Background: an optimization exercise with open tools, aiming at small area. Do not read the settings as production practice. The RTL was checked by simulation tests, not by an equivalence proof against the original design. The series may have gaps, and a smaller design here may also do less where the tests do not look. The flow treats the clock pin as an ideal source, which a real chip does not have.

==> design/flow/design.v <==
`timescale 1ns / 1ps
module neuron_eval (
    input [31:0] a,
    input [8:0] P,
    input [8:0] L,
    input [8:0] T,
    input [1:0] We,
    input [1:0] Wo,
    output spike
);
    wire s1, c2;
    fa_m u_s1 (.x(a[0]), .y(a[2]), .z(a[4]), .s(s1), .c(c2));
    wire s3, c4;
    fa_m u_s3 (.x(a[6]), .y(a[8]), .z(a[10]), .s(s3), .c(c4));
    wire s5, c6;
    fa_m u_s5 (.x(a[12]), .y(a[14]), .z(a[16]), .s(s5), .c(c6));
    wire s7, c8;
    fa_m u_s7 (.x(a[18]), .y(a[20]), .z(a[22]), .s(s7), .c(c8));
    wire s9, c10;
    fa_m u_s9 (.x(a[24]), .y(a[26]), .z(a[28]), .s(s9), .c(c10));
    wire s11, c12;
    fa_m u_s11 (.x(a[30]), .y(s1), .z(s3), .s(s11), .c(c12));
    wire s13, c14;
    fa_m u_s13 (.x(s5), .y(s7), .z(s9), .s(s13), .c(c14));
    wire s15, c16;
    ha_m u_s15 (.x(s11), .y(s13), .s(s15), .c(c16));
    wire s17, c18;
    fa_m u_s17 (.x(c2), .y(c4), .z(c6), .s(s17), .c(c18));
    wire s19, c20;
    fa_m u_s19 (.x(c8), .y(c10), .z(c12), .s(s19), .c(c20));
    wire s21, c22;
    fa_m u_s21 (.x(c14), .y(c16), .z(s17), .s(s21), .c(c22));
    wire s23, c24;
    ha_m u_s23 (.x(s19), .y(s21), .s(s23), .c(c24));
    wire s25, c26;
    fa_m u_s25 (.x(c18), .y(c20), .z(c22), .s(s25), .c(c26));
    wire s27, c28;
    ha_m u_s27 (.x(c24), .y(s25), .s(s27), .c(c28));
    wire s29, c30;
    ha_m u_s29 (.x(c26), .y(c28), .s(s29), .c(c30));
    wire s31, c32;
    fa_m u_s31 (.x(a[1]), .y(a[3]), .z(a[5]), .s(s31), .c(c32));
    wire s33, c34;
    fa_m u_s33 (.x(a[7]), .y(a[9]), .z(a[11]), .s(s33), .c(c34));
    wire s35, c36;
    fa_m u_s35 (.x(a[13]), .y(a[15]), .z(a[17]), .s(s35), .c(c36));
    wire s37, c38;
    fa_m u_s37 (.x(a[19]), .y(a[21]), .z(a[23]), .s(s37), .c(c38));
    wire s39, c40;
    fa_m u_s39 (.x(a[25]), .y(a[27]), .z(a[29]), .s(s39), .c(c40));
    wire s41, c42;
    fa_m u_s41 (.x(a[31]), .y(s31), .z(s33), .s(s41), .c(c42));
    wire s43, c44;
    fa_m u_s43 (.x(s35), .y(s37), .z(s39), .s(s43), .c(c44));
    wire s45, c46;
    ha_m u_s45 (.x(s41), .y(s43), .s(s45), .c(c46));
    wire s47, c48;
    fa_m u_s47 (.x(c32), .y(c34), .z(c36), .s(s47), .c(c48));
    wire s49, c50;
    fa_m u_s49 (.x(c38), .y(c40), .z(c42), .s(s49), .c(c50));
    wire s51, c52;
    fa_m u_s51 (.x(c44), .y(c46), .z(s47), .s(s51), .c(c52));
    wire s53, c54;
    ha_m u_s53 (.x(s49), .y(s51), .s(s53), .c(c54));
    wire s55, c56;
    fa_m u_s55 (.x(c48), .y(c50), .z(c52), .s(s55), .c(c56));
    wire s57, c58;
    ha_m u_s57 (.x(c54), .y(s55), .s(s57), .c(c58));
    wire s59, c60;
    ha_m u_s59 (.x(c56), .y(c58), .s(s59), .c(c60));
    wire ae0 = We[0] & s15;
    wire ao0 = Wo[0] & s45;
    wire ne0 = ~(We[1] & s15);
    wire no0 = ~(Wo[1] & s45);
    wire ae1 = We[0] & s23;
    wire ao1 = Wo[0] & s53;
    wire ne1 = ~(We[1] & s23);
    wire no1 = ~(Wo[1] & s53);
    wire ae2 = We[0] & s27;
    wire ao2 = Wo[0] & s57;
    wire ne2 = ~(We[1] & s27);
    wire no2 = ~(Wo[1] & s57);
    wire ae3 = We[0] & s29;
    wire ao3 = Wo[0] & s59;
    wire ne3 = ~(We[1] & s29);
    wire no3 = ~(Wo[1] & s59);
    wire ae4 = We[0] & c30;
    wire ao4 = Wo[0] & c60;
    wire ne4 = ~(We[1] & c30);
    wire no4 = ~(Wo[1] & c60);
    wire s61, c62;
    fa_m u_s61 (.x(P[0]), .y(L[0]), .z(ae0), .s(s61), .c(c62));
    wire s63, c64;
    ha_m u_s63 (.x(ao0), .y(s61), .s(s63), .c(c64));
    wire s65, c66;
    fa_m u_s65 (.x(P[1]), .y(L[1]), .z(ne0), .s(s65), .c(c66));
    wire s67, c68;
    fa_m u_s67 (.x(no0), .y(ae1), .z(ao1), .s(s67), .c(c68));
    wire s69, c70;
    fa_m u_s69 (.x(c62), .y(c64), .z(s65), .s(s69), .c(c70));
    wire s71, c72;
    ha_m u_s71 (.x(s67), .y(s69), .s(s71), .c(c72));
    wire s73, c74;
    fa_m u_s73 (.x(P[2]), .y(L[2]), .z(ne1), .s(s73), .c(c74));
    wire s75, c76;
    fa_m u_s75 (.x(no1), .y(ae2), .z(ao2), .s(s75), .c(c76));
    wire s77, c78;
    fa_m u_s77 (.x(c66), .y(c68), .z(c70), .s(s77), .c(c78));
    wire s79, c80;
    fa_m u_s79 (.x(c72), .y(s73), .z(s75), .s(s79), .c(c80));
    wire s81, c82;
    ha_m u_s81 (.x(s77), .y(s79), .s(s81), .c(c82));
    wire s83, c84;
    fa_m u_s83 (.x(P[3]), .y(L[3]), .z(ne2), .s(s83), .c(c84));
    wire s85, c86;
    fa_m u_s85 (.x(no2), .y(ae3), .z(ao3), .s(s85), .c(c86));
    wire s87, c88;
    fa_m u_s87 (.x(c74), .y(c76), .z(c78), .s(s87), .c(c88));
    wire s89, c90;
    fa_m u_s89 (.x(c80), .y(c82), .z(s83), .s(s89), .c(c90));
    wire s91, c92;
    fa_m u_s91 (.x(s85), .y(s87), .z(s89), .s(s91), .c(c92));
    wire s93, c94;
    fa_m u_s93 (.x(P[4]), .y(L[4]), .z(ne3), .s(s93), .c(c94));
    wire s95, c96;
    fa_m u_s95 (.x(no3), .y(ae4), .z(ao4), .s(s95), .c(c96));
    wire s97, c98;
    fa_m u_s97 (.x(c84), .y(c86), .z(c88), .s(s97), .c(c98));
    wire s99, c100;
    fa_m u_s99 (.x(c90), .y(c92), .z(s93), .s(s99), .c(c100));
    wire s101, c102;
    fa_m u_s101 (.x(s95), .y(s97), .z(s99), .s(s101), .c(c102));
    wire s103, c104;
    fa_m u_s103 (.x(P[5]), .y(L[5]), .z(ne4), .s(s103), .c(c104));
    wire s105, c106;
    fa_m u_s105 (.x(no4), .y(c94), .z(c96), .s(s105), .c(c106));
    wire s107, c108;
    fa_m u_s107 (.x(c98), .y(c100), .z(c102), .s(s107), .c(c108));
    wire s109, c110;
    fa_m u_s109 (.x(s103), .y(s105), .z(s107), .s(s109), .c(c110));
    wire s111, c112;
    fa_m u_s111 (.x(P[6]), .y(L[6]), .z(c104), .s(s111), .c(c112));
    wire s113, c114;
    fa_m u_s113 (.x(c106), .y(c108), .z(c110), .s(s113), .c(c114));
    wire s115, c116;
    ha_m u_s115 (.x(s111), .y(s113), .s(s115), .c(c116));
    wire s117, c118;
    fa_m u_s117 (.x(P[7]), .y(L[7]), .z(c112), .s(s117), .c(c118));
    wire s119, c120;
    fa_m u_s119 (.x(c114), .y(c116), .z(s117), .s(s119), .c(c120));
    wire s121, c122;
    fa_m u_s121 (.x(P[8]), .y(L[8]), .z(c118), .s(s121), .c(c122));
    wire s123, c124;
    ha_m u_s123 (.x(c120), .y(s121), .s(s123), .c(c124));
    wire [8:0] Vf = {s123, s119, s115, s109, s101, s91, s81, s71, s63};
    assign spike = Vf > {~T[8], T[7:0]};
endmodule
module fa_m (input x, input y, input z, output s, output c);
    assign s = x ^ y ^ z;
    assign c = (x & y) | (z & (x ^ y));
endmodule
module ha_m (input x, input y, output s, output c);
    assign s = x ^ y;
    assign c = x & y;
endmodule
`timescale 1ns / 1ps
module neuron_network (
    input clk_i,
    input wb_rst_i,
    input wbs_cyc_i,
    input wbs_stb_i,
    input wbs_we_i,
    input [3:0] wbs_sel_i,
    input [31:0] wbs_adr_i,
    input [31:0] wbs_dat_i,
    output reg wbs_ack_o,
    output [31:0] wbs_dat_o
);
    wire [31:0] adr = wbs_adr_i;
    wire wr = wbs_cyc_i & wbs_stb_i & wbs_we_i;
    wire rd = wbs_cyc_i & wbs_stb_i & ~wbs_we_i & (adr[18:17] == 2'b10);
    wire [31:0] lane = {{8{wbs_sel_i[3]}}, {8{wbs_sel_i[2]}}, {8{wbs_sel_i[1]}}, {8{wbs_sel_i[0]}}};
    wire in_hit0 = wr & (adr[31:2] == 30'h20000000);
    wire in_hit1 = wr & (adr[31:2] == 30'h20004000);
    reg [31:0] in0, in1;
    reg vin0, vin1;
    always @(posedge clk_i or posedge wb_rst_i)
        if (wb_rst_i) begin
            vin0 <= 1'b0;
            vin1 <= 1'b0;
        end else begin
            if (in_hit0) vin0 <= 1'b1;
            if (in_hit1) vin1 <= 1'b1;
        end
    genvar b;
    generate
        for (b = 0; b < 4; b = b + 1) begin : in_lane
            always @(posedge clk_i) begin
                if (in_hit0 & (wbs_sel_i[b] | ~vin0)) in0[8*b +: 8] <= wbs_dat_i[8*b +: 8] & lane[8*b +: 8];
                if (in_hit1 & (wbs_sel_i[b] | ~vin1)) in1[8*b +: 8] <= wbs_dat_i[8*b +: 8] & lane[8*b +: 8];
            end
        end
    endgenerate
    wire preg = wr & (adr[31:17] == 15'h4001) & (adr[15:12] == 4'h0);
    wire [5:0] word = adr[7:2];
    wire [31:0] d0 = wbs_dat_i & lane & {32{word == 6'd0}};
    wire [31:0] d1 = wbs_dat_i & lane & {32{word == 6'd1}};
    wire [31:0] d2 = wbs_dat_i & lane & {32{word == 6'd2}};
    wire [31:0] d3 = wbs_dat_i & lane & {32{word == 6'd3}};
    wire [7:0] p_hi = d1[31:24] + 8'd66;
    wire [3:0] w0l = wbs_sel_i & {4{word == 6'd0}};
    wire [3:0] w1l = wbs_sel_i & {4{word == 6'd1}};
    wire [3:0] w2l = wbs_sel_i & {4{word == 6'd2}};
    wire [3:0] w3l = wbs_sel_i & {4{word == 6'd3}};
    reg sel;   
    always @(posedge clk_i or posedge wb_rst_i)
        if (wb_rst_i) sel <= 1'b0;
        else sel <= adr[16];
    wire [31:0] g0 = in0 & {32{vin0 & ~sel}};
    wire [31:0] g1 = in1 & {32{vin1 & sel}};
    wire [15:0] f;        
    wire [15:0] v1all;    
    reg [15:0] pre0, pre1;
    genvar c, n;
    generate
        for (n = 0; n < 16; n = n + 1) begin : neuron
            wire [31:0] mask [0:1];
            wire [8:0] pot [0:1];
            wire [8:0] leak [0:1];
            wire [8:0] thr [0:1];
            wire [1:0] we_ [0:1];
            wire [1:0] wo_ [0:1];
            wire vld [0:1];
            for (c = 0; c < 2; c = c + 1) begin : core
                wire hit = preg & (adr[16] == c) & (adr[11:8] == n);
                reg v;
                always @(posedge clk_i or posedge wb_rst_i)
                    if (wb_rst_i) v <= 1'b0;
                    else if (hit) v <= 1'b1;
                reg [31:0] m;
                reg [8:0] p, l, t;
                reg [1:0] we, wo;
                always @(posedge clk_i) begin
                    if (hit & (w0l[0] | ~v)) m[7:0] <= d0[7:0];
                    if (hit & (w0l[1] | ~v)) m[15:8] <= d0[15:8];
                    if (hit & (w0l[2] | ~v)) m[23:16] <= d0[23:16];
                    if (hit & (w0l[3] | ~v)) m[31:24] <= d0[31:24];
                    if (hit & (w1l[3] | ~v)) p[8:1] <= p_hi;
                    if (hit & (w1l[2] | ~v)) p[0] <= d1[23];
                    if (hit & (w1l[0] | ~v)) we <= d1[6:5];
                    if (hit & (w2l[3] | ~v)) wo <= d2[29:28];
                    if (hit & (w2l[1] | ~v)) l[8:7] <= d2[9:8];
                    if (hit & (w2l[0] | ~v)) l[6:0] <= d2[7:1];
                    if (hit & (w2l[0] | ~v)) t[8] <= d2[0];
                    if (hit & (w3l[3] | ~v)) t[7:0] <= d3[31:24];
                end
                assign mask[c] = m;
                assign pot[c] = p;
                assign leak[c] = l;
                assign thr[c] = t;
                assign we_[c] = we;
                assign wo_[c] = wo;
                assign vld[c] = v;
            end
            assign v1all[n] = vld[1];
            wire [31:0] a = (mask[0] & g0) | (mask[1] & g1);
            wire [8:0] P = sel ? pot[1] : pot[0];
            wire [8:0] L = sel ? leak[1] : leak[0];
            wire [8:0] T = sel ? thr[1] : thr[0];
            wire [1:0] We = sel ? we_[1] : we_[0];
            wire [1:0] Wo = sel ? wo_[1] : wo_[0];
            wire V_ok = sel ? vld[1] : vld[0];
            wire f_raw;
            neuron_eval ev (
                .a(a), .P(P), .L(L), .T(T), .We(We), .Wo(Wo), .spike(f_raw)
            );
            assign f[n] = V_ok & f_raw;
        end
    endgenerate
    always @(posedge clk_i) begin
        if (~sel) pre0 <= f;
        if (sel) pre1 <= f;
    end
    wire [15:0] spike0 = sel ? pre0 : f;
    wire [15:0] spike1 = sel ? f : (pre1 & v1all);
    reg [15:0] out0, out1;
    reg vout0, vout1;
    always @(posedge clk_i or posedge wb_rst_i)
        if (wb_rst_i) begin
            vout0 <= 1'b0;
            vout1 <= 1'b0;
        end else begin
            if (adr[20]) vout0 <= 1'b1;
            if (adr[21]) vout1 <= 1'b1;
        end
    always @(posedge clk_i) begin
        if (adr[20]) out0 <= spike0;
        if (adr[21]) out1 <= spike1;
    end
    wire m0 = adr[31:2] == 30'h20010000;
    wire m1 = adr[31:2] == 30'h20014000;
    reg [15:0] dat;
    always @(posedge clk_i or posedge wb_rst_i)
        if (wb_rst_i) begin
            wbs_ack_o <= 1'b0;
            dat <= 16'h0000;
        end else if (rd) begin
            wbs_ack_o <= 1'b1;
            dat <= (out0 & {16{m0 & vout0}}) | (out1 & {16{m1 & vout1}});
        end
    assign wbs_dat_o = {16'h0000, dat};
endmodule
==> design/flow/run.sh <==
#!/bin/bash
# synth_recipe.tcl (not shown) runs the flow's synth.tcl, then flattens the netlist and writes it again
# the make line also repeats each setting of config.mk as NAME=value (left out here)
make -C /OpenROAD-flow-scripts/flow DESIGN_CONFIG=/design/flow/config.mk WORK_HOME=/design/flow/orfs CLKGATE_MAP_FILE= SYNTH_SCRIPT=/design/flow/synth_recipe.tcl finish
==> design/flow/config.mk <==
export PLATFORM = sky130hd
export DESIGN_NAME = neuron_network
export DESIGN_NICKNAME = neuron_network
export VERILOG_FILES = /design/flow/design.v
export SDC_FILE = /design/flow/constraint.sdc
export NUM_CORES = 4
export LEC_CHECK = 0
export CAP_MARGIN = 20
export CORE_MARGIN = 2
export CORE_UTILIZATION = 40
export SLEW_MARGIN = 20
export SYNTH_HIERARCHICAL = 1
export SYNTH_MINIMUM_KEEP_SIZE = 0
==> design/flow/constraint.sdc <==
create_clock -name core_clock -period 10.0 [get_ports {clk_i}]
set_input_delay 2.0000 -clock core_clock [delete_from_list [all_inputs] [get_ports {clk_i}]]
set_output_delay 2.0000 -clock core_clock [all_outputs]
set_load 0.01 [all_outputs]
Figure 1. Routing congestion map (run 1).
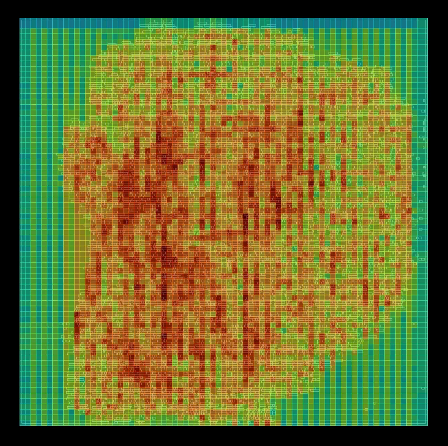
grt met2 use: 0.412
grt met1 use: 0.335
post-DR wirelength/cell: 32.9 µm

Figure 2. Finished layout with every layer on (run 1).
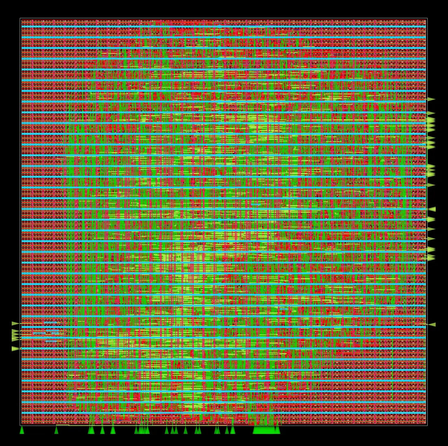
Layout Cells excl Fill: 10,278
final wirelength: 338 mm
Die ar.: 267,000 µm²
Die Span Y: 517 µm

Figure 3. Port wiring (run 1).
Scale: 1 px per µm.
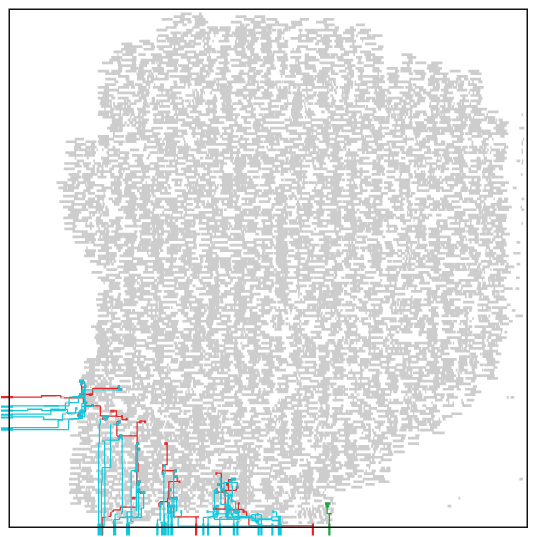
Cyan stands for wbs_dat_i, direction input, edge 26 bottom, 6 left, end cells 77, wire 2,390 µm. Green stands for wbs_we_i, direction input, edge bottom, end cells 3, wire 31.2 µm. Red stands for wbs_sel_i, direction input, edge 3 bottom, 1 left, end cells 70, wire 850 µm.

==> impl_metrics.csv, run 1 <==
group,metric,value,unit
status,status,"failed layout checks",
status,violations,"negative setup slack",
critical_path,crit_top_cell,"fa_1",
synth,synth_commonest_cells,"2,128 x edfxtp_1, 784 x fa_1, 512 x a22o_1",
critical_path,crit_end,"out1[4]$_DFFE_PP_",
timing,slew_viol_final,0,
critical_path,worstPathRequired,10.59,ns
critical_path,critPathLaunchType,"flip-flop",
cts,clock_latency,0.91,ns
timing,relSlewSlack,0.208,
synth,synthXorXnorAreaFrac,0.000417,
floorplan,ios,106,
timing,layout_setup_ws,-0.740,ns
critical_path,worst-setup-path-type,"reg2reg",
min_path,min_delay_path_depth,2,
timing,setup_viol,64,
finish,utilization,0.471,
grt,grt_use_total,0.253,
place,placed_area,114000,µm²
synth,synth_edf_count,2128,
critical_path,rr_worst_depth,35,
drt,drtPass1Iterations,5,
drt,top_layer_used,"met5",
synth,synth_warnings,7,
finish,multi_input_cells,3500,
critical_path,r2r-end,"out1[4]$_DFFE_PP_",
grt,antenna_found_initial,33,
critical_path,max_stage_delay,0.59,ns
synth,synth-compound-area-share,0.0688,
cts,clock-sinks,2198,
synth,synth_top_area_cell,"edfxtp_1",
grt,grt_pass1_wl,467,mm
finish,final_nets,7763,
min_path,min_from,"out1[7]$_DFFE_PP_",
timing,rsz0062_at_grt,"yes",
finish,design.seq.count,2198,
grt,grt_busiest_layer,"met2",
synth,yosysSeqAreaShare,0.624,
synth,syn_area_per_cell,17.1,µm²
critical_path,worst-path-buf-inv,5,
finish,area_growth_syn_to_layout,17.4,%
critical_path,slowest_stage,"fa_1",
synth,synth.most_common_cell,"edfxtp_1",
cts,cts_post_setup_buffers_inserted,5,
cts,clk_pin_slew_worst_paths,0.06,ns
finish,seq_share,0.531,
min_path,hp-class,"reg2reg",
drt,vias,59156,
drt,routed_via_density,5.76,
critical_path,endpoint_kind,"flip-flop",
synth,synth_ff_type,"edfxtp_1",
cts,htreeDepth,4,
critical_path,cpLargestDelayFamily,"adder cells",
floorplan,rows,188,
place,place_inst,9797,
place,dpl_worst_slack,-1.03,ns
finish,diodes,14,
synth,postSynthCellCount,6162,
run,drv_cap,0,
cts,cts_resized,194,
finish,nonClkBufAreaFrac,0.0452,
finish,multi_input_area_share,0.322,
cts,hold_buffers,0,
drt,drt_iter0_markers,7148,
finish,fillers,21892,
timing,finalClockSkew,0.0736,ns
finish,top_register,"neuron.core.m",
critical_path,path_depth,35,
critical_path,cp-startpoint,"sel$_DFF_PP0_",
drt,wl_met1,133,mm
timing,fmax,0.0931,GHz
floorplan,die_w,517,µm
synth,synth_top_family_by_area,"adder cells",
finish,final_common_cell,"edfxtp_1",
critical_path,r2r-start,"sel$_DFF_PP0_",
grt,met3_usage,0.0499,
place,gp_congestion,0.916,
finish,seqCellArea,65600,µm²
synth,synth.cell_area,105000,µm²
finish,final_cell_mix,"2,128 x edfxtp_1, 631 x fa_1, 496 x mux2_2",
finish,drive_gt1_frac,0.261,
==> run 2: a larger rewrite; changed files in full <==
==> design/flow/design.v <==
`timescale 1ns / 1ps
module neuron_eval (
    input [31:0] m0, m1, g0, g1,
    input [8:0] p0, p1, l0, l1, tq0, tq1,
    input [1:0] we0, we1, wo0, wo1,
    input v0, v1, sel, nsel,
    output spike
);
    wire an0 = ~((m0[0] & g0[0]) | (m1[0] & g1[0]));
    wire an1 = ~((m0[1] & g0[1]) | (m1[1] & g1[1]));
    wire an2 = ~((m0[2] & g0[2]) | (m1[2] & g1[2]));
    wire an3 = ~((m0[3] & g0[3]) | (m1[3] & g1[3]));
    wire an4 = ~((m0[4] & g0[4]) | (m1[4] & g1[4]));
    wire an5 = ~((m0[5] & g0[5]) | (m1[5] & g1[5]));
    wire an6 = ~((m0[6] & g0[6]) | (m1[6] & g1[6]));
    wire an7 = ~((m0[7] & g0[7]) | (m1[7] & g1[7]));
    wire an8 = ~((m0[8] & g0[8]) | (m1[8] & g1[8]));
    wire an9 = ~((m0[9] & g0[9]) | (m1[9] & g1[9]));
    wire an10 = ~((m0[10] & g0[10]) | (m1[10] & g1[10]));
    wire an11 = ~((m0[11] & g0[11]) | (m1[11] & g1[11]));
    wire an12 = ~((m0[12] & g0[12]) | (m1[12] & g1[12]));
    wire an13 = ~((m0[13] & g0[13]) | (m1[13] & g1[13]));
    wire an14 = ~((m0[14] & g0[14]) | (m1[14] & g1[14]));
    wire an15 = ~((m0[15] & g0[15]) | (m1[15] & g1[15]));
    wire an16 = ~((m0[16] & g0[16]) | (m1[16] & g1[16]));
    wire an17 = ~((m0[17] & g0[17]) | (m1[17] & g1[17]));
    wire an18 = ~((m0[18] & g0[18]) | (m1[18] & g1[18]));
    wire an19 = ~((m0[19] & g0[19]) | (m1[19] & g1[19]));
    wire an20 = ~((m0[20] & g0[20]) | (m1[20] & g1[20]));
    wire an21 = ~((m0[21] & g0[21]) | (m1[21] & g1[21]));
    wire an22 = ~((m0[22] & g0[22]) | (m1[22] & g1[22]));
    wire an23 = ~((m0[23] & g0[23]) | (m1[23] & g1[23]));
    wire an24 = ~((m0[24] & g0[24]) | (m1[24] & g1[24]));
    wire an25 = ~((m0[25] & g0[25]) | (m1[25] & g1[25]));
    wire an26 = ~((m0[26] & g0[26]) | (m1[26] & g1[26]));
    wire an27 = ~((m0[27] & g0[27]) | (m1[27] & g1[27]));
    wire an28 = ~((m0[28] & g0[28]) | (m1[28] & g1[28]));
    wire an29 = ~((m0[29] & g0[29]) | (m1[29] & g1[29]));
    wire an30 = ~((m0[30] & g0[30]) | (m1[30] & g1[30]));
    wire an31 = ~((m0[31] & g0[31]) | (m1[31] & g1[31]));
    wire wen0 = ~((we1[0] & sel) | (we0[0] & nsel));
    wire wen1 = ~((we1[1] & sel) | (we0[1] & nsel));
    wire won0 = ~((wo1[0] & sel) | (wo0[0] & nsel));
    wire won1 = ~((wo1[1] & sel) | (wo0[1] & nsel));
    wire s1, c2;
    fa_m u_s1 (.x(an0), .y(an2), .z(an4), .s(s1), .c(c2));
    wire s3, c4;
    fa_m u_s3 (.x(an6), .y(an8), .z(an10), .s(s3), .c(c4));
    wire s5, c6;
    fa_m u_s5 (.x(an12), .y(an14), .z(an16), .s(s5), .c(c6));
    wire s7, c8;
    fa_m u_s7 (.x(an18), .y(an20), .z(an22), .s(s7), .c(c8));
    wire s9, c10;
    fa_m u_s9 (.x(an24), .y(an26), .z(an28), .s(s9), .c(c10));
    wire s11, c12;
    fa_m u_s11 (.x(s1), .y(s3), .z(s5), .s(s11), .c(c12));
    wire s13, c14;
    fa_m u_s13 (.x(s7), .y(s9), .z(s11), .s(s13), .c(c14));
    wire s15, c16;
    fa_m u_s15 (.x(c2), .y(c4), .z(c6), .s(s15), .c(c16));
    wire s17, c18;
    fa_m u_s17 (.x(c8), .y(c10), .z(c12), .s(s17), .c(c18));
    wire s19, c20;
    fa_m u_s19 (.x(s15), .y(c14), .z(s17), .s(s19), .c(c20));
    wire s21, c22;
    fa_m u_s21 (.x(c16), .y(c18), .z(c20), .s(s21), .c(c22));
    wire s23, c24;
    fa_m u_s23 (.x(an1), .y(an3), .z(an5), .s(s23), .c(c24));
    wire s25, c26;
    fa_m u_s25 (.x(an7), .y(an9), .z(an11), .s(s25), .c(c26));
    wire s27, c28;
    fa_m u_s27 (.x(an13), .y(an15), .z(an17), .s(s27), .c(c28));
    wire s29, c30;
    fa_m u_s29 (.x(an19), .y(an21), .z(an23), .s(s29), .c(c30));
    wire s31, c32;
    fa_m u_s31 (.x(an25), .y(an27), .z(an29), .s(s31), .c(c32));
    wire s33, c34;
    fa_m u_s33 (.x(s23), .y(s25), .z(s27), .s(s33), .c(c34));
    wire s35, c36;
    fa_m u_s35 (.x(s29), .y(s31), .z(s33), .s(s35), .c(c36));
    wire s37, c38;
    fa_m u_s37 (.x(c24), .y(c26), .z(c28), .s(s37), .c(c38));
    wire s39, c40;
    fa_m u_s39 (.x(c30), .y(c32), .z(c34), .s(s39), .c(c40));
    wire s41, c42;
    fa_m u_s41 (.x(s37), .y(c36), .z(s39), .s(s41), .c(c42));
    wire s43, c44;
    fa_m u_s43 (.x(c38), .y(c40), .z(c42), .s(s43), .c(c44));
    wire t45 = ~(wen0 | s13);
    wire t46 = ~(wen1 | s13);
    wire t47 = ~(wen0 | s19);
    wire t48 = ~(wen1 | s19);
    wire t49 = ~(wen0 | s21);
    wire t50 = ~(wen1 | s21);
    wire t51 = ~(wen0 | c22);
    wire t52 = ~(wen1 | c22);
    wire t53 = ~(wen0 | an30);
    wire t54 = ~(wen1 | an30);
    wire t55 = ~(won0 | s35);
    wire t56 = ~(won1 | s35);
    wire t57 = ~(won0 | s41);
    wire t58 = ~(won1 | s41);
    wire t59 = ~(won0 | s43);
    wire t60 = ~(won1 | s43);
    wire t61 = ~(won0 | c44);
    wire t62 = ~(won1 | c44);
    wire t63 = ~(won0 | an31);
    wire t64 = ~(won1 | an31);
    wire p65 = ((p1[0] & sel) | (p0[0] & nsel));
    wire l66 = ((l1[0] & sel) | (l0[0] & nsel));
    wire pn67 = ~((p1[1] & sel) | (p0[1] & nsel));
    wire ln68 = ~((l1[1] & sel) | (l0[1] & nsel));
    wire pn69 = ~((p1[2] & sel) | (p0[2] & nsel));
    wire ln70 = ~((l1[2] & sel) | (l0[2] & nsel));
    wire p71 = ((p1[3] & sel) | (p0[3] & nsel));
    wire l72 = ((l1[3] & sel) | (l0[3] & nsel));
    wire p73 = ((p1[4] & sel) | (p0[4] & nsel));
    wire l74 = ((l1[4] & sel) | (l0[4] & nsel));
    wire p75 = ((p1[5] & sel) | (p0[5] & nsel));
    wire l76 = ((l1[5] & sel) | (l0[5] & nsel));
    wire p77 = ((p1[6] & sel) | (p0[6] & nsel));
    wire l78 = ((l1[6] & sel) | (l0[6] & nsel));
    wire p79 = ((p1[7] & sel) | (p0[7] & nsel));
    wire l80 = ((l1[7] & sel) | (l0[7] & nsel));
    wire p81 = ((p1[8] & sel) | (p0[8] & nsel));
    wire l82 = ((l1[8] & sel) | (l0[8] & nsel));
    wire s83, c84;
    fa_m u_s83 (.x(p65), .y(l66), .z(t53), .s(s83), .c(c84));
    wire s85, c86;
    fa_m u_s85 (.x(t63), .y(s83), .z(t45), .s(s85), .c(c86));
    wire s87, c88;
    ha_m u_s87 (.x(t55), .y(s85), .s(s87), .c(c88));
    wire s89, c90;
    fa_m u_s89 (.x(pn67), .y(ln68), .z(t54), .s(s89), .c(c90));
    wire i91 = ~c84;
    wire s92, c93;
    fa_m u_s92 (.x(t64), .y(i91), .z(s89), .s(s92), .c(c93));
    wire s94, c95;
    fa_m u_s94 (.x(s92), .y(t46), .z(t56), .s(s94), .c(c95));
    wire s96, c97;
    fa_m u_s96 (.x(t47), .y(t57), .z(c86), .s(s96), .c(c97));
    wire i98 = ~s94;
    wire s99, c100;
    fa_m u_s99 (.x(i98), .y(c88), .z(s96), .s(s99), .c(c100));
    wire s101, c102;
    fa_m u_s101 (.x(pn69), .y(ln70), .z(c90), .s(s101), .c(c102));
    wire s103, c104;
    fa_m u_s103 (.x(s101), .y(c93), .z(t48), .s(s103), .c(c104));
    wire s105, c106;
    fa_m u_s105 (.x(t49), .y(t59), .z(c97), .s(s105), .c(c106));
    wire s107, c108;
    fa_m u_s107 (.x(t58), .y(c95), .z(s103), .s(s107), .c(c108));
    wire i109 = ~s107;
    wire s110, c111;
    fa_m u_s110 (.x(c100), .y(s105), .z(i109), .s(s110), .c(c111));
    wire i112 = ~c102;
    wire s113, c114;
    fa_m u_s113 (.x(p71), .y(l72), .z(i112), .s(s113), .c(c114));
    wire s115, c116;
    fa_m u_s115 (.x(s113), .y(t51), .z(t61), .s(s115), .c(c116));
    wire s117, c118;
    fa_m u_s117 (.x(t50), .y(t60), .z(c104), .s(s117), .c(c118));
    wire i119 = ~c108;
    wire s120, c121;
    fa_m u_s120 (.x(c106), .y(s115), .z(i119), .s(s120), .c(c121));
    wire i122 = ~s117;
    wire s123, c124;
    fa_m u_s123 (.x(i122), .y(c111), .z(s120), .s(s123), .c(c124));
    wire s125, c126;
    fa_m u_s125 (.x(p73), .y(l74), .z(c114), .s(s125), .c(c126));
    wire i127 = ~s125;
    wire s128, c129;
    fa_m u_s128 (.x(i127), .y(t52), .z(t62), .s(s128), .c(c129));
    wire i130 = ~c116;
    wire s131, c132;
    fa_m u_s131 (.x(i130), .y(c118), .z(s128), .s(s131), .c(c132));
    wire i133 = ~s131;
    wire s134, c135;
    fa_m u_s134 (.x(i133), .y(c121), .z(c124), .s(s134), .c(c135));
    wire s136, c137;
    fa_m u_s136 (.x(p75), .y(l76), .z(c126), .s(s136), .c(c137));
    wire i138 = ~s136;
    wire s139, c140;
    fa_m u_s139 (.x(i138), .y(c129), .z(c132), .s(s139), .c(c140));
    wire i141 = ~s139;
    wire s142, c143;
    ha_m u_s142 (.x(i141), .y(c135), .s(s142), .c(c143));
    wire s144, c145;
    fa_m u_s144 (.x(p77), .y(l78), .z(c137), .s(s144), .c(c145));
    wire i146 = ~c140;
    wire s147, c148;
    fa_m u_s147 (.x(s144), .y(i146), .z(c143), .s(s147), .c(c148));
    wire s149, c150;
    fa_m u_s149 (.x(p79), .y(l80), .z(c145), .s(s149), .c(c150));
    wire s151, c152;
    ha_m u_s151 (.x(s149), .y(c148), .s(s151), .c(c152));
    wire s153, c154;
    fa_m u_s153 (.x(p81), .y(l82), .z(c150), .s(s153), .c(c154));
    wire s155, c156;
    ha_m u_s155 (.x(s153), .y(c152), .s(s155), .c(c156));
    wire tq157 = ((tq1[0] & sel) | (tq0[0] & nsel));
    wire k158 = s87 & tq157;
    wire tq159 = ((tq1[1] & sel) | (tq0[1] & nsel));
    wire k160 = (s99 & tq159) | (k158 & (s99 | tq159));
    wire tq161 = ((tq1[2] & sel) | (tq0[2] & nsel));
    wire k162 = (s110 & tq161) | (k160 & (s110 | tq161));
    wire tq163 = ((tq1[3] & sel) | (tq0[3] & nsel));
    wire k164 = (s123 & tq163) | (k162 & (s123 | tq163));
    wire tq165 = ((tq1[4] & sel) | (tq0[4] & nsel));
    wire k166 = (s134 & tq165) | (k164 & (s134 | tq165));
    wire tq167 = ((tq1[5] & sel) | (tq0[5] & nsel));
    wire k168 = (s142 & tq167) | (k166 & (s142 | tq167));
    wire tq169 = ((tq1[6] & sel) | (tq0[6] & nsel));
    wire k170 = (s147 & tq169) | (k168 & (s147 | tq169));
    wire tq171 = ((tq1[7] & sel) | (tq0[7] & nsel));
    wire k172 = (s151 & tq171) | (k170 & (s151 | tq171));
    wire tq173 = ((tq1[8] & sel) | (tq0[8] & nsel));
    wire k174 = (s155 & tq173) | (k172 & (s155 | tq173));
    assign spike = (sel ? v1 : v0) & k174;
endmodule
module fa_m (input x, input y, input z, output s, output c);
    assign s = x ^ y ^ z;
    assign c = (x & y) | (z & (x ^ y));
endmodule
module ha_m (input x, input y, output s, output c);
    assign s = x ^ y;
    assign c = x & y;
endmodule
`timescale 1ns / 1ps
module neuron_network (
    input clk_i,
    input wb_rst_i,
    input wbs_cyc_i,
    input wbs_stb_i,
    input wbs_we_i,
    input [3:0] wbs_sel_i,
    input [31:0] wbs_adr_i,
    input [31:0] wbs_dat_i,
    output reg wbs_ack_o,
    output [31:0] wbs_dat_o
);
    wire [31:0] adr = wbs_adr_i;
    wire wr = wbs_cyc_i & wbs_stb_i & wbs_we_i;
    wire rd = wbs_cyc_i & wbs_stb_i & ~wbs_we_i & (adr[18:17] == 2'b10);
    wire [31:0] lane = {{8{wbs_sel_i[3]}}, {8{wbs_sel_i[2]}}, {8{wbs_sel_i[1]}}, {8{wbs_sel_i[0]}}};
    wire in_hit0 = wr & (adr[31:2] == 30'h20000000);
    wire in_hit1 = wr & (adr[31:2] == 30'h20004000);
    reg [31:0] in0, in1;
    reg vin0, vin1;
    always @(posedge clk_i or posedge wb_rst_i)
        if (wb_rst_i) begin
            vin0 <= 1'b0;
            vin1 <= 1'b0;
        end else begin
            if (in_hit0) vin0 <= 1'b1;
            if (in_hit1) vin1 <= 1'b1;
        end
    genvar b;
    generate
        for (b = 0; b < 4; b = b + 1) begin : in_lane
            always @(posedge clk_i) begin
                if (in_hit0 & (wbs_sel_i[b] | ~vin0)) in0[8*b +: 8] <= wbs_dat_i[8*b +: 8] & lane[8*b +: 8];
                if (in_hit1 & (wbs_sel_i[b] | ~vin1)) in1[8*b +: 8] <= wbs_dat_i[8*b +: 8] & lane[8*b +: 8];
            end
        end
    endgenerate
    wire preg = wr & (adr[31:17] == 15'h4001) & (adr[15:12] == 4'h0);
    wire [5:0] word = adr[7:2];
    wire [31:0] d0 = wbs_dat_i & lane & {32{word == 6'd0}};
    wire [31:0] d1 = wbs_dat_i & lane & {32{word == 6'd1}};
    wire [31:0] d2 = wbs_dat_i & lane & {32{word == 6'd2}};
    wire [31:0] d3 = wbs_dat_i & lane & {32{word == 6'd3}};
    wire [3:0] w0l = wbs_sel_i & {4{word == 6'd0}};
    wire [3:0] w1l = wbs_sel_i & {4{word == 6'd1}};
    wire [3:0] w2l = wbs_sel_i & {4{word == 6'd2}};
    wire [3:0] w3l = wbs_sel_i & {4{word == 6'd3}};
    wire [7:0] p_hi = d1[31:24] + 8'd96;
    wire [7:0] t_lo = ~d3[31:24];
    reg sel;   
    always @(posedge clk_i or posedge wb_rst_i)
        if (wb_rst_i) sel <= 1'b0;
        else sel <= adr[16];
    wire nsel = ~sel;
    wire [31:0] g0 = in0 & {32{vin0 & nsel}};
    wire [31:0] g1 = in1 & {32{vin1 & sel}};
    wire [15:0] f;        
    wire [15:0] v1all;    
    genvar c, n;
    generate
        for (n = 0; n < 16; n = n + 1) begin : neuron
            wire [31:0] mask [0:1];
            wire [8:0] pot [0:1];
            wire [8:0] leak [0:1];
            wire [8:0] thr [0:1];
            wire [1:0] we_ [0:1];
            wire [1:0] wo_ [0:1];
            wire vld [0:1];
            for (c = 0; c < 2; c = c + 1) begin : core
                wire hit = preg & (adr[16] == c) & (adr[11:8] == n);
                reg v;
                always @(posedge clk_i or posedge wb_rst_i)
                    if (wb_rst_i) v <= 1'b0;
                    else if (hit) v <= 1'b1;
                reg [31:0] m;
                reg [8:0] p, l, t;
                reg [1:0] we, wo;
                always @(posedge clk_i) begin
                    if (hit & (w0l[0] | ~v)) m[7:0] <= d0[7:0];
                    if (hit & (w0l[1] | ~v)) m[15:8] <= d0[15:8];
                    if (hit & (w0l[2] | ~v)) m[23:16] <= d0[23:16];
                    if (hit & (w0l[3] | ~v)) m[31:24] <= d0[31:24];
                    if (hit & (w1l[3] | ~v)) p[8:1] <= p_hi;
                    if (hit & (w1l[2] | ~v)) p[0] <= d1[23];
                    if (hit & (w1l[0] | ~v)) we <= d1[6:5];
                    if (hit & (w2l[3] | ~v)) wo <= d2[29:28];
                    if (hit & (w2l[1] | ~v)) l[8:7] <= d2[9:8];
                    if (hit & (w2l[0] | ~v)) l[6:0] <= d2[7:1];
                    if (hit & (w2l[0] | ~v)) t[8] <= d2[0];
                    if (hit & (w3l[3] | ~v)) t[7:0] <= t_lo;
                end
                assign mask[c] = m;
                assign pot[c] = p;
                assign leak[c] = l;
                assign thr[c] = t;
                assign we_[c] = we;
                assign wo_[c] = wo;
                assign vld[c] = v;
            end
            assign v1all[n] = vld[1];
            neuron_eval ev (
                .m0(mask[0]), .m1(mask[1]), .g0(g0), .g1(g1),
                .p0(pot[0]), .p1(pot[1]), .l0(leak[0]), .l1(leak[1]),
                .tq0(thr[0]), .tq1(thr[1]),
                .we0(we_[0]), .we1(we_[1]), .wo0(wo_[0]), .wo1(wo_[1]),
                .v0(vld[0]), .v1(vld[1]), .sel(sel), .nsel(nsel),
                .spike(f[n])
            );
        end
    endgenerate
    reg [15:0] q;
    always @(posedge clk_i)
        if (adr[16] != sel) q <= f;
    wire [15:0] spike0 = sel ? q : f;
    wire [15:0] spike1 = sel ? f : (q & v1all);
    reg [15:0] out0, out1;
    reg vout0, vout1;
    always @(posedge clk_i or posedge wb_rst_i)
        if (wb_rst_i) begin
            vout0 <= 1'b0;
            vout1 <= 1'b0;
        end else begin
            if (adr[20]) vout0 <= 1'b1;
            if (adr[21]) vout1 <= 1'b1;
        end
    always @(posedge clk_i) begin
        if (adr[20]) out0 <= spike0;
        if (adr[21]) out1 <= spike1;
    end
    wire m0 = adr[31:2] == 30'h20010000;
    wire m1 = adr[31:2] == 30'h20014000;
    reg [15:0] dat;
    always @(posedge clk_i or posedge wb_rst_i)
        if (wb_rst_i) begin
            wbs_ack_o <= 1'b0;
            dat <= 16'h0000;
        end else if (rd) begin
            wbs_ack_o <= 1'b1;
            dat <= (out0 & {16{m0 & vout0}}) | (out1 & {16{m1 & vout1}});
        end
    assign wbs_dat_o = {16'h0000, dat};
endmodule
Figure 4. Finished layout with every layer on (run 2).
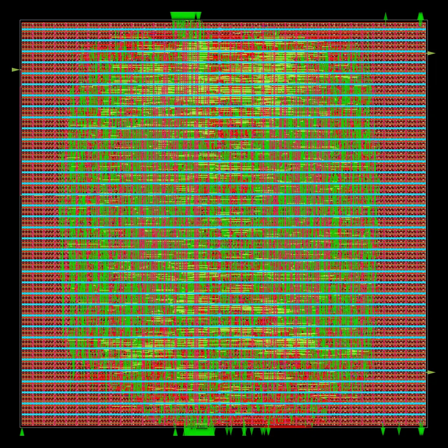
I/O pin cnt: 106
fin area: 112,000 µm²
die width: 504 µm
Die Span Y: 504 µm

==> run 2 against run 1 <==
Effect of this change:
- first-iteration DRC count shrank 12%
- count of clock-buffer cells in the layout grew 20
- die area shrank 4.9%
- now clean on timing, DRC and antenna
- cell count shrank 6.0%
- register-to-register slack gained 1.5 ns
- worst setup slack gained 1.5 ns
- via count shrank 2.6%
- sequential share of layout area grew 5.2 points
==> impl_metrics.csv, run 2 <==
group,metric,value,unit
place,placed_area,105000,µm²
critical_path,rr_worst_depth,24,
timing,tightest_slew,1.20,ns
cts,htreeDepth,4,
floorplan,rows,183,
synth,synthArstFlopShare,0.0247,
synth,synth_top_cell_area_share,0.639,
critical_path,cpLargestDelayFamily,"adder cells",
critical_path,crit_end,"out0[10]$_DFFE_PP_",
synth,synthXorXnorAreaFrac,0.000175,
grt,grt_pass1_wl,439,mm
drt,top_layer_used,"met4",
finish,final_nets,7072,
min_path,min_delay_path_depth,2,
critical_path,cp-startpoint,"sel$_DFF_PP0_",
finish,seqCellArea,65300,µm²
synth,postSynthCellCount,5936,
critical_path,path_depth,24,
grt,grt_use_total,0.245,
drt,dr_wl_met2,157,mm
synth,synth_area_leaders,"edfxtp_1 64%, fa_1 16%, a22oi_1 5.2%",
critical_path,max_stage_delay,0.70,ns
timing,finalClockSkew,0.0207,ns
critical_path,worstPathRequired,10.60,ns
cts,hold_buffers,0,
synth,synth.cell_area,99900,µm²
cts,cts_post_setup_buffers_inserted,0,
synth,syn_area_per_cell,16.8,µm²
cts,clock_latency,0.86,ns
finish,diodes,10,
finish,drive_gt1_frac,0.0976,
drt,drt_iter0_markers,6307,
synth,yosysSeqAreaShare,0.653,
cts,clock-sinks,2182,
place,dpl_worst_slack,0.777,ns
finish,nonClkBufAreaFrac,0.0202,
place,hpwlAfterDp,201,mm
finish,multi_input_area_share,0.291,
synth,synth_top_family_by_area,"adder cells",
synth,synth_warnings,7,
run,drv_cap,0,
finish,multi_input_cells,3272,
timing,slew_viol_final,0,
critical_path,endpoint_kind,"flip-flop",
synth,synth_edf_count,2128,
grt,use_met1,0.288,
drt,vias,57628,
drt,routed_via_density,5.96,
synth,synth_top_area_cell,"edfxtp_1",
finish,utilization,0.450,
timing,setup_viol,0,
timing,relSlewSlack,0.201,
critical_path,r2r-end,"out0[10]$_DFFE_PP_",
status,status,"timing/DRC/antenna clean",
finish,final_common_cell,"edfxtp_1",
synth,synth_commonest_cells,"2,128 x edfxtp_1, 784 x fa_1, 688 x a22oi_1",
drt,routed_wl,315,mm
timing,layout_setup_ws,0.726,ns
critical_path,crit_top_cell,"fa_1",
cts,clk_pin_slew_worst_paths,0.06,ns
finish,final_cell_mix,"2,128 x edfxtp_1, 784 x fa_1, 688 x a22oi_1",
drt,drtPass1Iterations,8,
finish,design.seq.count,2182,
timing,rsz0062_at_grt,"no",
place,gp_congestion,0.908,
finish,area_growth_syn_to_layout,11.9,%
critical_path,r2r-start,"sel$_DFF_PP0_",
critical_path,worst-path-buf-inv,3,
place,place_inst,9264,
min_path,min_from,"out1[15]$_DFFE_PP_",
grt,grt_busiest_layer,"met2",
drt,wl_met1,111,mm
cts,cts_resized,0,
cts,cts_made_buffers,212,
synth,synth_ff_type,"edfxtp_1",
grt,met3_usage,0.0442,
finish,fin_cells,9664,
synth,synth-compound-area-share,0.117,
critical_path,slowest_stage,"fa_1",
floorplan,dieArea,254000,µm²
critical_path,worst-setup-path-type,"reg2reg",
timing,fmax,0.108,GHz
timing,fin_setup_tns,0,ns
finish,fillers,21353,
Figure 5. Port wiring (run 2).
Scale: 1 px per µm.
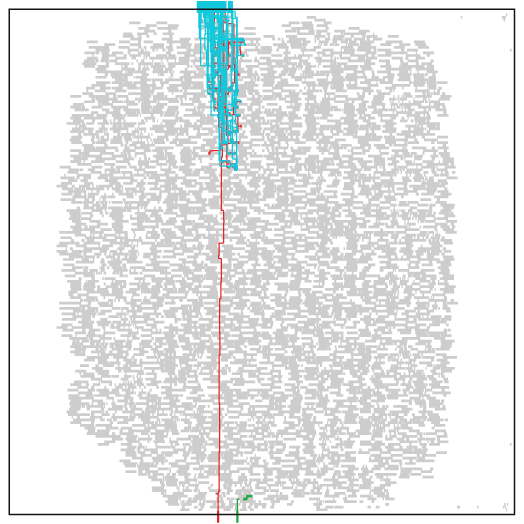
Red stands for wbs_sel_i, direction input, edge 3 top, 1 bottom, end cells 79, wire 1,270 µm. Cyan stands for wbs_dat_i, direction input, edge top, end cells 87, wire 3,490 µm. Green stands for wbs_we_i, direction input, edge bottom, end cells 3, wire 29.1 µm.
port bufs: 87

==> run 3, diff against run 2 <==
--- a/design/flow/config.mk
+++ b/design/flow/config.mk
@@ -8,5 +8,8 @@
 export CAP_MARGIN = 20
 export CORE_MARGIN = 2
-export CORE_UTILIZATION = 40
+export CORE_UTILIZATION = 70
+export CTS_CLUSTER_DIAMETER = 100
+export CTS_CLUSTER_SIZE = 25
+export PLACE_DENSITY = 0.8
 export SLEW_MARGIN = 20
 export SYNTH_HIERARCHICAL = 1
Figure 6. Selected gate families (run 3).
Scale: 1.5 px per µm.
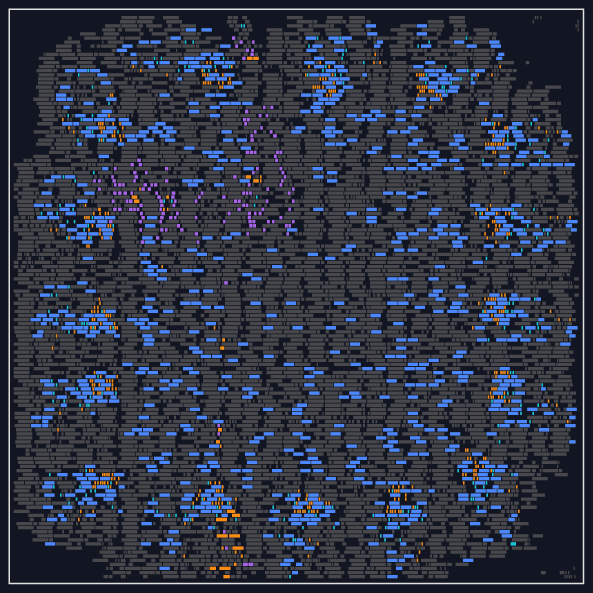
Orange stands for nor cells, cells 401, where spread over the die. Cyan stands for inv cells, cells 219, where spread over the die. Blue stands for fa/ha/maj cells, cells 865, where spread over the die. Purple stands for and/or cells, cells 148.

==> run 3 against run 2 <==
Effect of this change:
- first-iteration DRC count up 55%
- largest cell class unchanged
- core utilization up 30 points
- still clean
- non-clock buffer count down 41
- global-route usage up 16 points
- count of clock-buffer cells in the layout down 111
- design area down 5.5%
- via count up 3.5%
==> impl_metrics.csv, run 3 <==
group,metric,value,unit
floorplan,core,142000,µm²
critical_path,worstPathRequired,10.51,ns
synth,synthXorXnorAreaFrac,0.000175,
timing,min_period,9.38,ns
cts,cts_post_setup_buffers_inserted,0,
place,place_inst,7785,
drt,detail-route-antenna-nets,0,
synth,synth_area_leaders,"edfxtp_1 64%, fa_1 16%, a22oi_1 5.2%",
grt,grt-ovfl-total,0,
finish,multi_input_cells,3272,
cts,clock_latency,0.78,ns
floorplan,taps,1890,
timing,tightest_slew,1.31,ns
timing,slew_viol_final,0,
cts,hold_buffers,0,
place,dpl_worst_slack,0.743,ns
critical_path,max_stage_delay,0.76,ns
timing,fin_setup_tns,0,ns
finish,final_cell_mix,"2,128 x edfxtp_1, 784 x fa_1, 688 x a22oi_1",
finish,nNonClkBuffers,222,
place,gp_congestion,0.954,
finish,nonClkBufAreaFrac,0.0182,
place,hpwlAfterDp,186,mm
finish,multi_input_area,32500,µm²
timing,whs,0.455,ns
critical_path,crit_path_max_fanout,28,
synth,synth-adder-area-share,0.167,
grt,grt_pass1_wl,412,mm
timing,hold_violations,0,
cts,cts_made_buffers,97,
floorplan,die_h,382,µm
floorplan,rows,138,
timing,finalClockSkew,0.0324,ns
critical_path,rr_worst_depth,23,
status,status,"timing/DRC/antenna clean",
timing,final.period_utilization,0.938,
synth,synth_cell_types,45,
finish,dominant-cell-class,"registers",
synth,synth_top_family_by_area,"adder cells",
critical_path,worst-setup-path-type,"reg2reg",
floorplan,start_util,0.706,
finish,drive_gt1_frac,0.0622,
cts,clk_pin_slew_worst_paths,0.10,ns
min_path,holdPathEnd,"dat[5]$_DFFE_PP0P_",
drt,drtPass1Iterations,9,
synth,synth_commonest_cells,"2,128 x edfxtp_1, 784 x fa_1, 688 x a22oi_1",
critical_path,cp-startpoint,"sel$_DFF_PP0_",
timing,layout_setup_ws,0.624,ns
cts,cts_resized,0,
critical_path,path_depth,23,
synth,synth.most_common_cell,"edfxtp_1",
cts,cts_tree,"done",
synth,postSynthCellCount,5936,
synth,synth_top_area_cell,"edfxtp_1",
synth,synth_ff_type,"edfxtp_1",
synth,synth_mux_area_frac,0.00180,
drt,routed_via_density,7.48,
finish,multi_input_area_share,0.308,
cts,clock_path_buffers,3,
finish,fin_cells,7972,
synth,synth-simple-area-share,0.0371,
finish,final_nets,6916,
place,placed_area,103000,µm²
drt,drc_errors,0,
drt,wl_met1,93.4,mm
timing,fmax,0.107,GHz
finish,final_cell_area,106000,µm²
finish,clk_share,0.0266,
place,port_buffers,87,
cts,clock_tree.root_cell,"clkbuf_16",
cts,clock-sinks,2182,
finish,clkbuf_count,175,
synth,syn_area_per_cell,16.8,µm²
finish,utilization,0.747,
critical_path,worst-path-buf-inv,2,
finish,top_register,"neuron.core.m",
drt,routed_wl,294,mm
grt,grt_busiest_layer,"met2",
critical_path,crit_end,"out0[6]$_DFFE_PP_",
synth,ys_seq_elements,2182,
timing,rsz0062_at_grt,"no",
finish,seqCellArea,65300,µm²
synth,synth.cell_area,99900,µm²
grt,grt_max_degree,155,
critical_path,crit_top_cell,"fa_1",
floorplan,ios,106,
synth,yosysSeqAreaShare,0.653,
min_path,min_delay_path_depth,2,
timing,setup_viol,0,
finish,final_common_cell,"edfxtp_1",
drt,top_layer_used,"met5",
synth,synth-compound-area-share,0.117,
critical_path,endpoint_kind,"flip-flop",
critical_path,path_cells,"nor2b_1 > buf_4 > and2_1 > a22oi_1 > fa_1 > fa_1 > fa_1 > fa_1 > nor2_1 > fa_1 > fa_1 > inv_1 > fa_1 > fa_1 > fa_1 > ha_1 > fa_1 > ha_1 > ha_1 > nand2_1 > nand3_1 > o211a_1 > mux2_2",
critical_path,reg2reg_slack,0.62,ns
critical_path,r2r-start,"sel$_DFF_PP0_",
critical_path,r2r-end,"out0[6]$_DFFE_PP_",
drt,dr_wl_met3,44.7,mm
synth,synth_edf_count,2128,
cts,htreeDepth,3,
drt,dr_wl_met2,133,mm
min_path,min_from,"out1[5]$_DFFE_PP_",
synth,synthArstFlopShare,0.0247,
finish,seq_share,0.617,
synth,synth_top_cell_area_share,0.639,
finish,design.seq.count,2182,
grt,antenna_found_initial,8,
finish,area_growth_syn_to_layout,5.83,%
grt,use_met1,0.523,
timing,relSlewSlack,0.127,
drt,drt_iter0_markers,9753,
grt,met2_usage,0.610,
run,drv_cap,0,
min_path,hp-class,"reg2reg",
finish,diodes,8,
critical_path,arrival,9.89,ns
synth,synth_warnings,7,
finish,fillers,8229,
critical_path,slowest_stage,"and2_1",
finish,n_all_inverters,219,
floorplan,die_w,382,µm
critical_path,critPathLaunchType,"flip-flop",
grt,first_global_vias,59261,
critical_path,cpLargestDelayFamily,"adder cells",
drt,vias,59654,
finish,largest_reg_flops,1024,
floorplan,dieArea,146000,µm²
Figure 7. Routing congestion map (run 3).
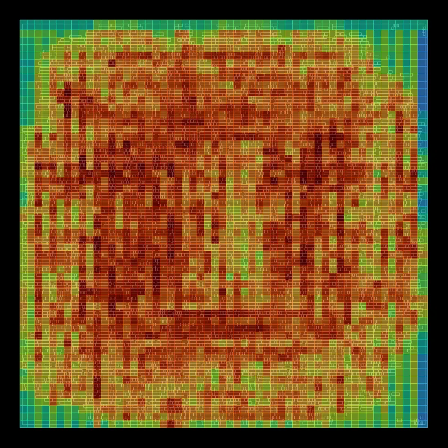
post-DR wirelength/cell: 36.9 µm
grt met3 use: 0.136
gr usage total: 0.407

==> run 4, diff against run 3 <==
--- a/design/flow/design.v
+++ b/design/flow/design.v
@@ -88,29 +88,29 @@
     fa_m u_s43 (.x(c38), .y(c40), .z(c42), .s(s43), .c(c44));
     wire t45 = ~(wen0 | s13);
-    wire t46 = ~(wen1 | s13);
+    wire t46 = wen1 | s13;
     wire t47 = ~(wen0 | s19);
-    wire t48 = ~(wen1 | s19);
+    wire t48 = wen1 | s19;
     wire t49 = ~(wen0 | s21);
-    wire t50 = ~(wen1 | s21);
+    wire t50 = wen1 | s21;
     wire t51 = ~(wen0 | c22);
-    wire t52 = ~(wen1 | c22);
+    wire t52 = wen1 | c22;
     wire t53 = ~(wen0 | an30);
-    wire t54 = ~(wen1 | an30);
+    wire t54 = wen1 | an30;
     wire t55 = ~(won0 | s35);
-    wire t56 = ~(won1 | s35);
+    wire t56 = won1 | s35;
     wire t57 = ~(won0 | s41);
-    wire t58 = ~(won1 | s41);
+    wire t58 = won1 | s41;
     wire t59 = ~(won0 | s43);
-    wire t60 = ~(won1 | s43);
+    wire t60 = won1 | s43;
     wire t61 = ~(won0 | c44);
-    wire t62 = ~(won1 | c44);
+    wire t62 = won1 | c44;
     wire t63 = ~(won0 | an31);
-    wire t64 = ~(won1 | an31);
+    wire t64 = won1 | an31;
     wire p65 = ((p1[0] & sel) | (p0[0] & nsel));
     wire l66 = ((l1[0] & sel) | (l0[0] & nsel));
-    wire pn67 = ~((p1[1] & sel) | (p0[1] & nsel));
-    wire ln68 = ~((l1[1] & sel) | (l0[1] & nsel));
-    wire pn69 = ~((p1[2] & sel) | (p0[2] & nsel));
-    wire ln70 = ~((l1[2] & sel) | (l0[2] & nsel));
+    wire p67 = ((p1[1] & sel) | (p0[1] & nsel));
+    wire l68 = ((l1[1] & sel) | (l0[1] & nsel));
+    wire p69 = ((p1[2] & sel) | (p0[2] & nsel));
+    wire l70 = ((l1[2] & sel) | (l0[2] & nsel));
     wire p71 = ((p1[3] & sel) | (p0[3] & nsel));
     wire l72 = ((l1[3] & sel) | (l0[3] & nsel));
@@ -132,90 +132,78 @@
     ha_m u_s87 (.x(t55), .y(s85), .s(s87), .c(c88));
     wire s89, c90;
-    fa_m u_s89 (.x(pn67), .y(ln68), .z(t54), .s(s89), .c(c90));
-    wire i91 = ~c84;
-    wire s92, c93;
-    fa_m u_s92 (.x(t64), .y(i91), .z(s89), .s(s92), .c(c93));
-    wire s94, c95;
-    fa_m u_s94 (.x(s92), .y(t46), .z(t56), .s(s94), .c(c95));
-    wire s96, c97;
-    fa_m u_s96 (.x(t47), .y(t57), .z(c86), .s(s96), .c(c97));
-    wire i98 = ~s94;
+    fa_m u_s89 (.x(p67), .y(l68), .z(t54), .s(s89), .c(c90));
+    wire s91, c92;
+    fa_m u_s91 (.x(t64), .y(c84), .z(s89), .s(s91), .c(c92));
+    wire s93, c94;
+    fa_m u_s93 (.x(s91), .y(t46), .z(t56), .s(s93), .c(c94));
+    wire s95, c96;
+    fa_m u_s95 (.x(t47), .y(t57), .z(c86), .s(s95), .c(c96));
+    wire s97, c98;
+    fa_m u_s97 (.x(s93), .y(c88), .z(s95), .s(s97), .c(c98));
     wire s99, c100;
-    fa_m u_s99 (.x(i98), .y(c88), .z(s96), .s(s99), .c(c100));
+    fa_m u_s99 (.x(p69), .y(l70), .z(c90), .s(s99), .c(c100));
     wire s101, c102;
-    fa_m u_s101 (.x(pn69), .y(ln70), .z(c90), .s(s101), .c(c102));
+    fa_m u_s101 (.x(c92), .y(s99), .z(t48), .s(s101), .c(c102));
     wire s103, c104;
-    fa_m u_s103 (.x(s101), .y(c93), .z(t48), .s(s103), .c(c104));
+    fa_m u_s103 (.x(t58), .y(c94), .z(t49), .s(s103), .c(c104));
     wire s105, c106;
-    fa_m u_s105 (.x(t49), .y(t59), .z(c97), .s(s105), .c(c106));
+    fa_m u_s105 (.x(t59), .y(c96), .z(s101), .s(s105), .c(c106));
     wire s107, c108;
-    fa_m u_s107 (.x(t58), .y(c95), .z(s103), .s(s107), .c(c108));
-    wire i109 = ~s107;
-    wire s110, c111;
-    fa_m u_s110 (.x(c100), .y(s105), .z(i109), .s(s110), .c(c111));
-    wire i112 = ~c102;
+    fa_m u_s107 (.x(c98), .y(s103), .z(s105), .s(s107), .c(c108));
+    wire s109, c110;
+    fa_m u_s109 (.x(p71), .y(l72), .z(c100), .s(s109), .c(c110));
+    wire s111, c112;
+    fa_m u_s111 (.x(s109), .y(t51), .z(t61), .s(s111), .c(c112));
     wire s113, c114;
-    fa_m u_s113 (.x(p71), .y(l72), .z(i112), .s(s113), .c(c114));
+    fa_m u_s113 (.x(t50), .y(t60), .z(c102), .s(s113), .c(c114));
     wire s115, c116;
-    fa_m u_s115 (.x(s113), .y(t51), .z(t61), .s(s115), .c(c116));
+    fa_m u_s115 (.x(c104), .y(s111), .z(c106), .s(s115), .c(c116));
     wire s117, c118;
-    fa_m u_s117 (.x(t50), .y(t60), .z(c104), .s(s117), .c(c118));
-    wire i119 = ~c108;
-    wire s120, c121;
-    fa_m u_s120 (.x(c106), .y(s115), .z(i119), .s(s120), .c(c121));
-    wire i122 = ~s117;
+    fa_m u_s117 (.x(s113), .y(c108), .z(s115), .s(s117), .c(c118));
+    wire s119, c120;
+    fa_m u_s119 (.x(p73), .y(l74), .z(c110), .s(s119), .c(c120));
+    wire s121, c122;
+    fa_m u_s121 (.x(s119), .y(t52), .z(t62), .s(s121), .c(c122));
     wire s123, c124;
-    fa_m u_s123 (.x(i122), .y(c111), .z(s120), .s(s123), .c(c124));
+    fa_m u_s123 (.x(c112), .y(c114), .z(s121), .s(s123), .c(c124));
     wire s125, c126;
-    fa_m u_s125 (.x(p73), .y(l74), .z(c114), .s(s125), .c(c126));
-    wire i127 = ~s125;
-    wire s128, c129;
-    fa_m u_s128 (.x(i127), .y(t52), .z(t62), .s(s128), .c(c129));
-    wire i130 = ~c116;
+    fa_m u_s125 (.x(c116), .y(s123), .z(c118), .s(s125), .c(c126));
+    wire s127, c128;
+    fa_m u_s127 (.x(p75), .y(l76), .z(c120), .s(s127), .c(c128));
+    wire s129, c130;
+    fa_m u_s129 (.x(s127), .y(c122), .z(c124), .s(s129), .c(c130));
     wire s131, c132;
-    fa_m u_s131 (.x(i130), .y(c118), .z(s128), .s(s131), .c(c132));
-    wire i133 = ~s131;
-    wire s134, c135;
-    fa_m u_s134 (.x(i133), .y(c121), .z(c124), .s(s134), .c(c135));
-    wire s136, c137;
-    fa_m u_s136 (.x(p75), .y(l76), .z(c126), .s(s136), .c(c137));
-    wire i138 = ~s136;
+    ha_m u_s131 (.x(s129), .y(c126), .s(s131), .c(c132));
+    wire s133, c134;
+    fa_m u_s133 (.x(p77), .y(l78), .z(c128), .s(s133), .c(c134));
+    wire s135, c136;
+    fa_m u_s135 (.x(s133), .y(c130), .z(c132), .s(s135), .c(c136));
+    wire s137, c138;
+    fa_m u_s137 (.x(p79), .y(l80), .z(c134), .s(s137), .c(c138));
     wire s139, c140;
-    fa_m u_s139 (.x(i138), .y(c129), .z(c132), .s(s139), .c(c140));
-    wire i141 = ~s139;
-    wire s142, c143;
-    ha_m u_s142 (.x(i141), .y(c135), .s(s142), .c(c143));
-    wire s144, c145;
-    fa_m u_s144 (.x(p77), .y(l78), .z(c137), .s(s144), .c(c145));
-    wire i146 = ~c140;
-    wire s147, c148;
-    fa_m u_s147 (.x(s144), .y(i146), .z(c143), .s(s147), .c(c148));
-    wire s149, c150;
-    fa_m u_s149 (.x(p79), .y(l80), .z(c145), .s(s149), .c(c150));
-    wire s151, c152;
-    ha_m u_s151 (.x(s149), .y(c148), .s(s151), .c(c152));
-    wire s153, c154;
-    fa_m u_s153 (.x(p81), .y(l82), .z(c150), .s(s153), .c(c154));
-    wire s155, c156;
-    ha_m u_s155 (.x(s153), .y(c152), .s(s155), .c(c156));
-    wire tq157 = ((tq1[0] & sel) | (tq0[0] & nsel));
-    wire k158 = s87 & tq157;
-    wire tq159 = ((tq1[1] & sel) | (tq0[1] & nsel));
-    wire k160 = (s99 & tq159) | (k158 & (s99 | tq159));
-    wire tq161 = ((tq1[2] & sel) | (tq0[2] & nsel));
-    wire k162 = (s110 & tq161) | (k160 & (s110 | tq161));
-    wire tq163 = ((tq1[3] & sel) | (tq0[3] & nsel));
-    wire k164 = (s123 & tq163) | (k162 & (s123 | tq163));
-    wire tq165 = ((tq1[4] & sel) | (tq0[4] & nsel));
-    wire k166 = (s134 & tq165) | (k164 & (s134 | tq165));
-    wire tq167 = ((tq1[5] & sel) | (tq0[5] & nsel));
-    wire k168 = (s142 & tq167) | (k166 & (s142 | tq167));
-    wire tq169 = ((tq1[6] & sel) | (tq0[6] & nsel));
-    wire k170 = (s147 & tq169) | (k168 & (s147 | tq169));
-    wire tq171 = ((tq1[7] & sel) | (tq0[7] & nsel));
-    wire k172 = (s151 & tq171) | (k170 & (s151 | tq171));
-    wire tq173 = ((tq1[8] & sel) | (tq0[8] & nsel));
-    wire k174 = (s155 & tq173) | (k172 & (s155 | tq173));
-    assign spike = (sel ? v1 : v0) & k174;
+    ha_m u_s139 (.x(s137), .y(c136), .s(s139), .c(c140));
+    wire s141, c142;
+    fa_m u_s141 (.x(p81), .y(l82), .z(c138), .s(s141), .c(c142));
+    wire s143, c144;
+    ha_m u_s143 (.x(s141), .y(c140), .s(s143), .c(c144));
+    wire tq145 = ((tq1[0] & sel) | (tq0[0] & nsel));
+    wire k146 = s87 & tq145;
+    wire tq147 = ((tq1[1] & sel) | (tq0[1] & nsel));
+    wire k148 = (s97 & tq147) | (k146 & (s97 | tq147));
+    wire tq149 = ((tq1[2] & sel) | (tq0[2] & nsel));
+    wire k150 = (s107 & tq149) | (k148 & (s107 | tq149));
+    wire tq151 = ((tq1[3] & sel) | (tq0[3] & nsel));
+    wire k152 = (s117 & tq151) | (k150 & (s117 | tq151));
+    wire tq153 = ((tq1[4] & sel) | (tq0[4] & nsel));
+    wire k154 = (s125 & tq153) | (k152 & (s125 | tq153));
+    wire tq155 = ((tq1[5] & sel) | (tq0[5] & nsel));
+    wire k156 = (s131 & tq155) | (k154 & (s131 | tq155));
+    wire tq157 = ((tq1[6] & sel) | (tq0[6] & nsel));
+    wire k158 = (s135 & tq157) | (k156 & (s135 | tq157));
+    wire tq159 = ((tq1[7] & sel) | (tq0[7] & nsel));
+    wire k160 = (s139 & tq159) | (k158 & (s139 | tq159));
+    wire tq161 = ((tq1[8] & sel) | (tq0[8] & nsel));
+    wire k162 = (s143 & tq161) | (k160 & (s143 | tq161));
+    assign spike = (sel ? v1 : v0) & k162;
 endmodule
 module fa_m (input x, input y, input z, output s, output c);
@@ -227,4 +215,16 @@
     assign c = x & y;
 endmodule
+module xor_m (input x, input y, output s);
+    assign s = x ^ y;
+endmodule
+module nor_m (input x, input y, output s);
+    assign s = ~(x | y);
+endmodule
+module xnor_m (input x, input y, output s);
+    assign s = ~(x ^ y);
+endmodule
+module andn_m (input x, input y, output s);
+    assign s = x & ~y;
+endmodule
 `timescale 1ns / 1ps
 module neuron_network (
Figure 8. Port wiring (run 4).
Scale: 1 px per µm.
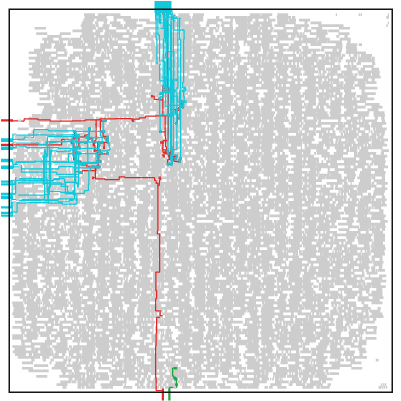
Cyan stands for wbs_dat_i, direction input, edge 16 top, 16 left, end cells 87, wire 4,160 µm. Green stands for wbs_we_i, direction input, edge bottom, end cells 3, wire 37.0 µm. Red stands for wbs_sel_i, direction input, edge 2 left, 1 top, 1 bottom, end cells 79, wire 1,250 µm.

==> run 4 against run 3 <==
Effect of this change:
- still clean
- area after synthesis down 0.24%
- core utilization grew 0.16 points
- via count is 1.5% lower
- critical path depth is 1 lower
- register-to-register slack worse by 0.37 ns
- design area about the same
- count of clock-buffer cells in the layout fell by 9
- fmax shrank 3.8%
- sequential cell count unchanged
- worst setup slack worse by 0.37 ns
==> impl_metrics.csv, run 4 <==
group,metric,value,unit
synth,synth_warnings,7,
grt,grt_max_degree,124,
timing,whs,0.455,ns
critical_path,worst-setup-path-type,"reg2reg",
critical_path,worstPathRequired,10.52,ns
critical_path,path_depth,22,
grt,grt_busiest_layer,"met2",
timing,fmax,0.103,GHz
drt,top_layer_used,"met5",
cts,cts_made_buffers,97,
run,drv_cap,0,
finish,nonClkBufAreaFrac,0.0218,
finish,final_cell_area,106000,µm²
synth,yosysSeqAreaShare,0.655,
finish,final_cell_mix,"2,128 x edfxtp_1, 784 x fa_1, 624 x a22oi_1",
place,place_inst,7639,
status,status,"timing/DRC/antenna clean",
cts,clock_tree.root_cell,"clkbuf_16",
finish,multi_input_area,33000,µm²
synth,synth_commonest_cells,"2,128 x edfxtp_1, 784 x fa_1, 624 x a22oi_1",
drt,detail-route-antenna-nets,0,
drt,routed_wl,295,mm
min_path,hp-class,"reg2reg",
timing,rsz0062_at_grt,"no",
grt,use_met1,0.524,
critical_path,path_cells,"nor2b_1 > buf_4 > and2_1 > a22oi_1 > fa_1 > fa_1 > fa_1 > fa_1 > or2_2 > fa_1 > fa_1 > fa_1 > fa_1 > fa_1 > ha_1 > fa_1 > ha_1 > ha_1 > nand2_1 > nand3_1 > o211a_1 > mux2_2",
finish,nNonClkBuffers,269,
finish,diodes,6,
grt,first_global_vias,58969,
synth,synth_mux_area_frac,0.00181,
floorplan,ios,106,
grt,grt_pass1_wl,412,mm
timing,hold_violations,0,
drt,drc_errors,0,
floorplan,dieArea,145000,µm²
finish,seqCellArea,65300,µm²
cts,cts_tree,"done",
min_path,min_from,"out1[7]$_DFFE_PP_",
grt,grt-ovfl-total,0,
critical_path,slowest_stage,"and2_1",
critical_path,endpoint_kind,"flip-flop",
critical_path,crit_end,"out0[5]$_DFFE_PP_",
synth,synth-compound-area-share,0.118,
floorplan,die_w,381,µm
finish,clkbuf_count,166,
drt,dr_wl_met2,132,mm
critical_path,crit_top_cell,"fa_1",
finish,clk_share,0.0263,
critical_path,r2r-start,"sel$_DFF_PP0_",
finish,top_register,"neuron.core.m",
timing,layout_setup_ws,0.256,ns
critical_path,critPathLaunchType,"flip-flop",
synth,synth_area_leaders,"edfxtp_1 64%, fa_1 16%, a22oi_1 4.7%",
drt,drtPass1Iterations,8,
min_path,holdPathEnd,"dat[7]$_DFFE_PP0P_",
grt,met3_usage,0.140,
finish,multi_input_cells,3272,
floorplan,taps,1890,
grt,met2_usage,0.605,
finish,final_nets,6771,
finish,drive_gt1_frac,0.0974,
finish,final_common_cell,"edfxtp_1",
critical_path,max_stage_delay,0.89,ns
cts,hold_buffers,0,
critical_path,cpLargestDelayFamily,"adder cells",
place,dpl_worst_slack,0.569,ns
critical_path,worst-path-buf-inv,1,
synth,synthArstFlopShare,0.0247,
floorplan,rows,138,
critical_path,reg2reg_slack,0.26,ns
place,gp_congestion,0.982,
finish,multi_input_area_share,0.312,
finish,n_all_inverters,27,
finish,fin_cells,7817,
synth,postSynthCellCount,5744,
critical_path,crit_path_max_fanout,25,
floorplan,die_h,381,µm
cts,cts_post_setup_buffers_inserted,0,
timing,final.period_utilization,0.974,
synth,synth.cell_area,99700,µm²
critical_path,cp-startpoint,"sel$_DFF_PP0_",
synth,synth_cell_types,45,
floorplan,core,141000,µm²
timing,finalClockSkew,0.0338,ns
finish,seq_share,0.616,
drt,vias,58780,
min_path,min_delay_path_depth,2,
critical_path,rr_worst_depth,22,
synth,synth_top_area_cell,"edfxtp_1",
drt,drt_iter0_markers,9298,
finish,largest_reg_flops,1024,
synth,synth_top_cell_area_share,0.641,
drt,routed_via_density,7.52,
cts,clk_pin_slew_worst_paths,0.10,ns
synth,synth-simple-area-share,0.0412,
timing,fin_setup_tns,0,ns
timing,tightest_slew,1.26,ns
synth,syn_area_per_cell,17.4,µm²
cts,clock-sinks,2182,
finish,dominant-cell-class,"registers",
cts,cts_resized,0,
grt,antenna_found_initial,24,
finish,fillers,8063,
critical_path,arrival,10.26,ns
cts,clock_latency,0.77,ns
synth,synthXorXnorAreaFrac,0.000176,
critical_path,r2r-end,"out0[5]$_DFFE_PP_",
drt,wl_met1,93.8,mm
synth,synth.most_common_cell,"edfxtp_1",
synth,synth_edf_count,2128,
finish,area_growth_syn_to_layout,6.18,%
timing,relSlewSlack,0.158,
grt,grt_use_total,0.408,
Figure 9. Cell classes on the final placement (run 4).
Scale: 1 px per µm. Fill, decap, tap and diode cells in gray.
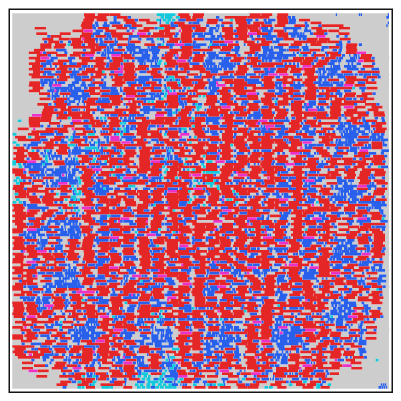
Blue stands for combinational and other logic, cells 3,299, share of their area 32%. Magenta stands for clock drivers and dummy loads, cells 171, share of their area 2.7%. Red stands for sequential cells, cells 2,182, share of their area 63%. Cyan stands for remaining buffers and delay cells, cells 269, share of their area 2.2%.

==> run 5, diff against run 4 <==
==> design/flow/flow/run.sh (new file) <==
#!/bin/bash
set -euo pipefail
export BUFFER_PORTS_ARGS="-buffer_cell sky130_fd_sc_hd__buf_1"
export CTS_ARGS="-sink_clustering_enable -repair_clock_nets -sink_clustering_size 25 -sink_clustering_max_diameter 100 -dont_use_dummy_load"
bash standard.sh > standard.log 2>&1
==> design/flow/standard.sh (new file) <==
#!/bin/bash
# synth_recipe.tcl (not shown) runs the flow's synth.tcl, then flattens the netlist and writes it again
# the make line also repeats each setting of config.mk as NAME=value (left out here)
make -C /OpenROAD-flow-scripts/flow DESIGN_CONFIG=/design/flow/config.mk WORK_HOME=/design/flow/orfs CLKGATE_MAP_FILE= SYNTH_SCRIPT=/design/flow/synth_recipe.tcl "${@:-finish}"
removed: design/flow/run.sh
Figure 10. Selected gate families (run 5).
Scale: 1.5 px per µm.
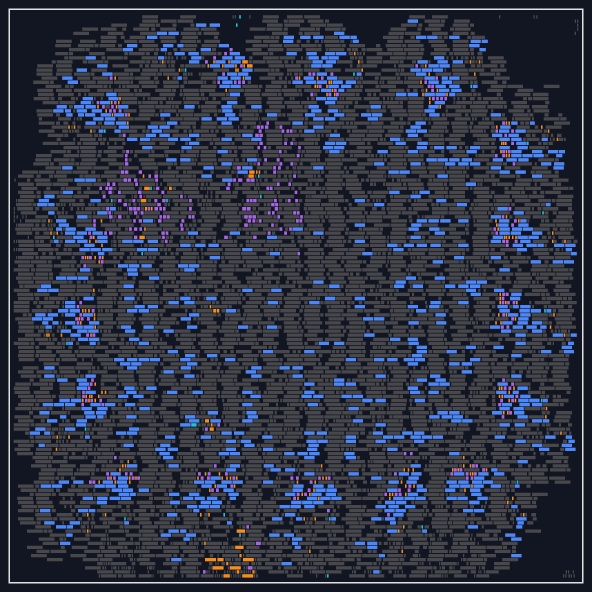
Purple stands for and/or cells, cells 308, where spread over the die. Orange stands for nor cells, cells 241, where spread over the die. Cyan stands for inv cells, cells 27, where spread over the die. Blue stands for fa/ha/maj cells, cells 865, where spread over the die.
multi-input gate share of total cell area: 0.315
Layout Cells excl Fill: 7,750
most common cell after layout, fill and taps aside: edfxtp_1

==> run 5 against run 4 <==
Effect of this change:
- clock skew rose by 0.036 ns
- worst setup slack better by 0.19 ns
- critical path depth is the same
- count of clock-buffer cells in the layout is 68 lower
- fmax grew 2.0%
- hold slack got worse by 0.0055 ns
- critical endpoint is now out0[8]$_DFFE_PP_
- critical path type unchanged
- first-iteration DRC count is 0.44% higher
==> impl_metrics.csv, run 5 <==
group,metric,value,unit
timing,hold_violations,0,
critical_path,crit_path_max_fanout,32,
drt,wl_met1,93.9,mm
synth,synth_area_leaders,"edfxtp_1 64%, fa_1 16%, a22oi_1 4.7%",
synth,synth.cell_area,99700,µm²
finish,utilization,0.742,
finish,top_register,"neuron.core.m",
synth,yosysSeqAreaShare,0.655,
cts,hold_buffers,0,
finish,largest_reg_flops,1024,
place,gp_congestion,0.984,
place,dpl_worst_slack,0.677,ns
floorplan,ios,106,
critical_path,endpoint_kind,"flip-flop",
place,placed_area,102000,µm²
finish,area_growth_syn_to_layout,5.25,%
critical_path,cpLargestDelayFamily,"adder cells",
synth,synth.most_common_cell,"edfxtp_1",
synth,synth_top_area_cell,"edfxtp_1",
synth,postSynthCellCount,5744,
timing,slew_viol_final,0,
critical_path,cp-startpoint,"sel$_DFF_PP0_",
floorplan,rows,138,
synth,synth_commonest_cells,"2,128 x edfxtp_1, 784 x fa_1, 624 x a22oi_1",
timing,layout_setup_ws,0.445,ns
floorplan,die_h,381,µm
synth,synthXorXnorAreaFrac,0.000176,
min_path,min_delay_path_depth,2,
synth,synth_mux_area_frac,0.00181,
floorplan,core,141000,µm²
synth,synth_top_cell_area_share,0.641,
synth,ys_seq_elements,2182,
critical_path,critPathLaunchType,"flip-flop",
drt,detail-route-antenna-nets,0,
critical_path,path_cells,"nor2b_1 > buf_4 > and2_1 > a22oi_1 > fa_1 > fa_1 > fa_1 > fa_1 > or2_2 > fa_1 > fa_1 > fa_1 > fa_1 > fa_1 > ha_1 > fa_1 > ha_1 > ha_1 > nand2_1 > nand3_1 > o211a_1 > mux2_2",
grt,grt_pass1_wl,408,mm
synth,synth-compound-area-share,0.118,
synth,synth_edf_count,2128,
floorplan,dieArea,145000,µm²
min_path,holdPathEnd,"dat[11]$_DFFE_PP0P_",
grt,first_global_vias,58291,
timing,finalClockSkew,0.0700,ns
drt,drt_iter0_markers,9339,
grt,grt-ovfl-total,0,
timing,min_period,9.56,ns
min_path,hp-class,"reg2reg",
critical_path,r2r-end,"out0[8]$_DFFE_PP_",
cts,cts_post_setup_buffers_inserted,0,
synth,synth_top_family_by_area,"adder cells",
grt,grt_use_total,0.406,
drt,dr_wl_met2,130,mm
grt,grt_max_degree,130,
finish,clk_share,0.0234,
drt,routed_via_density,7.55,
critical_path,arrival,10.07,ns
cts,clock_tree.root_cell,"clkbuf_16",
synth,syn_area_per_cell,17.4,µm²
status,status,"timing/DRC/antenna clean",
timing,whs,0.449,ns
cts,cts_made_buffers,98,
critical_path,rr_worst_depth,22,
synth,synth_ff_type,"edfxtp_1",
grt,met2_usage,0.592,
cts,cts_resized,0,
cts,clock-sinks,2182,
finish,nonClkBufAreaFrac,0.0161,
finish,drive_gt1_frac,0.0962,
cts,htreeDepth,3,
drt,drc_errors,0,
cts,clock_latency,0.77,ns
synth,synth-adder-area-share,0.167,
floorplan,start_util,0.705,
synth,synth_warnings,7,
finish,n_all_inverters,27,
critical_path,worst-path-buf-inv,1,
drt,dr_wl_met3,46.6,mm
place,port_buffers,87,
floorplan,die_w,381,µm
critical_path,worstPathRequired,10.51,ns
timing,fin_setup_tns,0,ns
finish,design.seq.count,2182,
Figure 11. Port wiring (run 5).
Scale: 1 px per µm.
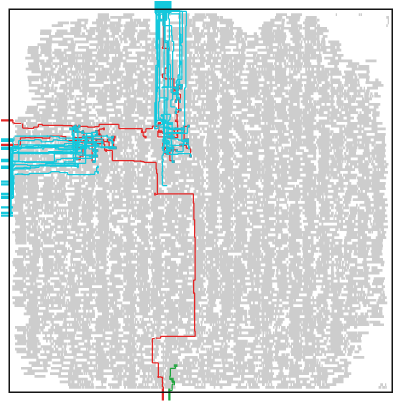
Red stands for wbs_sel_i, direction input, edge 2 left, 1 top, 1 bottom, end cells 79, wire 1,260 µm. Cyan stands for wbs_dat_i, direction input, edge 16 top, 16 left, end cells 87, wire 4,420 µm. Green stands for wbs_we_i, direction input, edge bottom, end cells 3, wire 41.6 µm.

==> run 6, diff against run 5 <==
==> design/flow/flow/run.sh (replaced) <==
#!/bin/bash
set -euo pipefail
export BUFFER_PORTS_ARGS="-buffer_cell sky130_fd_sc_hd__buf_1"
export CTS_ARGS="-sink_clustering_enable -repair_clock_nets -sink_clustering_size 28 -sink_clustering_max_diameter 100 -dont_use_dummy_load"
bash standard.sh > standard.log 2>&1
--- a/design/flow/config.mk
+++ b/design/flow/config.mk
@@ -10,5 +10,5 @@
 export CORE_UTILIZATION = 70
 export CTS_CLUSTER_DIAMETER = 100
-export CTS_CLUSTER_SIZE = 25
+export CTS_CLUSTER_SIZE = 28
 export PLACE_DENSITY = 0.8
 export SLEW_MARGIN = 20
Figure 12. Routing congestion map (run 6).
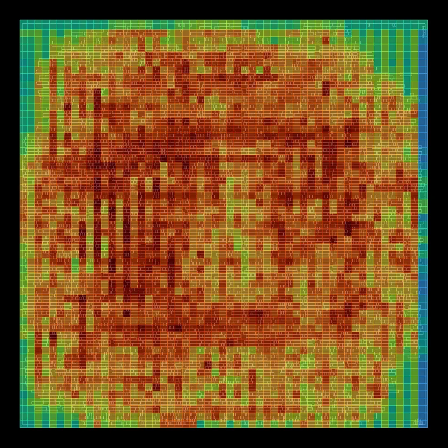
final core occ: 0.740
gr busiest metal: met2
gr usage total: 0.405

==> run 6 against run 5 <==
Effect of this change:
- clock skew decreased by 0.042 ns
- die area stayed put
- still clean on timing, DRC and antenna
- synthesized cell count did not move
- via count decreased by 0.29%
- critical path depth did not move
- highest routed layer unchanged
- sequential share of layout area up 0.17 points
- count of clock-buffer cells in the layout decreased by 11
- register-to-register slack about the same
- critical path type unchanged
==> impl_metrics.csv, run 6 <==
group,metric,value,unit
finish,final_cell_area,105000,µm²
cts,cts_resized,0,
synth,yosysSeqAreaShare,0.655,
grt,grt_pass1_wl,407,mm
critical_path,arrival,10.07,ns
synth,synth_top_area_cell,"edfxtp_1",
finish,nonClkBufAreaFrac,0.0161,
grt,use_met1,0.515,
synth,postSynthCellCount,5744,
drt,drc_errors,0,
synth,synth_top_family_by_area,"adder cells",
finish,top_register,"neuron.core.m",
grt,antenna_found_initial,18,
finish,clkbuf_count,87,
run,drv_cap,0,
critical_path,worst-setup-path-type,"reg2reg",
finish,nNonClkBuffers,262,
critical_path,r2r-start,"sel$_DFF_PP0_",
drt,drtPass1Iterations,10,
drt,dr_wl_met3,45.8,mm
grt,grt-ovfl-total,0,
timing,whs,0.442,ns
finish,clk_share,0.0208,
critical_path,max_stage_delay,0.81,ns
drt,routed_via_density,7.54,
finish,fillers,8213,
place,port_buffers,87,
finish,n_all_inverters,27,
critical_path,rr_worst_depth,22,
drt,drt_iter0_markers,9204,
critical_path,path_depth,22,
synth,synth_area_leaders,"edfxtp_1 64%, fa_1 16%, a22oi_1 4.7%",
finish,drive_gt1_frac,0.0945,
timing,fmax,0.105,GHz
critical_path,crit_path_max_fanout,32,
critical_path,worst-path-buf-inv,1,
drt,wl_per_cell,37.9,µm
critical_path,worstPathRequired,10.51,ns
synth,synth_cell_types,45,
cts,cts_made_buffers,87,
cts,cts_tree,"done",
critical_path,reg2reg_slack,0.44,ns
critical_path,crit_end,"out0[8]$_DFFE_PP_",
grt,first_global_vias,58379,
synth,synth-simple-area-share,0.0412,
cts,cts_post_setup_buffers_inserted,0,
grt,met2_usage,0.591,
min_path,min_from,"out1[11]$_DFFE_PP_",
cts,hold_buffers,0,
synth,ys_seq_elements,2182,
place,placed_area,102000,µm²
synth,synth_top_cell_area_share,0.641,
synth,synth_commonest_cells,"2,128 x edfxtp_1, 784 x fa_1, 624 x a22oi_1",
cts,clk_pin_slew_worst_paths,0.11,ns
cts,clock-sinks,2182,
floorplan,ios,106,
drt,top_layer_used,"met5",
grt,grt_max_degree,130,
finish,seq_share,0.624,
synth,synth-compound-area-share,0.118,
grt,met3_usage,0.158,
critical_path,r2r-end,"out0[8]$_DFFE_PP_",
finish,multi_input_cells,3272,
finish,fin_cells,7737,
synth,synth_warnings,7,
finish,largest_reg_flops,1024,
synth,synthArstFlopShare,0.0247,
floorplan,dieArea,145000,µm²
finish,final_common_cell,"edfxtp_1",
critical_path,crit_top_cell,"fa_1",
finish,multi_input_area,33000,µm²
floorplan,die_w,381,µm
min_path,min_delay_path_depth,2,
critical_path,path_cells,"nor2b_1 > buf_4 > and2_1 > a22oi_1 > fa_1 > fa_1 > fa_1 > fa_1 > or2_2 > fa_1 > fa_1 > fa_1 > fa_1 > fa_1 > ha_1 > fa_1 > ha_1 > ha_1 > nand2_1 > nand3_1 > o211a_1 > mux2_2",
floorplan,taps,1890,
status,status,"timing/DRC/antenna clean",
floorplan,die_h,381,µm
critical_path,endpoint_kind,"flip-flop",
place,dpl_worst_slack,0.677,ns
timing,setup_viol,0,
cts,clock_tree.root_cell,"clkbuf_16",
drt,routed_wl,293,mm
timing,fin_setup_tns,0,ns
drt,wl_met1,94.0,mm
finish,area_growth_syn_to_layout,4.97,%
timing,finalClockSkew,0.0280,ns
timing,layout_setup_ws,0.442,ns
timing,slew_viol_final,0,
min_path,hp-class,"reg2reg",
synth,synth_ff_type,"edfxtp_1",
synth,synth_edf_count,2128,
critical_path,slowest_stage,"and2_1",
finish,design.seq.count,2182,
critical_path,cp-startpoint,"sel$_DFF_PP0_",
synth,syn_area_per_cell,17.4,µm²
place,gp_congestion,0.984,
synth,synth_mux_area_frac,0.00181,
place,place_inst,7630,
synth,synth-adder-area-share,0.167,
drt,detail-route-antenna-nets,0,
finish,final_cell_mix,"2,128 x edfxtp_1, 784 x fa_1, 624 x a22oi_1",
synth,synth.cell_area,99700,µm²
timing,rsz0062_at_grt,"no",
finish,final_nets,6754,
timing,tightest_slew,1.28,ns
finish,dominant-cell-class,"registers",
finish,diodes,17,
timing,final.period_utilization,0.956,
floorplan,core,141000,µm²
finish,seqCellArea,65300,µm²
timing,relSlewSlack,0.140,
synth,synth.most_common_cell,"edfxtp_1",
cts,clock_path_buffers,3,
critical_path,critPathLaunchType,"flip-flop",
cts,clock_latency,0.75,ns
drt,dr_wl_met2,130,mm
place,hpwlAfterDp,189,mm
floorplan,start_util,0.705,
finish,multi_input_area_share,0.315,
critical_path,cpLargestDelayFamily,"adder cells",
drt,vias,58338,
timing,min_period,9.56,ns
synth,synthXorXnorAreaFrac,0.000176,
timing,hold_violations,0,
min_path,holdPathEnd,"dat[11]$_DFFE_PP0P_",
Figure 13. Met2 routing (run 6).
Scale: 2 px per µm.
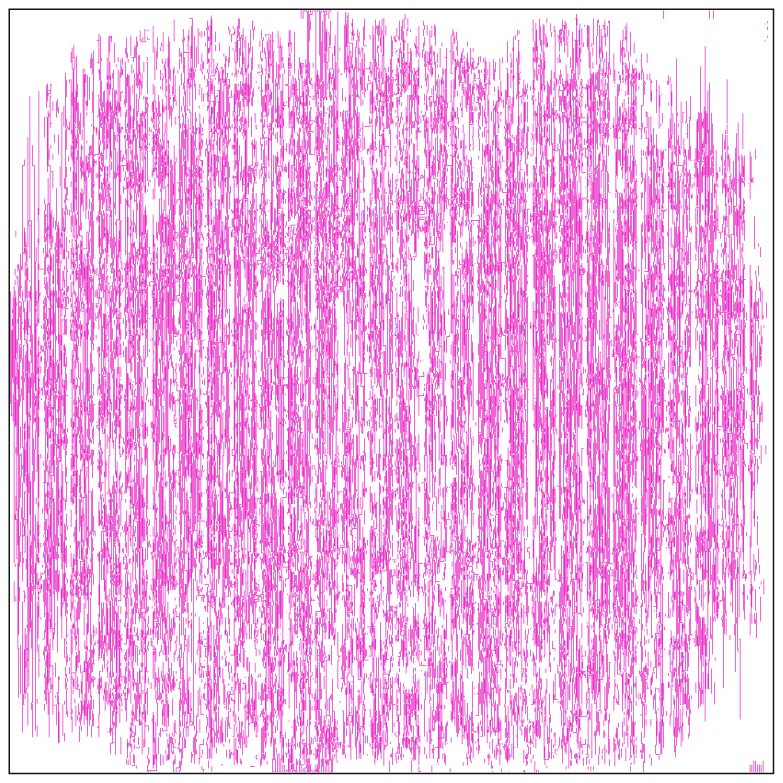
The layer carries 130 mm of wire. The layer holds 44% of the routed length.

==> run 7, diff against run 6 <==
--- a/design/flow/config.mk
+++ b/design/flow/config.mk
@@ -8,8 +8,8 @@
 export CAP_MARGIN = 20
 export CORE_MARGIN = 2
-export CORE_UTILIZATION = 70
+export CORE_UTILIZATION = 78
 export CTS_CLUSTER_DIAMETER = 100
 export CTS_CLUSTER_SIZE = 28
-export PLACE_DENSITY = 0.8
+export PLACE_DENSITY = 0.86
 export SLEW_MARGIN = 20
 export SYNTH_HIERARCHICAL = 1
Figure 14. Port wiring (run 7).
Scale: 1 px per µm.
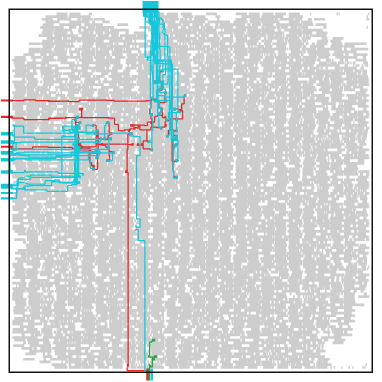
Green stands for wbs_we_i, direction input, edge bottom, end cells 3, wire 48.3 µm. Red stands for wbs_sel_i, direction input, edge 3 left, 1 bottom, end cells 79, wire 1,400 µm. Cyan stands for wbs_dat_i, direction input, edge 16 top, 15 left, 1 bottom, end cells 87, wire 4,260 µm.

==> run 7 against run 6 <==
Effect of this change:
- worst setup slack worse by 0.20 ns
- cell count down 3.4%
- hold slack better by 0.0047 ns
- core utilization up 8.0 points
- synthesized cell count unchanged
- critical path type unchanged
- clock skew up 0.025 ns
- critical endpoint is now out0[4]$_DFFE_PP_
- register-to-register slack worse by 0.20 ns
- global-route usage up 6.8 points
- via count up 3.5%
- highest routed layer unchanged
- non-clock buffer count down 32
- largest cell class unchanged
- area after synthesis unchanged
==> impl_metrics.csv, run 7 <==
group,metric,value,unit
status,status,"timing/DRC/antenna clean",
cts,cts_made_buffers,87,
synth,synth-simple-area-share,0.0412,
synth,synth-adder-area-share,0.167,
floorplan,die_h,362,µm
drt,dr_wl_met2,133,mm
cts,clock_tree.root_cell,"clkbuf_16",
timing,slew_viol_final,0,
synth,synth_top_area_cell,"edfxtp_1",
cts,cts_resized,0,
synth,synth_warnings,7,
min_path,min_from,"out1[8]$_DFFE_PP_",
critical_path,path_depth,21,
min_path,holdPathEnd,"dat[8]$_DFFE_PP0P_",
place,hpwlAfterDp,191,mm
finish,utilization,0.820,
grt,met2_usage,0.687,
grt,met3_usage,0.207,
finish,multi_input_area_share,0.317,
finish,final_nets,6722,
finish,final_cell_area,104000,µm²
floorplan,start_util,0.784,
finish,final_common_cell,"edfxtp_1",
synth,synth.most_common_cell,"edfxtp_1",
cts,cts_post_setup_buffers_inserted,0,
finish,top_register,"neuron.core.m",
synth,synth_cell_types,45,
grt,grt_max_degree,118,
synth,ys_seq_elements,2182,
drt,wl_per_cell,40.7,µm
grt,first_global_vias,60861,
timing,finalClockSkew,0.0531,ns
critical_path,endpoint_kind,"flip-flop",
timing,min_period,9.76,ns
drt,dr_wl_met3,52.7,mm
timing,whs,0.447,ns
synth,synth-compound-area-share,0.118,
critical_path,worst-setup-path-type,"reg2reg",
finish,clkbuf_count,87,
synth,synth_top_cell_area_share,0.641,
floorplan,ios,106,
drt,vias,60380,
grt,grt_use_total,0.473,
timing,rsz0062_at_grt,"no",
cts,cts_tree,"done",
timing,relSlewSlack,0.131,
critical_path,arrival,10.27,ns
finish,seqCellArea,65300,µm²
critical_path,r2r-end,"out0[4]$_DFFE_PP_",
min_path,hp-class,"reg2reg",
grt,grt_busiest_layer,"met2",
min_path,min_delay_path_depth,2,
drt,wl_met1,87.8,mm
place,gp_congestion,1.00,
synth,yosysSeqAreaShare,0.655,
timing,fin_setup_tns,0,ns
place,port_buffers,87,
finish,diodes,16,
timing,tightest_slew,1.30,ns
floorplan,dieArea,131000,µm²
synth,postSynthCellCount,5744,
finish,fin_cells,7476,
finish,multi_input_area,33100,µm²
critical_path,worst-path-buf-inv,1,
drt,top_layer_used,"met5",
critical_path,reg2reg_slack,0.24,ns
finish,nNonClkBuffers,230,
cts,hold_buffers,0,
drt,drtPass1Iterations,14,
critical_path,crit_path_max_fanout,37,
place,place_inst,7373,
synth,synthArstFlopShare,0.0247,
synth,synth_ff_type,"edfxtp_1",
floorplan,die_w,362,µm
floorplan,taps,1662,
finish,nonClkBufAreaFrac,0.0146,
cts,clock_latency,0.77,ns
finish,clk_share,0.0209,
synth,synth.cell_area,99700,µm²
finish,dominant-cell-class,"registers",
synth,synth_commonest_cells,"2,128 x edfxtp_1, 784 x fa_1, 624 x a22oi_1",
drt,routed_via_density,8.08,
critical_path,cp-startpoint,"vin1$_DFFE_PP0P_",
timing,hold_violations,0,
finish,seq_share,0.626,
critical_path,rr_worst_depth,21,
timing,layout_setup_ws,0.243,ns
finish,fillers,5981,
critical_path,crit_end,"out0[4]$_DFFE_PP_",
drt,drc_errors,0,
synth,syn_area_per_cell,17.4,µm²
synth,synthXorXnorAreaFrac,0.000176,
synth,synth_top_family_by_area,"adder cells",
synth,synth_area_leaders,"edfxtp_1 64%, fa_1 16%, a22oi_1 4.7%",
finish,drive_gt1_frac,0.0923,
floorplan,rows,131,
timing,fmax,0.102,GHz
grt,antenna_found_initial,19,
critical_path,max_stage_delay,1.15,ns
critical_path,r2r-start,"vin1$_DFFE_PP0P_",
drt,detail-route-antenna-nets,0,
grt,grt_pass1_wl,423,mm
critical_path,crit_top_cell,"fa_1",
run,drv_cap,0,
grt,use_met1,0.566,
finish,design.seq.count,2182,
critical_path,path_cells,"and3_1 > buf_4 > a22oi_1 > fa_1 > fa_1 > fa_1 > fa_1 > nor2_1 > fa_1 > fa_1 > fa_1 > fa_1 > fa_1 > ha_1 > fa_1 > ha_1 > ha_1 > nand2_1 > nand3_1 > o211a_1 > mux2_2",
Figure 15. Cell classes on the final placement (run 7).
Scale: 1 px per µm. Fill, decap, tap and diode cells in gray.
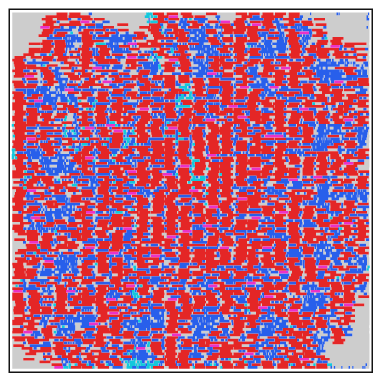
Magenta stands for clock drivers, cells 87, share of their area 2.1%. Red stands for sequential cells, cells 2,182, share of their area 64%. Cyan stands for remaining buffers and delay cells, cells 230, share of their area 1.5%. Blue stands for combinational and other logic, cells 3,299, share of their area 32%.

==> afterwards: timing with drivers on the ports <==
Ports are ideal in the flow. The routed layouts listed here were re-timed in OpenROAD.
Step 1 assumes that a clkbuf_16 drives the clock port and a buf_2 every other input.
Step 2 adds t to the input delays and takes it off the output delays; t is the mean of the earliest and latest rising clock arrival at the registers after step 1. Input paths then give back, and output paths get back, about the clock's delay inside the block.
a / b / c = ideal ports / drivers / drivers and shift; a / b = the first two.
run	t (ns)	setup WS [ns]	worst setup path at the end	worst slew at a driven data input, ns	cell pins on the clock port's net
run 1	0.964	-0.740 / -0.740 / -0.740	register to register	0.09	1
run 2	0.927	0.726 / 0.726 / 0.726	register to register	0.13	1
run 3	0.849	0.624 / 0.624 / 0.624	register to register	0.12	1
run 4	0.843	0.256 / 0.256 / 0.256	register to register	0.08	1
run 5	0.827	0.445 / 0.445 / 0.445	register to register	0.20	1
run 6	0.819	0.442 / 0.442 / 0.442	register to register	0.20	1
run 7	0.829	0.243 / 0.243 / 0.243	register to register	0.17	1
